Background: an optimization exercise with open tools, aiming at small area. Do not read the settings as production practice. At most, simulation tests tie the RTL to the original design; equivalence was not proved. Some runs may be left out. An edit can pass the tests and still lose a function that they never use. No functional check of the RTL was part of runs 2 to 4. Power figures rest on the tool's default switching activity, not on a simulated workload.

**Run 1: power grid**

Drawn at 2 px/um. Pins as bars on the die edge.
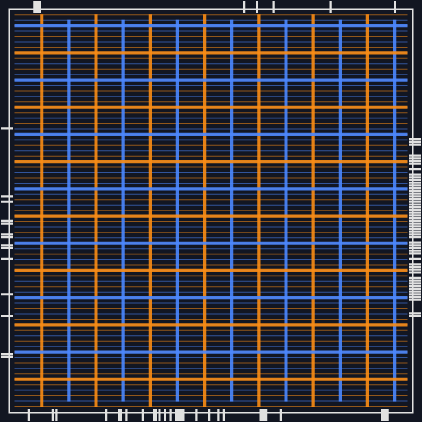
**Run 1: placement by cell class**

Drawn at 2 px/um.
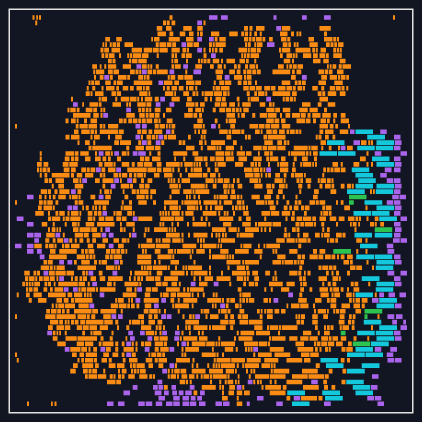
**Run 1: routed clock nets over the placement**

Drawn at 3 px/um.
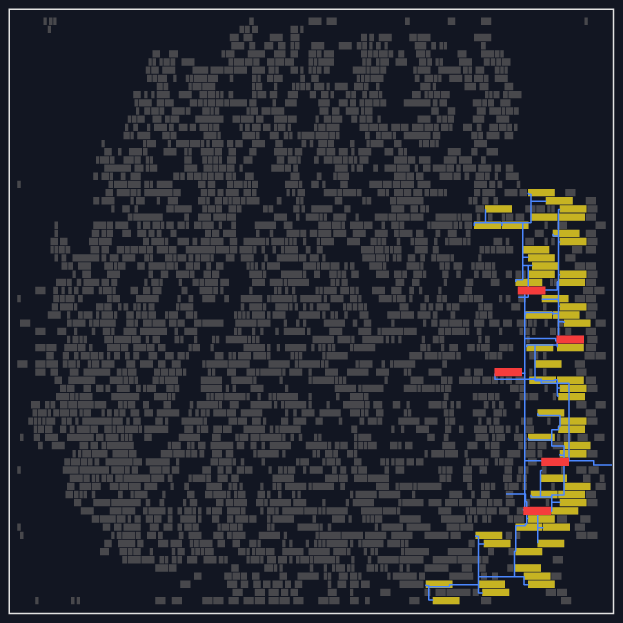
$ cat flow/run.sh
#!/bin/bash
# synth_recipe.tcl (not shown) runs the flow's synth.tcl, then flattens the netlist and writes it again
# the make line also repeats each setting of config.mk as NAME=value (left out here)
make -C /OpenROAD-flow-scripts/flow DESIGN_CONFIG=/design/flow/config.mk WORK_HOME=/design/flow/orfs CLKGATE_MAP_FILE= SYNTH_SCRIPT=/design/flow/synth_recipe.tcl finish
$ cat flow/config.mk
export PLATFORM = sky130hd
export DESIGN_NAME = ALU_TOP
export DESIGN_NICKNAME = ALU_TOP
export VERILOG_FILES = /design/flow/design.v
export SDC_FILE = /design/flow/constraint.sdc
export NUM_CORES = 4
export LEC_CHECK = 0
export CAP_MARGIN = 20
export CORE_MARGIN = 2
export CORE_UTILIZATION = 40
export SLEW_MARGIN = 20
$ cat flow/constraint.sdc
create_clock -name core_clock -period 34.0 [get_ports {Clk}]
set_input_delay 6.8000 -clock core_clock [delete_from_list [all_inputs] [get_ports {Clk}]]
set_output_delay 6.8000 -clock core_clock [all_outputs]
set_load 0.01 [all_outputs]
$ cat flow/design.v
module Decoder_UNIT (
 input wire         [1:0]       ALU_FUN,
 output reg                      Arith_Enable,Logic_Enable,CMP_Enable,Shift_Enable
);
always @(*)
 begin
  case(ALU_FUN)
   2'b00 : begin
     Arith_Enable=1'b1 ;
	 Logic_Enable=1'b0 ;
	 CMP_Enable=1'b0 ;
	 Shift_Enable=1'b0 ;
    end
   2'b01 : begin
     Arith_Enable=1'b0 ;
	 Logic_Enable=1'b1 ;
	 CMP_Enable=1'b0 ;
	 Shift_Enable=1'b0 ;
    end
   2'b10 : begin
     Arith_Enable=1'b0 ;
	 Logic_Enable=1'b0 ;
	 CMP_Enable=1'b1 ;
	 Shift_Enable=1'b0 ;
    end
   2'b11 : begin
     Arith_Enable=1'b0 ;
	 Logic_Enable=1'b0 ;
	 CMP_Enable=1'b0 ;
	 Shift_Enable=1'b1 ;
    end
   default : begin
     Arith_Enable=1'b0 ;
	 Logic_Enable=1'b0 ;
	 CMP_Enable=1'b0 ;
	 Shift_Enable=1'b0 ;
    end
  endcase
 end
endmodule
module ARITHMETIC_UNIT #(parameter WIDTH=16)
(
 input wire        [WIDTH-1:0]     A,B,
 input wire                              Clk,Arith_Enable,RST,
 input wire        [1:0]               Arith_FUN,
 output reg       [WIDTH-1:0]     Arith_OUT,
 output reg                             Carry_OUT,Arith_Flag
);
reg                 [WIDTH-1:0]      Arith_comb;
reg                                        Arith_Carry;
reg                                        Arith_Flag_comb;
always @(posedge Clk or negedge RST)
 begin
  if(!RST)
   begin
     Arith_OUT<='b0;
     Arith_Flag<=1'b0 ;
     Carry_OUT<=1'b0;	 
   end
  else 
   begin
    Arith_OUT<=Arith_comb;
	Arith_Flag<=Arith_Flag_comb ;
	Carry_OUT<=Arith_Carry;
   end
 end
always @(*)
 begin
  if(Arith_Enable)
   begin
    Arith_Carry=1'b0;
    Arith_Flag_comb=1'b1 ;
    case (Arith_FUN)
     2'b00 : {Arith_Carry,Arith_comb}=A+B ;
     2'b01 : Arith_comb=A-B ;
     2'b10 : Arith_comb=A*B ;
     2'b11 : Arith_comb=(B=='b0) ? {WIDTH{1'b1}} : A/B ;
     default : Arith_comb='b0; 
    endcase
   end             
  else
   begin
    Arith_comb='b0 ; 
    Arith_Carry=1'b0;
    Arith_Flag_comb=1'b0;	
   end   
 end
endmodule
module LOGIC_UNIT #(parameter WIDTH=16)
(
 input wire        [WIDTH-1:0]     A,B,
 input wire                              Clk,Logic_Enable, RST,
 input wire        [1:0]               Logic_FUN,
 output reg       [WIDTH-1:0]     Logic_OUT,
 output reg                             Logic_Flag
);
reg                 [WIDTH-1:0]      Logic_comb;
reg                                        Logic_Flag_comb;
always @(posedge Clk or negedge RST)
 begin
  if(!RST)
   begin
     Logic_OUT<='b0;
     Logic_Flag<=1'b0 ;	 
   end
  else 
   begin
    Logic_OUT<=Logic_comb;
	Logic_Flag<=Logic_Flag_comb ;
   end
 end
always @(*)
 begin
  if(Logic_Enable)
   begin
    Logic_Flag_comb=1'b1 ;
    case (Logic_FUN)
     2'b00 : Logic_comb=A&B ;
     2'b01 : Logic_comb=A|B ;
     2'b10 : Logic_comb=~(A&B); 
     2'b11 : Logic_comb=~(A|B) ;
     default : Logic_comb='b0 ;
    endcase
   end              
  else
   begin
    Logic_comb='b0 ; 
    Logic_Flag_comb=1'b0;	
   end   
 end
endmodule
module CMP_UNIT #(parameter WIDTH=16)
(
 input wire        [WIDTH-1:0]     A,B,
 input wire                              Clk,CMP_Enable,RST,
 input wire        [1:0]               CMP_FUN,
 output reg       [WIDTH-1:0]     CMP_OUT,
 output reg                             CMP_Flag
);
reg                 [WIDTH-1:0]      CMP_comb;
reg                                        CMP_Flag_comb;
always @(posedge Clk or negedge RST)
 begin
  if(!RST)
   begin
     CMP_OUT<='b0;
     CMP_Flag<=1'b0 ;	 
   end
  else 
   begin
    CMP_OUT<=CMP_comb;
	CMP_Flag<=CMP_Flag_comb ;
   end
 end
always @(*)
 begin
  if(CMP_Enable)
   begin
    CMP_Flag_comb=1'b1 ;
    case (CMP_FUN) 
     2'b01 : begin
	  if (A==B)
       begin
        CMP_comb='b1 ;
       end
      else
       begin
        CMP_comb='b0 ;
       end
	  end
     2'b10 : begin
	  if (A>B)
       begin
        CMP_comb='b10 ;
       end
      else
       begin
        CMP_comb='b0 ;
       end
	  end
     2'b11 : begin
	  if (A<B)
       begin
        CMP_comb='b11 ;
       end
      else
       begin
        CMP_comb='b0 ;
       end
	  end
     default : CMP_comb='b0 ; 
    endcase
   end
  else
   begin
    CMP_comb='b0 ; 
    CMP_Flag_comb=1'b0;	
   end   
 end
endmodule
module SHIFT_UNIT #(parameter WIDTH=16)
(
 input wire        [WIDTH-1:0]     A,B,
 input wire                              Clk,Shift_Enable,RST,
 input wire        [1:0]               Shift_FUN,
 output reg       [WIDTH-1:0]     Shift_OUT,
 output reg                             Shift_Flag
);
reg                 [WIDTH-1:0]      Shift_comb;
reg                                        Shift_Flag_comb;
always @(posedge Clk or negedge RST)
 begin
  if(!RST)
   begin
     Shift_OUT<='b0;
     Shift_Flag<=1'b0 ;	 
   end
  else 
   begin
    Shift_OUT<=Shift_comb;
	Shift_Flag<=Shift_Flag_comb ;
   end
 end
always @(*)
 begin
  if(Shift_Enable)
   begin
    Shift_Flag_comb=1'b1 ;
    case (Shift_FUN)
     2'b00 : Shift_comb=A>>1 ;
     2'b01 : Shift_comb=A<<1 ;
     2'b10 : Shift_comb=B>>1 ;
     2'b11 : Shift_comb=B<<1 ;
     default : Shift_comb='b0 ;
    endcase
   end           
  else
   begin
    Shift_comb='b0 ; 
    Shift_Flag_comb=1'b0;	
   end   
 end
endmodule
module ALU_TOP #(parameter WIDTH=16)
(
 input wire      [WIDTH-1:0]      A,B,
 input wire      [3:0]                ALU_FUN,
 input wire                             Clk,RST,
 output wire    [WIDTH-1:0]      Arith_OUT,Logic_OUT,CMP_OUT,SHIFT_OUT,
 output wire                           Carry_OUT,Arith_Flag,Logic_Flag,CMP_Flag,SHIFT_Flag   
);
wire                                      Arith_Enable,Logic_Enable,CMP_Enable,Shift_Enable;
Decoder_UNIT U_Decoder (
.ALU_FUN(ALU_FUN[3:2]),
.Arith_Enable(Arith_Enable), 
.Logic_Enable(Logic_Enable), 
.CMP_Enable(CMP_Enable), 
.Shift_Enable(Shift_Enable)
);
ARITHMETIC_UNIT U_Arithmetic (
.A(A), 
.B(B), 
.Clk(Clk), 
.Arith_Enable(Arith_Enable), 
.Arith_FUN(ALU_FUN[1:0]), 
.Arith_OUT(Arith_OUT), 
.Carry_OUT(Carry_OUT), 
.Arith_Flag(Arith_Flag),
.RST(RST)
);
LOGIC_UNIT U_Logic (
.A(A), 
.B(B), 
.Clk(Clk), 
.Logic_Enable(Logic_Enable), 
.Logic_FUN(ALU_FUN[1:0]), 
.Logic_OUT(Logic_OUT), 
.Logic_Flag(Logic_Flag),
.RST(RST)
);
CMP_UNIT U_CMP (
.A(A), 
.B(B), 
.Clk(Clk), 
.CMP_Enable(CMP_Enable), 
.CMP_FUN(ALU_FUN[1:0]), 
.CMP_OUT(CMP_OUT), 
.CMP_Flag(CMP_Flag),
.RST(RST)
);
SHIFT_UNIT U_Shift (
.A(A), 
.B(B), 
.Clk(Clk), 
.Shift_Enable(Shift_Enable), 
.Shift_FUN(ALU_FUN[1:0]), 
.Shift_OUT(SHIFT_OUT), 
.Shift_Flag(SHIFT_Flag),
.RST(RST)
);
endmodule
==> reports/metrics.yaml, run 1 <==
outcome: "finished clean"
io_pins: 107
num_rows: 72
cp_common_cell: "o21a_1"
multi_input_area_um2: 13700
synth_top_family_by_area: "adder cells"
finalNetCount: 2508
leakagePower_nw: 8.33
core_um2: 38500
synth_cells: 2015
buffer_area_share_pct: 9.97
drt_pass1_iterations: 6
met2_usage_pct: 46.6
regArea_um2: 1380
met3_usage_pct: 4.06
numCtsBuffers: 5
cp_top_family: "compound AO/OA/AOI/OAI gates"
die_x_um: 201
gr-total-overflow: 0
dp_hpwl_um: 45800
ys_ff_latch: 55
synth.most_common_cell: "ha_1"
multi_input_area_share_pct: 74.3
p_sw_mw: 0.378
ys.flop_type: "dfrtp_1"
powerDensity_nw_per_um2: 40.4
final_area_um2: 18400
vias_per_cell: 6.01
synth_area_leaders: "ha_1 (19%), fa_1 (11%), dfrtp_1 (8.9%)"
drv_slew: 0
critPathMaxFanout: 20
finalSetupViolCount: 0
clkSinkCount: 55
met3WireLength_um: 5360
n_clock_buffer: 5
finalHoldViolations: 0
clock_area_share_pct: 0.788
drive_gt1_share_pct: 13.5
cts_tree: "built"
maxCapViolCount: 0
endpoint: "U_Arithmetic.Arith_OUT[0]$_DFF_PN0_"
seq_cell_power_mw: 0.0722
critPathBufInv: 12
wl_per_cell_um: 22.6
post-route-drc-count: 0
multi_input_gates: 1683
comb_power_share_pct: 83.6
met1_usage_pct: 38.8
power.total_mw: 0.744
drtIter0Drc: 1604
worst_slew_margin_rel_pct: 28.6
nFlopsAndLatches: 55
grt_pass1_vias: 15400
fmax_mhz: 30.3
synth_cell_types: 92
synthArstFlopShare_pct: 100
pwr-share-clk_pct: 6.7
tapCellCount: 518
period_needed_ns: 32.97
crit_type: "primary input to flip-flop"
placedCellCount: 2634
syn_avg_cell_area_um2: 7.70
vias: 16100
wl_met1_um: 25600
buffers: 214
Notes on 'power grid' above:
legend:
  orange:
    net: VSS
  blue:
    net: VDD
signal pins: 107
met4 straps: 14
met5 straps: 14
rows: 72

Notes on 'placement by cell class' above:
legend:
  orange:
    class: all other logic
    cells: 1876
  purple:
    class: other buffers and delay cells
    cells: 214
  cyan:
    class: flip-flops
    cells: 55
  green:
    class: clock drivers and dummy loads
    cells: 8

Notes on 'routed clock nets over the placement' above:
legend:
  yellow:
    item: flip-flops
    count: 55
  red:
    item: cells driving clock nets
    count: 5
  blue:
    item: clock wires
    length: 583 um
routed clock nets: 6

## Run 2: files that changed since run 1, shown whole
==> flow/design.v <==
module Decoder_UNIT (
 input  wire [1:0] ALU_FUN,
 output wire       Arith_Enable,Logic_Enable,CMP_Enable,Shift_Enable
);
assign Arith_Enable = ALU_FUN == 2'b00;
assign Logic_Enable = ALU_FUN == 2'b01;
assign CMP_Enable   = ALU_FUN == 2'b10;
assign Shift_Enable = ALU_FUN == 2'b11;
endmodule
module ARITHMETIC_UNIT #(parameter WIDTH=16)
(
 input  wire [WIDTH-1:0] A,B,
 input  wire [3:0]       FUN,
 output wire [WIDTH-1:0] Arith_comb,
 output wire             Carry_comb,
 output wire             Ge,      
 output wire             Eq       
);
wire mul = FUN[1] & ~FUN[0] & ~FUN[3];
wire div = FUN[1] &  FUN[0] & ~FUN[3];
wire sub = FUN[0] | FUN[3];
wire [WIDTH-1:0] Bx = B ^ {WIDTH{sub}};
wire [WIDTH-1:0] X [0:WIDTH];
wire [WIDTH-1:0] S [0:WIDTH-1];
wire [WIDTH-1:0] sel;
wire [WIDTH-1:0] cout;
wire [WIDTH:0]   hiz;    
assign X[WIDTH] = mul ? {WIDTH{1'b0}} : A;
assign hiz[0] = 1'b1;
genvar k, j;
generate
 for (k = 0; k < WIDTH; k = k + 1) begin : g_hiz
  assign hiz[k+1] = hiz[k] & ~B[WIDTH-1-k];
 end
 for (k = WIDTH-1; k >= 0; k = k - 1) begin : g_row
  wire [WIDTH:0] c;
  assign c[k] = sub;
  for (j = k; j < WIDTH; j = j + 1) begin : g_bit
   wire x = X[k+1][j];
   wire y = Bx[j-k];
   assign S[k][j]  = x ^ y ^ c[j];
   assign c[j+1]   = (x & y) | (c[j] & (x ^ y));
  end
  assign cout[k] = c[WIDTH];
  if (k == 0) begin : g_sel0
   assign sel[k] = FUN[1] ? (FUN[0] ? cout[k] : A[k]) : 1'b1;
  end else begin : g_selk
   assign sel[k] = mul ? A[k] : (div & cout[k] & hiz[k]);
  end
  for (j = 0; j < WIDTH; j = j + 1) begin : g_mux
   if (j < k) begin : g_keep
    assign X[k][j] = X[k+1][j];
   end else begin : g_sel
    assign X[k][j] = sel[k] ? S[k][j] : X[k+1][j];
   end
  end
  for (j = 0; j < k; j = j + 1) begin : g_nos
   assign S[k][j] = 1'b0;
  end
 end
endgenerate
assign Arith_comb = div ? sel : X[0];
assign Carry_comb = ~FUN[3] & ~FUN[2] & ~FUN[1] & ~FUN[0] & cout[0];
assign Ge = cout[0];
assign Eq = ~|S[0];
endmodule
module LOGIC_UNIT #(parameter WIDTH=16)
(
 input  wire [WIDTH-1:0] A,B,
 input  wire [1:0]       Logic_FUN,
 output wire [WIDTH-1:0] Logic_comb
);
assign Logic_comb = {WIDTH{Logic_FUN[1]}} ^ (Logic_FUN[0] ? (A | B) : (A & B));
endmodule
module CMP_UNIT
(
 input  wire       Ge, Eq,
 input  wire [1:0] CMP_FUN,
 output wire [1:0] CMP_comb
);
wire lt = ~Ge;
wire gt = Ge & ~Eq;
assign CMP_comb[0] = CMP_FUN[0] & (CMP_FUN[1] ? lt : Eq);
assign CMP_comb[1] = CMP_FUN[1] & (CMP_FUN[0] ? lt : gt);
endmodule
module SHIFT_UNIT #(parameter WIDTH=16)
(
 input  wire [WIDTH-1:0] A,B,
 input  wire [1:0]       Shift_FUN,
 output wire [WIDTH-1:0] Shift_comb
);
wire [WIDTH-1:0] src = Shift_FUN[1] ? B : A;
assign Shift_comb = Shift_FUN[0] ? {src[WIDTH-2:0],1'b0} : {1'b0,src[WIDTH-1:1]};
endmodule
module ALU_TOP #(parameter WIDTH=16)
(
 input wire      [WIDTH-1:0]      A,B,
 input wire      [3:0]            ALU_FUN,
 input wire                       Clk,RST,
 output reg      [WIDTH-1:0]      Arith_OUT,Logic_OUT,
 output reg      [WIDTH-1:0]      CMP_OUT,SHIFT_OUT,
 output reg                       Carry_OUT,Arith_Flag,Logic_Flag,CMP_Flag,SHIFT_Flag
);
wire             Arith_Enable,Logic_Enable,CMP_Enable,Shift_Enable;
wire [WIDTH-1:0] Arith_comb,Logic_comb,Shift_comb;
wire [1:0]       CMP_comb;
wire             Carry_comb,Ge,Eq;
Decoder_UNIT U_Decoder (
.ALU_FUN(ALU_FUN[3:2]),
.Arith_Enable(Arith_Enable),
.Logic_Enable(Logic_Enable),
.CMP_Enable(CMP_Enable),
.Shift_Enable(Shift_Enable)
);
ARITHMETIC_UNIT U_Arithmetic (
.A(A), .B(B), .FUN(ALU_FUN),
.Arith_comb(Arith_comb), .Carry_comb(Carry_comb), .Ge(Ge), .Eq(Eq)
);
LOGIC_UNIT U_Logic (.A(A), .B(B), .Logic_FUN(ALU_FUN[1:0]), .Logic_comb(Logic_comb));
CMP_UNIT U_CMP (.Ge(Ge), .Eq(Eq), .CMP_FUN(ALU_FUN[1:0]), .CMP_comb(CMP_comb));
SHIFT_UNIT U_Shift (.A(A), .B(B), .Shift_FUN(ALU_FUN[1:0]), .Shift_comb(Shift_comb));
always @(posedge Clk or negedge RST)
 begin
  if(!RST)
   begin
    Arith_OUT  <= 'b0;
    Logic_OUT  <= 'b0;
    CMP_OUT    <= 'b0;
    SHIFT_OUT  <= 'b0;
    Carry_OUT  <= 1'b0;
    Arith_Flag <= 1'b0;
    Logic_Flag <= 1'b0;
    CMP_Flag   <= 1'b0;
    SHIFT_Flag <= 1'b0;
   end
  else
   begin
    Arith_OUT  <= Arith_Enable ? Arith_comb : 'b0;
    Logic_OUT  <= Logic_Enable ? Logic_comb : 'b0;
    CMP_OUT    <= CMP_Enable   ? {{(WIDTH-2){1'b0}},CMP_comb} : 'b0;
    SHIFT_OUT  <= Shift_Enable ? Shift_comb : 'b0;
    Carry_OUT  <= Carry_comb;
    Arith_Flag <= Arith_Enable;
    Logic_Flag <= Logic_Enable;
    CMP_Flag   <= CMP_Enable;
    SHIFT_Flag <= Shift_Enable;
   end
 end
endmodule
==> reports/metrics.yaml, run 2 <==
seq_cell_power_mw: 0.0720  # about the same
finalNetCount: 1451  # -42%
buffers: 425  # +99%
placed_area_um2: 11800
numCtsBuffers: 5  # unchanged
period_needed_ns: 58.57  # +25.59 ns
drive_gt1_share_pct: 48.5  # +35 points
leakagePower_nw: 5.52  # -34%
cts-htree-levels: 2
nFlopsAndLatches: 55  # unchanged
met1_usage_pct: 38.4  # -0.39 points
clkSinkCount: 55  # unchanged
cts_tree: "built"
maxCapViolCount: 0  # unchanged
vias: 8378  # -48%
drv_slew: 0  # unchanged
powerDensity_nw_per_um2: 35.9  # -11%
postCtsSetupBuffers: 64
regArea_um2: 1380  # unchanged
n_clock_buffer: 5  # unchanged
crit_type: "primary input to flip-flop"
final_area_um2: 12700  # -31%
pwr-share-clk_pct: 11.7  # +5.0 points
synthArstFlopShare_pct: 100  # unchanged
multi_input_area_um2: 7200  # -47%
outcome: "failed layout checks"
wl_per_cell_um: 19.2  # -15%
buffer_area_share_pct: 27.1  # +17 points
power.total_mw: 0.456  # -39%
placedCellCount: 1486  # -44%
finalSetupViolCount: 19  # +19
worst_slew_margin_rel_pct: 55.4  # +27 points
synth_area_leaders: "fa_1 (29%), dfrtp_1 (17%), nor2_1 (4.8%)"
gr-total-overflow: 0  # unchanged
grt_pass1_vias: 8753  # -43%
crit_slowest_cell: "or3b_4"
drtIter0Drc: 585  # -64%
drt_pass1_iterations: 5  # -1
ys.flop_type: "dfrtp_1"
setup_ws_ns: -24.57
critPathMaxFanout: 6  # -70%
wl_met1_um: 12800  # -50%
fmax_mhz: 17.1  # -44%
io_pins: 107  # unchanged
multi_input_area_share_pct: 56.7  # -18 points
endpoint: "Arith_OUT[10]$_DFF_PN0_"
dp_hpwl_um: 23600  # -48%
checkFailReasons: "setup timing"
num_rows: 52  # -28%
vias_per_cell: 5.36  # -11%
post-route-drc-count: 0  # unchanged
finalHoldViolations: 0  # unchanged
multi_input_gates: 755  # -55%
p_seq_share_pct: 15.8
synth_cells: 920  # -54%
cp_top_family: "adder cells"
syn_avg_cell_area_um2: 9.03  # +17%
critPathBufInv: 33  # +21
ir_drop_mv: 0.0219
met3WireLength_um: 1920  # -64%
tapCellCount: 270  # -48%
final_util_pct: 62.6
p_sw_mw: 0.189  # -50%
clock_area_share_pct: 1.21  # +0.42 points
met3_usage_pct: 3.80  # -0.25 points
synth_cell_types: 77  # -16%
synth_top_family_by_area: "adder cells"
ys_ff_latch: 55  # unchanged
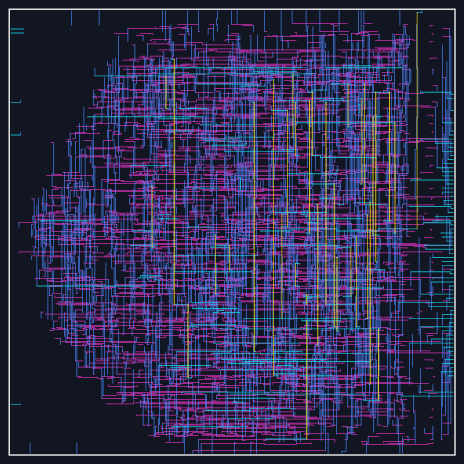
**Above:** run 2 (metal layers overlaid).
Drawn at 3 px/um.
legend:
  cyan:
    layer: met3
    wire_length: 1920 um
  magenta:
    layer: met1
    wire_length: 12800 um
  yellow:
    layer: met4
    wire_length: 1260 um
  blue:
    layer: met2
    wire_length: 14000 um

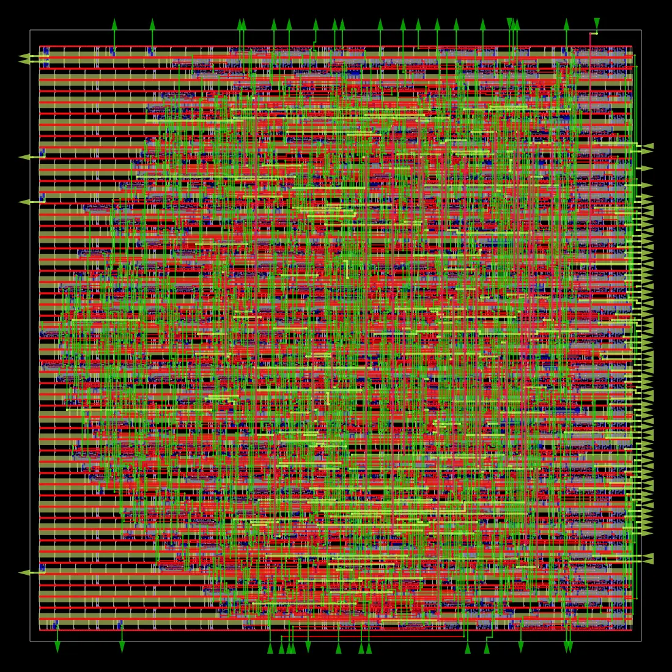
**Above:** run 2 (routing view).
routed wl met2: 14000 um
final wirelength: 30000 um
GRT Total Usage: 28.4%

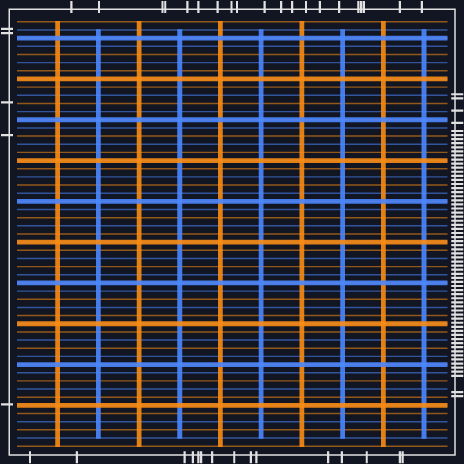
**Above:** run 2 (power grid).
Drawn at 3 px/um. Pins as bars on the die edge.
legend:
  orange:
    net: VSS
  blue:
    net: VDD
met5 straps: 10
met4 straps: 10
signal pins: 107
rows: 52
Chip Width: 148 um
Core Box Area: 20300 um2

==> run 2 -> run 3 <==
--- a/flow/config.mk
+++ b/flow/config.mk
@@ -5,6 +5,7 @@
 export SDC_FILE = /design/flow/constraint.sdc
 export NUM_CORES = 4
 export LEC_CHECK = 0
+export ABC_AREA = 1
 export CAP_MARGIN = 20
 export CORE_MARGIN = 2
 export CORE_UTILIZATION = 40
==> reports/metrics.yaml, run 3 <==
outcome: "failed layout checks"
checkFailReasons: "setup timing"
synth_compound_area_share_pct: 13.4
numCtsBuffers: 5  # unchanged
gr-total-overflow: 0  # unchanged
cts-htree-levels: 2  # unchanged
regArea_um2: 1380  # unchanged
ys.flop_type: "dfrtp_1"
cp_top_family: "adder cells"
synth_cell_types: 56  # -27%
powerDensity_nw_per_um2: 32.6  # -9.1%
synth_top_family_by_area: "adder cells"
met1_usage_pct: 34.6  # -3.8 points
met3WireLength_um: 1660  # -14%
clkSinkCount: 55  # unchanged
n_clock_buffer: 5  # unchanged
io_pins: 107  # unchanged
period_needed_ns: 58.02  # -0.543 ns
arrival_ns: 58.19
tapCellCount: 270  # unchanged
ys_ff_latch: 55  # unchanged
critPathBufInv: 67  # +100%
drive_gt1_share_pct: 54.4  # +6.0 points
yosys.area.top_type: "fa_1"
finalHoldViolations: 0  # unchanged
area_delta_synth_final_pct: 63.4
clock_area_share_pct: 1.28  # +0.067 points
core_um2: 20200  # -0.64%
seq_area_frac_synth_pct: 16.8
synth-adder-area-share_pct: 29.5
multi_input_area_share_pct: 51.6  # -5.1 points
met3_usage_pct: 3.14  # -0.67 points
setup_ws_ns: -24.02  # +0.543 ns
crit_slowest_cell: "or4_4"
die_x_um: 147  # -0.59%
crit_type: "primary input to flip-flop"
multi_input_gates: 766  # +1.5%
synthArstFlopShare_pct: 100  # unchanged
port_buffers: 92
fmax_mhz: 17.2  # +0.94%
drtIter0Drc: 677  # +16%
finalNetCount: 1631  # +12%
final_cell_mix: "buf_4 (410), nand2_1 (179), fa_2 (120), inv_1 (76), clkdlybuf4s50_1 (72)"
final_area_um2: 13400  # +5.6%
p_comb_mw: 0.307
startpoint: "B[14]"
cts_tree: "built"
worst_slew_margin_rel_pct: 29.7  # -26 points
post-route-period-util_pct: 171
yosysWarnings: 2
vias_per_cell: 5.02  # -6.3%
path_depth: 250
seq_cell_power_mw: 0.0716  # -0.6%
postCtsSetupBuffers: 107  # +67%
min_path_type: "primary input to asynchronous set/reset pin"
num_rows: 52  # unchanged
multi_input_area_um2: 6920  # -3.9%
wl_per_cell_um: 17.0  # -11%
vias: 8757  # +4.5%
ir_drop_mv: 0.0286  # +31%
cts_resized: 170
track_usage_pct: 27.6  # -0.79 points
power.total_mw: 0.437  # -4.1%
endpoint: "CMP_OUT[1]$_DFF_PN0_"
pwr-share-clk_pct: 13.4  # +1.7 points
finalSetupViolCount: 19  # unchanged
placedCellCount: 1615  # +8.7%
p_seq_share_pct: 16.4  # +0.6 points
maxCapViolCount: 0  # unchanged
syn_avg_cell_area_um2: 8.27  # -8.4%
grt_pass1_vias: 9058  # +3.5%
final_common_cell: "buf_4"
post-route-drc-count: 0  # unchanged
route.met2.wl_um: 15000  # +6.5%
critPathMaxFanout: 6  # unchanged
leakagePower_nw: 6.29  # +14%
placed_area_um2: 11800  # +0.37%
gp_congestion: 0.936
p_sw_mw: 0.182  # -3.7%
synth_cells: 992  # +7.8%
final_util_pct: 66.5  # +3.9 points
buffer_area_share_pct: 30.5  # +3.4 points
yosys.area_share.simple_pct: 26.8
met2_usage_pct: 48.8
buffers: 512  # +20%
synth_area_leaders: "fa_1 (29%), dfrtp_1 (17%), nand2_1 (8.8%)"
synth_top_area_share_pct: 29.3
synth_common_cells: "nand2_1 (193), fa_1 (120), inv_1 (114)"
dp_hpwl_um: 22000  # -6.9%
nFlopsAndLatches: 55  # unchanged
drt_pass1_iterations: 6  # +1
cpPeakStageDelay_ns: 0.57
drv_slew: 0  # unchanged
rsz0062_at_grt: "true"
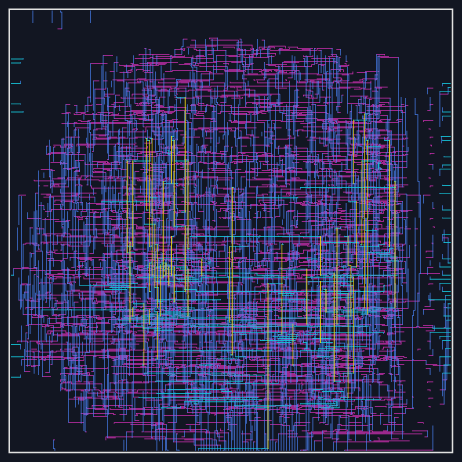
**Above:** run 3 (metal layers overlaid).
Drawn at 3 px/um.
legend:
  magenta:
    layer: met1
    wire_length: 11900 um
  blue:
    layer: met2
    wire_length: 15000 um
  cyan:
    layer: met3
    wire_length: 1660 um
  yellow:
    layer: met4
    wire_length: 1200 um

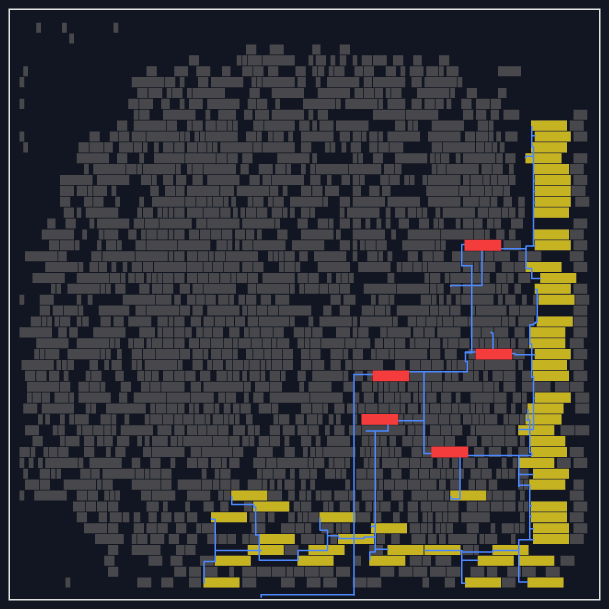
**Above:** run 3 (routed clock nets over the placement).
Drawn at 4 px/um.
legend:
  yellow:
    item: flip-flops
    count: 55
  blue:
    item: clock wires
    length: 589 um
  red:
    item: cells driving clock nets
    count: 5
routed clock nets: 6

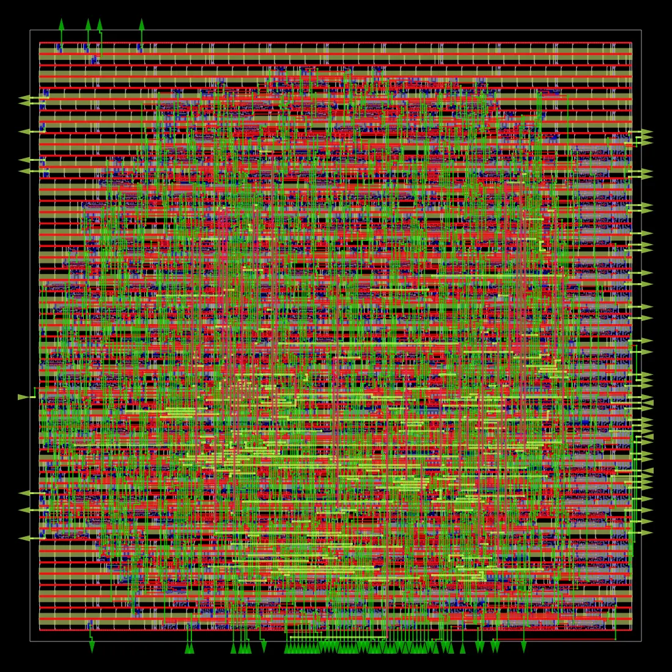
**Above:** run 3 (routing view).
uppermost layer routed: met4
DRT met1 WL: 11900 um
final wirelength: 29700 um

## Run 4: files that changed since run 3, shown whole
==> flow/design.v <==
module Decoder_UNIT (
 input  wire [1:0] ALU_FUN,
 output wire       Arith_Enable,Logic_Enable,CMP_Enable,Shift_Enable
);
assign Arith_Enable = ALU_FUN == 2'b00;
assign Logic_Enable = ALU_FUN == 2'b01;
assign CMP_Enable   = ALU_FUN == 2'b10;
assign Shift_Enable = ALU_FUN == 2'b11;
endmodule
module ARITHMETIC_UNIT #(parameter WIDTH=16)
(
 input  wire [WIDTH-1:0] A,B,
 input  wire [3:0]       FUN,
 output wire [WIDTH-1:0] Arith_comb,
 output wire             Carry_comb,
 output wire             Ge,      
 output wire             Eq       
);
wire mul = FUN[1] & ~FUN[0] & ~FUN[3];
wire div = FUN[1] &  FUN[0] & ~FUN[3];
wire sub = FUN[0] | FUN[3];
wire [WIDTH-1:0] Y1 = B ^ {WIDTH{sub}};
wire [WIDTH-1:0] Y2 = {Y1[WIDTH-2:0], sub};
wire [WIDTH-1:0] Y3;
wire [WIDTH:0]   c3;
assign c3[0] = sub;
assign Y3 = Y1 ^ Y2 ^ c3[WIDTH-1:0];
assign c3[WIDTH:1] = (Y1 & Y2) | (c3[WIDTH-1:0] & (Y1 ^ Y2));
wire [WIDTH-1:0] Q;
wire [15:0] x16 = mul ? {WIDTH{1'b0}} : A;
wire [1:0] a14 = x16[15:14];
wire [1:0] y14_1 = Y1[1:0];
wire [2:0] c14_1;
wire [1:0] r14_1;
assign c14_1[0] = sub;
assign r14_1 = a14 ^ y14_1 ^ c14_1[1:0];
assign c14_1[2:1] = (a14 & y14_1) | (c14_1[1:0] & (a14 ^ y14_1));
wire [1:0] y14_2 = Y2[1:0];
wire [2:0] c14_2;
wire [1:0] r14_2;
assign c14_2[0] = sub;
assign r14_2 = a14 ^ y14_2 ^ c14_2[1:0];
assign c14_2[2:1] = (a14 & y14_2) | (c14_2[1:0] & (a14 ^ y14_2));
wire [1:0] y14_3 = Y3[1:0];
wire [2:0] c14_3;
wire [1:0] r14_3;
assign c14_3[0] = sub;
assign r14_3 = a14 ^ y14_3 ^ c14_3[1:0];
assign c14_3[2:1] = (a14 & y14_3) | (c14_3[1:0] & (a14 ^ y14_3));
wire ok14_1 = c14_1[2] & (B < 16'd4);
wire ok14_2 = c14_2[2] & (B < 16'd2);
wire ok14_3 = c14_3[2] & (B <= 16'd1);
wire [1:0] q14 = {ok14_2, ok14_3 | (ok14_1 & ~ok14_2)};
wire [1:0] sel14 = mul ? A[15:14] : div ? q14 : 2'b00;
assign Q[15:14] = q14;
wire [15:0] x14 = {(sel14 == 2'd3) ? r14_3 : (sel14 == 2'd2) ? r14_2 : (sel14 == 2'd1) ? r14_1 : a14, x16[13:0]};
wire [3:0] a12 = x14[15:12];
wire [3:0] y12_1 = Y1[3:0];
wire [4:0] c12_1;
wire [3:0] r12_1;
assign c12_1[0] = sub;
assign r12_1 = a12 ^ y12_1 ^ c12_1[3:0];
assign c12_1[4:1] = (a12 & y12_1) | (c12_1[3:0] & (a12 ^ y12_1));
wire [3:0] y12_2 = Y2[3:0];
wire [4:0] c12_2;
wire [3:0] r12_2;
assign c12_2[0] = sub;
assign r12_2 = a12 ^ y12_2 ^ c12_2[3:0];
assign c12_2[4:1] = (a12 & y12_2) | (c12_2[3:0] & (a12 ^ y12_2));
wire [3:0] y12_3 = Y3[3:0];
wire [4:0] c12_3;
wire [3:0] r12_3;
assign c12_3[0] = sub;
assign r12_3 = a12 ^ y12_3 ^ c12_3[3:0];
assign c12_3[4:1] = (a12 & y12_3) | (c12_3[3:0] & (a12 ^ y12_3));
wire ok12_1 = c12_1[4] & (B < 16'd16);
wire ok12_2 = c12_2[4] & (B < 16'd8);
wire ok12_3 = c12_3[4] & (B <= 16'd5);
wire [1:0] q12 = {ok12_2, ok12_3 | (ok12_1 & ~ok12_2)};
wire [1:0] sel12 = mul ? A[13:12] : div ? q12 : 2'b00;
assign Q[13:12] = q12;
wire [15:0] x12 = {(sel12 == 2'd3) ? r12_3 : (sel12 == 2'd2) ? r12_2 : (sel12 == 2'd1) ? r12_1 : a12, x14[11:0]};
wire [5:0] a10 = x12[15:10];
wire [5:0] y10_1 = Y1[5:0];
wire [6:0] c10_1;
wire [5:0] r10_1;
assign c10_1[0] = sub;
assign r10_1 = a10 ^ y10_1 ^ c10_1[5:0];
assign c10_1[6:1] = (a10 & y10_1) | (c10_1[5:0] & (a10 ^ y10_1));
wire [5:0] y10_2 = Y2[5:0];
wire [6:0] c10_2;
wire [5:0] r10_2;
assign c10_2[0] = sub;
assign r10_2 = a10 ^ y10_2 ^ c10_2[5:0];
assign c10_2[6:1] = (a10 & y10_2) | (c10_2[5:0] & (a10 ^ y10_2));
wire [5:0] y10_3 = Y3[5:0];
wire [6:0] c10_3;
wire [5:0] r10_3;
assign c10_3[0] = sub;
assign r10_3 = a10 ^ y10_3 ^ c10_3[5:0];
assign c10_3[6:1] = (a10 & y10_3) | (c10_3[5:0] & (a10 ^ y10_3));
wire ok10_1 = c10_1[6] & (B < 16'd64);
wire ok10_2 = c10_2[6] & (B < 16'd32);
wire ok10_3 = c10_3[6] & (B <= 16'd21);
wire [1:0] q10 = {ok10_2, ok10_3 | (ok10_1 & ~ok10_2)};
wire [1:0] sel10 = mul ? A[11:10] : div ? q10 : 2'b00;
assign Q[11:10] = q10;
wire [15:0] x10 = {(sel10 == 2'd3) ? r10_3 : (sel10 == 2'd2) ? r10_2 : (sel10 == 2'd1) ? r10_1 : a10, x12[9:0]};
wire [7:0] a8 = x10[15:8];
wire [7:0] y8_1 = Y1[7:0];
wire [8:0] c8_1;
wire [7:0] r8_1;
assign c8_1[0] = sub;
assign r8_1 = a8 ^ y8_1 ^ c8_1[7:0];
assign c8_1[8:1] = (a8 & y8_1) | (c8_1[7:0] & (a8 ^ y8_1));
wire [7:0] y8_2 = Y2[7:0];
wire [8:0] c8_2;
wire [7:0] r8_2;
assign c8_2[0] = sub;
assign r8_2 = a8 ^ y8_2 ^ c8_2[7:0];
assign c8_2[8:1] = (a8 & y8_2) | (c8_2[7:0] & (a8 ^ y8_2));
wire [7:0] y8_3 = Y3[7:0];
wire [8:0] c8_3;
wire [7:0] r8_3;
assign c8_3[0] = sub;
assign r8_3 = a8 ^ y8_3 ^ c8_3[7:0];
assign c8_3[8:1] = (a8 & y8_3) | (c8_3[7:0] & (a8 ^ y8_3));
wire ok8_1 = c8_1[8] & (B < 16'd256);
wire ok8_2 = c8_2[8] & (B < 16'd128);
wire ok8_3 = c8_3[8] & (B <= 16'd85);
wire [1:0] q8 = {ok8_2, ok8_3 | (ok8_1 & ~ok8_2)};
wire [1:0] sel8 = mul ? A[9:8] : div ? q8 : 2'b00;
assign Q[9:8] = q8;
wire [15:0] x8 = {(sel8 == 2'd3) ? r8_3 : (sel8 == 2'd2) ? r8_2 : (sel8 == 2'd1) ? r8_1 : a8, x10[7:0]};
wire [9:0] a6 = x8[15:6];
wire [9:0] y6_1 = Y1[9:0];
wire [10:0] c6_1;
wire [9:0] r6_1;
assign c6_1[0] = sub;
assign r6_1 = a6 ^ y6_1 ^ c6_1[9:0];
assign c6_1[10:1] = (a6 & y6_1) | (c6_1[9:0] & (a6 ^ y6_1));
wire [9:0] y6_2 = Y2[9:0];
wire [10:0] c6_2;
wire [9:0] r6_2;
assign c6_2[0] = sub;
assign r6_2 = a6 ^ y6_2 ^ c6_2[9:0];
assign c6_2[10:1] = (a6 & y6_2) | (c6_2[9:0] & (a6 ^ y6_2));
wire [9:0] y6_3 = Y3[9:0];
wire [10:0] c6_3;
wire [9:0] r6_3;
assign c6_3[0] = sub;
assign r6_3 = a6 ^ y6_3 ^ c6_3[9:0];
assign c6_3[10:1] = (a6 & y6_3) | (c6_3[9:0] & (a6 ^ y6_3));
wire ok6_1 = c6_1[10] & (B < 16'd1024);
wire ok6_2 = c6_2[10] & (B < 16'd512);
wire ok6_3 = c6_3[10] & (B <= 16'd341);
wire [1:0] q6 = {ok6_2, ok6_3 | (ok6_1 & ~ok6_2)};
wire [1:0] sel6 = mul ? A[7:6] : div ? q6 : 2'b00;
assign Q[7:6] = q6;
wire [15:0] x6 = {(sel6 == 2'd3) ? r6_3 : (sel6 == 2'd2) ? r6_2 : (sel6 == 2'd1) ? r6_1 : a6, x8[5:0]};
wire [11:0] a4 = x6[15:4];
wire [11:0] y4_1 = Y1[11:0];
wire [12:0] c4_1;
wire [11:0] r4_1;
assign c4_1[0] = sub;
assign r4_1 = a4 ^ y4_1 ^ c4_1[11:0];
assign c4_1[12:1] = (a4 & y4_1) | (c4_1[11:0] & (a4 ^ y4_1));
wire [11:0] y4_2 = Y2[11:0];
wire [12:0] c4_2;
wire [11:0] r4_2;
assign c4_2[0] = sub;
assign r4_2 = a4 ^ y4_2 ^ c4_2[11:0];
assign c4_2[12:1] = (a4 & y4_2) | (c4_2[11:0] & (a4 ^ y4_2));
wire [11:0] y4_3 = Y3[11:0];
wire [12:0] c4_3;
wire [11:0] r4_3;
assign c4_3[0] = sub;
assign r4_3 = a4 ^ y4_3 ^ c4_3[11:0];
assign c4_3[12:1] = (a4 & y4_3) | (c4_3[11:0] & (a4 ^ y4_3));
wire ok4_1 = c4_1[12] & (B < 16'd4096);
wire ok4_2 = c4_2[12] & (B < 16'd2048);
wire ok4_3 = c4_3[12] & (B <= 16'd1365);
wire [1:0] q4 = {ok4_2, ok4_3 | (ok4_1 & ~ok4_2)};
wire [1:0] sel4 = mul ? A[5:4] : div ? q4 : 2'b00;
assign Q[5:4] = q4;
wire [15:0] x4 = {(sel4 == 2'd3) ? r4_3 : (sel4 == 2'd2) ? r4_2 : (sel4 == 2'd1) ? r4_1 : a4, x6[3:0]};
wire [13:0] a2 = x4[15:2];
wire [13:0] y2_1 = Y1[13:0];
wire [14:0] c2_1;
wire [13:0] r2_1;
assign c2_1[0] = sub;
assign r2_1 = a2 ^ y2_1 ^ c2_1[13:0];
assign c2_1[14:1] = (a2 & y2_1) | (c2_1[13:0] & (a2 ^ y2_1));
wire [13:0] y2_2 = Y2[13:0];
wire [14:0] c2_2;
wire [13:0] r2_2;
assign c2_2[0] = sub;
assign r2_2 = a2 ^ y2_2 ^ c2_2[13:0];
assign c2_2[14:1] = (a2 & y2_2) | (c2_2[13:0] & (a2 ^ y2_2));
wire [13:0] y2_3 = Y3[13:0];
wire [14:0] c2_3;
wire [13:0] r2_3;
assign c2_3[0] = sub;
assign r2_3 = a2 ^ y2_3 ^ c2_3[13:0];
assign c2_3[14:1] = (a2 & y2_3) | (c2_3[13:0] & (a2 ^ y2_3));
wire ok2_1 = c2_1[14] & (B < 16'd16384);
wire ok2_2 = c2_2[14] & (B < 16'd8192);
wire ok2_3 = c2_3[14] & (B <= 16'd5461);
wire [1:0] q2 = {ok2_2, ok2_3 | (ok2_1 & ~ok2_2)};
wire [1:0] sel2 = mul ? A[3:2] : div ? q2 : 2'b00;
assign Q[3:2] = q2;
wire [15:0] x2 = {(sel2 == 2'd3) ? r2_3 : (sel2 == 2'd2) ? r2_2 : (sel2 == 2'd1) ? r2_1 : a2, x4[1:0]};
wire [15:0] a0 = x2[15:0];
wire [15:0] y0_1 = Y1[15:0];
wire [16:0] c0_1;
wire [15:0] r0_1;
assign c0_1[0] = sub;
assign r0_1 = a0 ^ y0_1 ^ c0_1[15:0];
assign c0_1[16:1] = (a0 & y0_1) | (c0_1[15:0] & (a0 ^ y0_1));
wire [15:0] y0_2 = Y2[15:0];
wire [16:0] c0_2;
wire [15:0] r0_2;
assign c0_2[0] = sub;
assign r0_2 = a0 ^ y0_2 ^ c0_2[15:0];
assign c0_2[16:1] = (a0 & y0_2) | (c0_2[15:0] & (a0 ^ y0_2));
wire [15:0] y0_3 = Y3[15:0];
wire [16:0] c0_3;
wire [15:0] r0_3;
assign c0_3[0] = sub;
assign r0_3 = a0 ^ y0_3 ^ c0_3[15:0];
assign c0_3[16:1] = (a0 & y0_3) | (c0_3[15:0] & (a0 ^ y0_3));
wire ok0_1 = c0_1[16] & 1'b1;
wire ok0_2 = c0_2[16] & (B < 16'd32768);
wire ok0_3 = c0_3[16] & (B <= 16'd21845);
wire [1:0] q0 = {ok0_2, ok0_3 | (ok0_1 & ~ok0_2)};
wire [1:0] sel0 = mul ? A[1:0] : div ? q0 : 2'b01;
assign Q[1:0] = q0;
wire [15:0] x0 = (sel0 == 2'd3) ? r0_3 : (sel0 == 2'd2) ? r0_2 : (sel0 == 2'd1) ? r0_1 : a0;
assign Arith_comb = div ? Q : x0;
assign Carry_comb = ~FUN[3] & ~FUN[2] & ~FUN[1] & ~FUN[0] & c0_1[WIDTH];
assign Ge = c0_1[WIDTH];
assign Eq = ~|r0_1;
endmodule
module LOGIC_UNIT #(parameter WIDTH=16)
(
 input  wire [WIDTH-1:0] A,B,
 input  wire [1:0]       Logic_FUN,
 output wire [WIDTH-1:0] Logic_comb
);
assign Logic_comb = {WIDTH{Logic_FUN[1]}} ^ (Logic_FUN[0] ? (A | B) : (A & B));
endmodule
module CMP_UNIT
(
 input  wire       Ge, Eq,
 input  wire [1:0] CMP_FUN,
 output wire [1:0] CMP_comb
);
wire lt = ~Ge;
wire gt = Ge & ~Eq;
assign CMP_comb[0] = CMP_FUN[0] & (CMP_FUN[1] ? lt : Eq);
assign CMP_comb[1] = CMP_FUN[1] & (CMP_FUN[0] ? lt : gt);
endmodule
module SHIFT_UNIT #(parameter WIDTH=16)
(
 input  wire [WIDTH-1:0] A,B,
 input  wire [1:0]       Shift_FUN,
 output wire [WIDTH-1:0] Shift_comb
);
wire [WIDTH-1:0] src = Shift_FUN[1] ? B : A;
assign Shift_comb = Shift_FUN[0] ? {src[WIDTH-2:0],1'b0} : {1'b0,src[WIDTH-1:1]};
endmodule
module ALU_TOP #(parameter WIDTH=16)
(
 input wire      [WIDTH-1:0]      A,B,
 input wire      [3:0]            ALU_FUN,
 input wire                       Clk,RST,
 output reg      [WIDTH-1:0]      Arith_OUT,Logic_OUT,
 output reg      [WIDTH-1:0]      CMP_OUT,SHIFT_OUT,
 output reg                       Carry_OUT,Arith_Flag,Logic_Flag,CMP_Flag,SHIFT_Flag
);
wire             Arith_Enable,Logic_Enable,CMP_Enable,Shift_Enable;
wire [WIDTH-1:0] Arith_comb,Logic_comb,Shift_comb;
wire [1:0]       CMP_comb;
wire             Carry_comb,Ge,Eq;
Decoder_UNIT U_Decoder (
.ALU_FUN(ALU_FUN[3:2]),
.Arith_Enable(Arith_Enable),
.Logic_Enable(Logic_Enable),
.CMP_Enable(CMP_Enable),
.Shift_Enable(Shift_Enable)
);
ARITHMETIC_UNIT U_Arithmetic (
.A(A), .B(B), .FUN(ALU_FUN),
.Arith_comb(Arith_comb), .Carry_comb(Carry_comb), .Ge(Ge), .Eq(Eq)
);
LOGIC_UNIT U_Logic (.A(A), .B(B), .Logic_FUN(ALU_FUN[1:0]), .Logic_comb(Logic_comb));
CMP_UNIT U_CMP (.Ge(Ge), .Eq(Eq), .CMP_FUN(ALU_FUN[1:0]), .CMP_comb(CMP_comb));
SHIFT_UNIT U_Shift (.A(A), .B(B), .Shift_FUN(ALU_FUN[1:0]), .Shift_comb(Shift_comb));
always @(posedge Clk or negedge RST)
 begin
  if(!RST)
   begin
    Arith_OUT  <= 'b0;
    Logic_OUT  <= 'b0;
    CMP_OUT    <= 'b0;
    SHIFT_OUT  <= 'b0;
    Carry_OUT  <= 1'b0;
    Arith_Flag <= 1'b0;
    Logic_Flag <= 1'b0;
    CMP_Flag   <= 1'b0;
    SHIFT_Flag <= 1'b0;
   end
  else
   begin
    Arith_OUT  <= Arith_Enable ? Arith_comb : 'b0;
    Logic_OUT  <= Logic_Enable ? Logic_comb : 'b0;
    CMP_OUT    <= CMP_Enable   ? {{(WIDTH-2){1'b0}},CMP_comb} : 'b0;
    SHIFT_OUT  <= Shift_Enable ? Shift_comb : 'b0;
    Carry_OUT  <= Carry_comb;
    Arith_Flag <= Arith_Enable;
    Logic_Flag <= Logic_Enable;
    CMP_Flag   <= CMP_Enable;
    SHIFT_Flag <= Shift_Enable;
   end
 end
endmodule
==> flow/config.mk <==
export PLATFORM = sky130hd
export DESIGN_NAME = ALU_TOP
export DESIGN_NICKNAME = ALU_TOP
export VERILOG_FILES = /design/flow/design.v
export SDC_FILE = /design/flow/constraint.sdc
export NUM_CORES = 4
export LEC_CHECK = 0
export ABC_AREA = 1
export CAP_MARGIN = 20
export CORE_MARGIN = 2
export CORE_UTILIZATION = 40
export GPL_TIMING_DRIVEN = 0
export SLEW_MARGIN = 20
==> reports/metrics.yaml, run 4 <==
multi_input_area_um2: 9540  # +38%
pwr-share-clk_pct: 8.4  # -5.0 points
met2_usage_pct: 47.4  # -1.4 points
min_path_type: "primary input to asynchronous set/reset pin"
cts_tree: "built"
placedCellCount: 1808  # +12%
met3WireLength_um: 2580  # +56%
wl_met1_um: 16900  # +42%
synth-adder-area-share_pct: 38.3  # +8.8 points
num_rows: 60  # +15%
met3_usage_pct: 2.77  # -0.36 points
clkSinkCount: 55  # unchanged
seq_area_frac_synth_pct: 12.7  # -4.0 points
finalSetupViolCount: 15  # -4
checkFailReasons: "setup timing"
io_pins: 107  # unchanged
outcome: "failed layout checks"
drt_pass1_iterations: 5  # -1
setup_ws_ns: -0.343  # +23.68 ns
ys_ff_latch: 55  # unchanged
highest_layer: "met4"
ys.flop_type: "dfrtp_1"
grt_pass1_vias: 10500  # +16%
synthArstFlopShare_pct: 100  # unchanged
ir_drop_mv: 0.0165  # -42%
path_depth: 135  # -46%
p_sw_mw: 0.324  # +78%
p_comb_mw: 0.510  # +66%
regArea_um2: 1380  # unchanged
leakagePower_nw: 6.57  # +4.4%
cts_resized: 262  # +54%
synth_top_family_by_area: "adder cells"
gp_congestion: 0.937  # about the same
seq_cell_power_mw: 0.0731  # +2%
cpPeakStageDelay_ns: 0.54  # -0.03 ns
drtIter0Drc: 855  # +26%
buffers: 252  # -51%
post-route-drc-count: 0  # unchanged
critPathMaxFanout: 9  # +3
rsz0062_at_grt: "true"
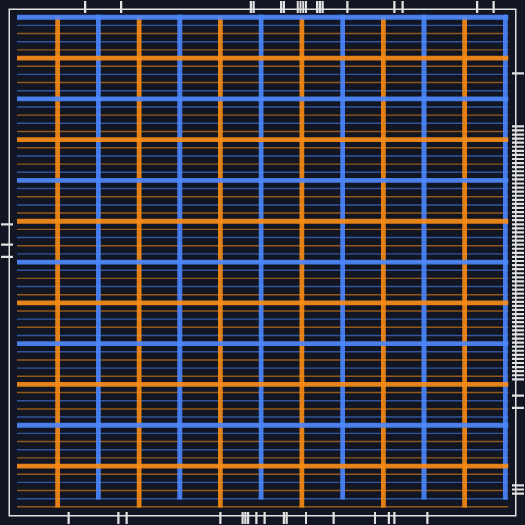
**Above:** run 4 (power grid).
Drawn at 3 px/um. Pins as bars on the die edge.
legend:
  orange:
    net: VSS
  blue:
    net: VDD
rows: 60
met4 straps: 12
signal pins: 107

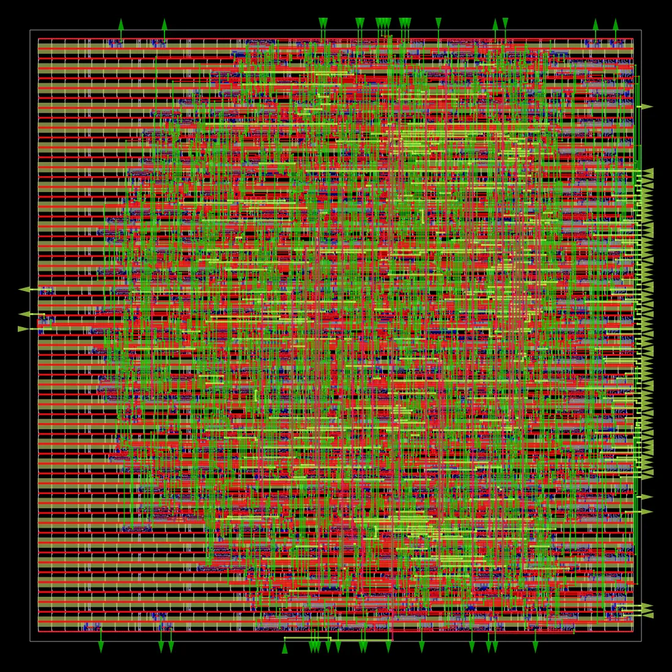
**Above:** run 4 (routing view).
GRT Total Usage: 28.8%
drt wl/cell: 20.9 um
DR vias: 10400
routed wl met2: 18900 um

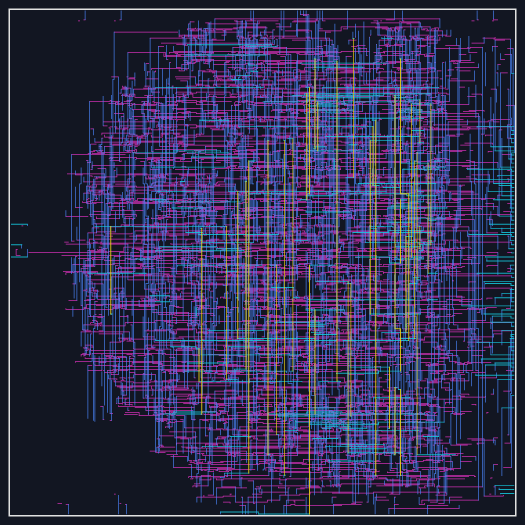
**Above:** run 4 (metal layers overlaid).
Drawn at 3 px/um.
legend:
  yellow:
    layer: met4
    wire_length: 2020 um
  magenta:
    layer: met1
    wire_length: 16900 um
  blue:
    layer: met2
    wire_length: 18900 um
  cyan:
    layer: met3
    wire_length: 2590 um

## Run 5: large edit since run 4, in outline
flow/design.v: 326 -> 730 lines; modules unchanged: 5
  ARITHMETIC_UNIT: edited, 234 -> 638 lines
==> reports/metrics.yaml, run 5 <==
gp_congestion: 0.931  # -0.65%
p_comb_mw: 0.445  # -13%
synth_top_area_share_pct: 22.8
postCtsSetupBuffers: 80
io_pins: 107  # unchanged
placedCellCount: 2118  # +17%
final_common_cell: "nand2_1"
cts_resized: 115  # -56%
wl_per_cell_um: 16.8  # -20%
synth_cells: 1632
p_sw_mw: 0.277  # -15%
drtIter0Drc: 849  # -0.70%
cts_buffer_depth: 2
grt_max_degree: 56
multi_input_area_um2: 9580  # +0.45%
met3WireLength_um: 2400  # -7.1%
critPathMaxFanout: 7  # -2
ys.flop_type: "dfrtp_1"
wl_met1_um: 16500  # -1.9%
num_rows: 61  # +1.7%
period_needed_ns: 32.45
synth.most_common_cell: "nand2_1"
grt-busiest-layer: "met2"
final_cell_mix: "nand2_1 (287), inv_1 (226), ha_1 (196), buf_4 (179), a21oi_1 (88)"
multi_input_gates: 1270
drt_pass1_iterations: 5  # unchanged
drv_slew: 0
tapCellCount: 378
critPathBufInv: 54
regArea_um2: 1380  # unchanged
comb_power_share_pct: 77.2
post-route-period-util_pct: 95.4
antenna_cells: 0
grt_pass1_vias: 10600  # +0.99%
nFlopsAndLatches: 55
seq_area_frac_synth_pct: 12.2  # -0.55 points
synth_edf_count: 0
start_util_pct: 40.6
highest_layer: "met4"
grt_pass1_wl_um: 56600
ant_nets: 0
post-place-ws_ns: -5.37
vias_per_cell: 5.07
pwr-share-clk_pct: 10.3  # +1.9 points
seq_cell_power_mw: 0.0720  # -2%
syn_avg_cell_area_um2: 6.92
met2_usage_pct: 42.5  # -4.9 points
outcome: "finished clean"
port_buffers: 89
cts-root-buf: "clkbuf_16"
clkSinkCount: 55  # unchanged
cts-htree-levels: 2
synth-adder-area-share_pct: 27.6  # -11 points
synth_area_um2: 11300
yosys.area.top_type: "ha_1"
maxCapViolCount: 0
n_clock_buffer: 5
path_depth: 220  # +63%
leakagePower_nw: 8.03  # +22%
vias: 11600  # +12%
power-top-group: "combinational cells"
power.total_mw: 0.576
numCtsBuffers: 5
gr-total-overflow: 0
finalHoldViolations: 0
route.met2.wl_um: 18100  # -4.3%
yosysWarnings: 1
synth-xor-area-share_pct: 8.45
met3_usage_pct: 1.85  # -0.92 points
dieArea_um2: 29600
p_clk_mw: 0.0595
finalSetupViolCount: 0  # -15
antenna_found_initial: 0
placed_area_um2: 12800
p_int_mw: 0.299
buffers: 316  # +25%
synth_cell_types: 51
multi_input_area_share_pct: 62.2
drive_gt1_share_pct: 29.3
synth_top_family_by_area: "adder cells"
min_path_type: "primary input to asynchronous set/reset pin"
inverters: 269
post-route-drc-count: 0  # unchanged
powerDensity_nw_per_um2: 37.4
endpoint: "Arith_OUT[13]$_DFF_PN0_"
worst_slew_margin_rel_pct: 18.0
ir_drop_mv: 0.0257  # +55%
die_height_um: 172
synthArstFlopShare_pct: 100  # unchanged
cts_tree: "built"
largest_class: "multi-input combinational cells"
cpPeakStageDelay_ns: 0.38  # -0.16 ns
arrival_ns: 32.62
cts_hold_buf: 0
clock_area_share_pct: 1.11
ys_ff_latch: 55  # unchanged
synth_compound_area_share_pct: 13.1
yosys.area_share.simple_pct: 26.3
track_usage_pct: 24.5  # -4.2 points
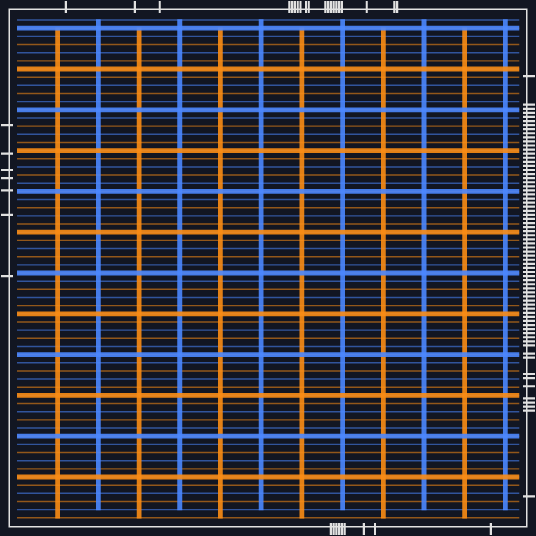
**Above:** run 5 (power grid).
Drawn at 3 px/um. Pins as bars on the die edge.
legend:
  orange:
    net: VSS
  blue:
    net: VDD
rows: 61
met4 straps: 12

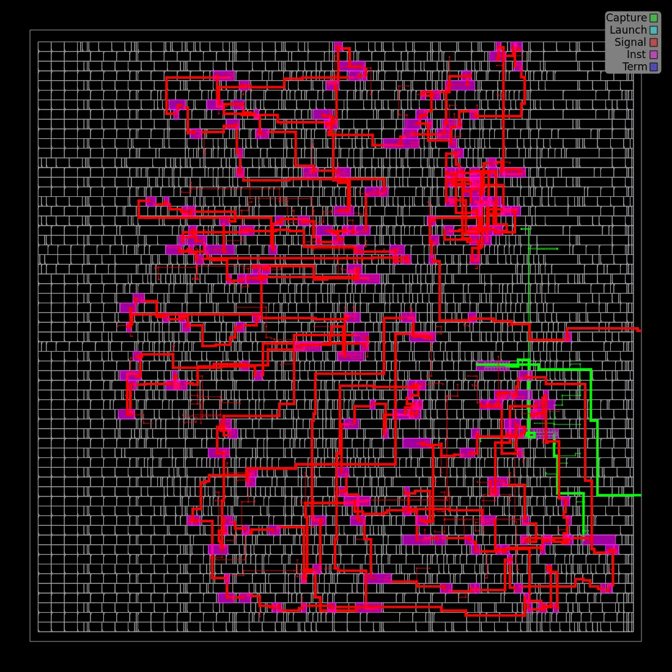
**Above:** run 5 (worst path highlighted).
Cell Count, Final, Fillers Out: 2296
setup_tns: 0 ns
PnR worst setup slack: 1.55 ns

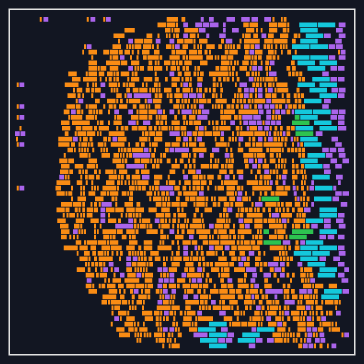
**Above:** run 5 (placement by cell class).
Drawn at 2 px/um.
legend:
  purple:
    class: other buffers and delay cells
    cells: 316
  orange:
    class: all other logic
    cells: 1539
  green:
    class: clock drivers and dummy loads
    cells: 8
  cyan:
    class: flip-flops
    cells: 55

==> run 5 -> run 6 <==
--- a/flow/config.mk
+++ b/flow/config.mk
@@ -9,5 +9,4 @@
 export CAP_MARGIN = 20
 export CORE_MARGIN = 2
 export CORE_UTILIZATION = 40
-export GPL_TIMING_DRIVEN = 0
 export SLEW_MARGIN = 20
==> reports/metrics.yaml, run 6 <==
outcome: "finished clean"
synth_edf_count: 0  # unchanged
cpPeakStageDelay_ns: 0.48  # +0.10 ns
io_pins: 107  # unchanged
comb_power_share_pct: 76.1  # -1.1 points
grt_max_degree: 63  # +13%
grt_pass1_vias: 10500  # -1.5%
gr-total-overflow: 0  # unchanged
buffers: 220  # -30%
inverters: 269  # unchanged
yosys.area.top_type: "ha_1"
power.total_mw: 0.530  # -7.9%
dieArea_um2: 29600  # unchanged
finalSetupTns_ns: 0  # unchanged
grt-busiest-layer: "met2"
seq_cell_power_mw: 0.0721  # about the same
post-route-period-util_pct: 95.0  # -0.39 points
antenna_found_initial: 0  # unchanged
final_common_cell: "nand2_1"
synth_top_area_share_pct: 22.8  # unchanged
nFlopsAndLatches: 55  # unchanged
route.met2.wl_um: 18300  # +1.2%
critPathMaxFanout: 8  # +1
syn_avg_cell_area_um2: 6.92  # unchanged
cts-root-buf: "clkbuf_16"
ir_drop_mv: 0.0181  # -30%
drv_slew: 0  # unchanged
port_buffers: 92  # +3.4%
gp_congestion: 0.899  # -3.4%
cts_tree: "built"
seq_area_frac_synth_pct: 12.2  # unchanged
ant_nets: 0  # unchanged
synth-xor-area-share_pct: 8.45  # unchanged
synth_top_family_by_area: "adder cells"
final_cell_mix: "nand2_1 (301), inv_1 (238), ha_1 (193), buf_4 (119), a21oi_1 (99)"
post-place-ws_ns: -1.40  # +3.97 ns
multi_input_area_share_pct: 65.1  # +2.9 points
placed_area_um2: 12900  # +0.41%
finalHoldViolations: 0  # unchanged
postCtsSetupBuffers: 2  # -98%
yosysWarnings: 1  # unchanged
met3_usage_pct: 2.13  # +0.27 points
start_util_pct: 40.6  # unchanged
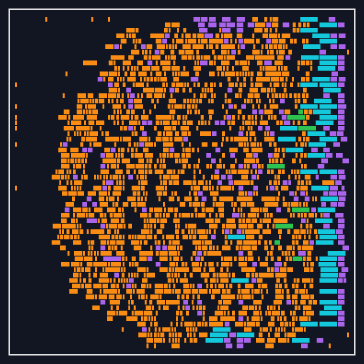
**Above:** run 6 (placement by cell class).
Drawn at 2 px/um.
legend:
  green:
    class: clock drivers and dummy loads
    cells: 8
  purple:
    class: other buffers and delay cells
    cells: 220
  orange:
    class: all other logic
    cells: 1541
  cyan:
    class: flip-flops
    cells: 55
Seq/total area: 9.66%
post-layout util: 51.3%
# rows: 61
Core Box Area: 27800 um2

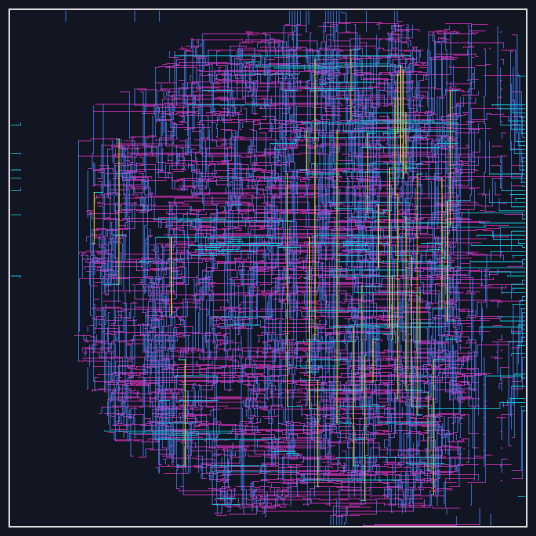
**Above:** run 6 (metal layers overlaid).
Drawn at 3 px/um.
legend:
  magenta:
    layer: met1
    wire_length: 16500 um
  yellow:
    layer: met4
    wire_length: 1400 um
  cyan:
    layer: met3
    wire_length: 2350 um
  blue:
    layer: met2
    wire_length: 18300 um
DR vias: 11200
final wirelength: 38500 um

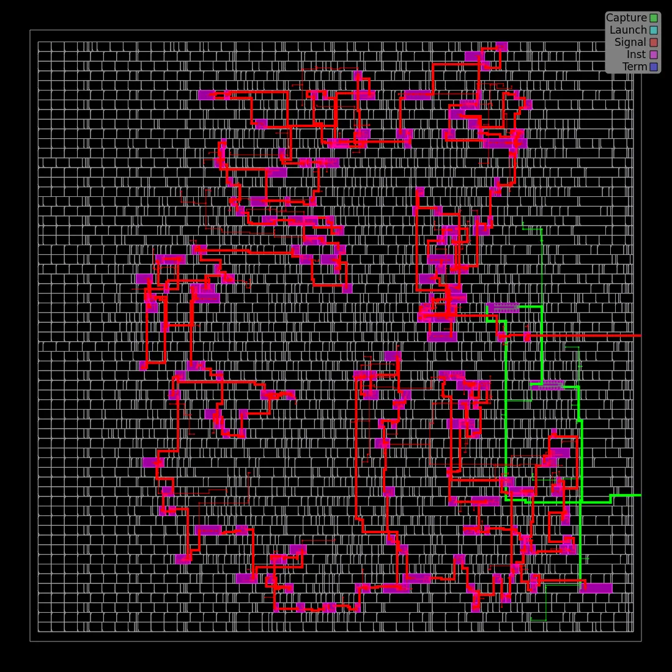
**Above:** run 6 (worst path highlighted).
PnR worst setup slack: 1.69 ns
minimum clock period: 32.31 ns
Cell Count, Final, Fillers Out: 2202


## Gallery

Routing view.
panel A
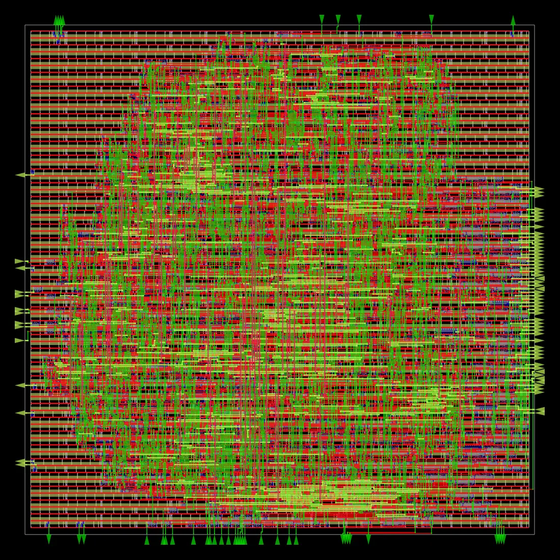
panel B
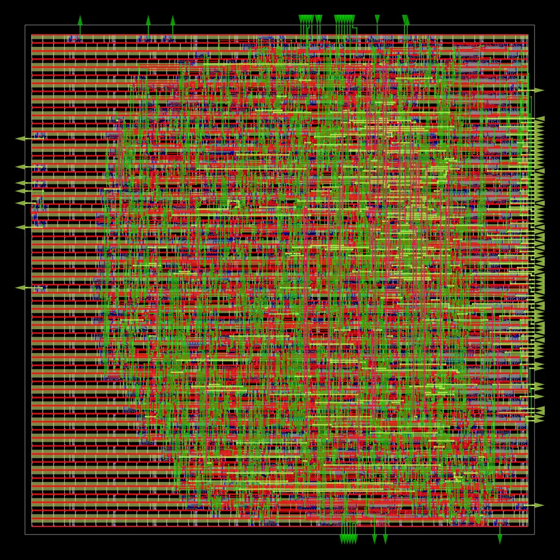
- most wire: panel A
Panel A comes from run 1.
Panel B comes from run 5.


==> screenshots <==
Worst path highlighted.
Plate I
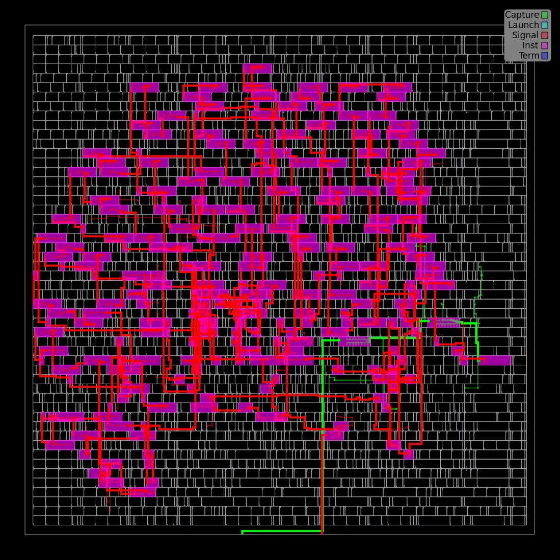
Plate II
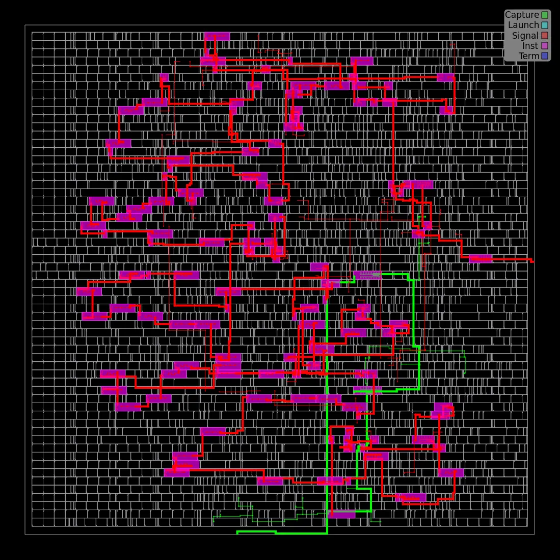
Plate III
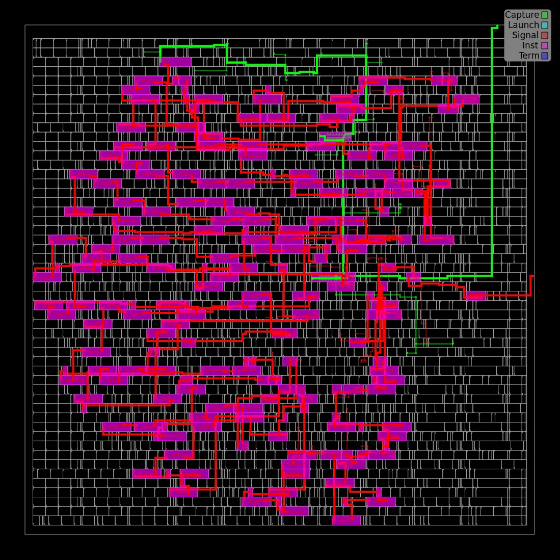
| picture | from |
|---|---|
| Plate I | run 3 |
| Plate III | run 2 |
| Plate II | run 4 |

[what the ideal ports hide]
Ports are ideal in the flow. The routed layouts listed here were re-timed in OpenROAD. Step 1 assumes that a clkbuf_16 drives the clock port and a buf_2 every other input. Step 2 adds t to the input delays and takes it off the output delays; t is the mean of the earliest and latest rising clock arrival at the registers after step 1. Input paths then give back, and output paths get back, about the clock's delay inside the block. a / b / c = no drivers / after step 1 / after step 2; a / b = the first two.
| run | shift t [ns] | setup WS [ns] | pins driven straight from the clock port |
|---|---|---|---|
| run 1 | 0.322 | 1.025 / 1.034 / 0.711 | 1 |
| run 2 | 0.347 | -24.566 / -24.570 / -24.916 | 1 |
| run 3 | 0.331 | -24.022 / -24.038 / -24.368 | 1 |
| run 4 | 0.345 | -0.343 / -0.351 / -0.696 | 1 |
| run 5 | 0.333 | 1.555 / 1.557 / 1.224 | 1 |
| run 6 | 0.333 | 1.687 / 1.687 / 1.354 | 1 |
For run 4, which loses most, drivers alone change the setup slack by -0.008 ns; drivers and shift together by -0.353 ns.
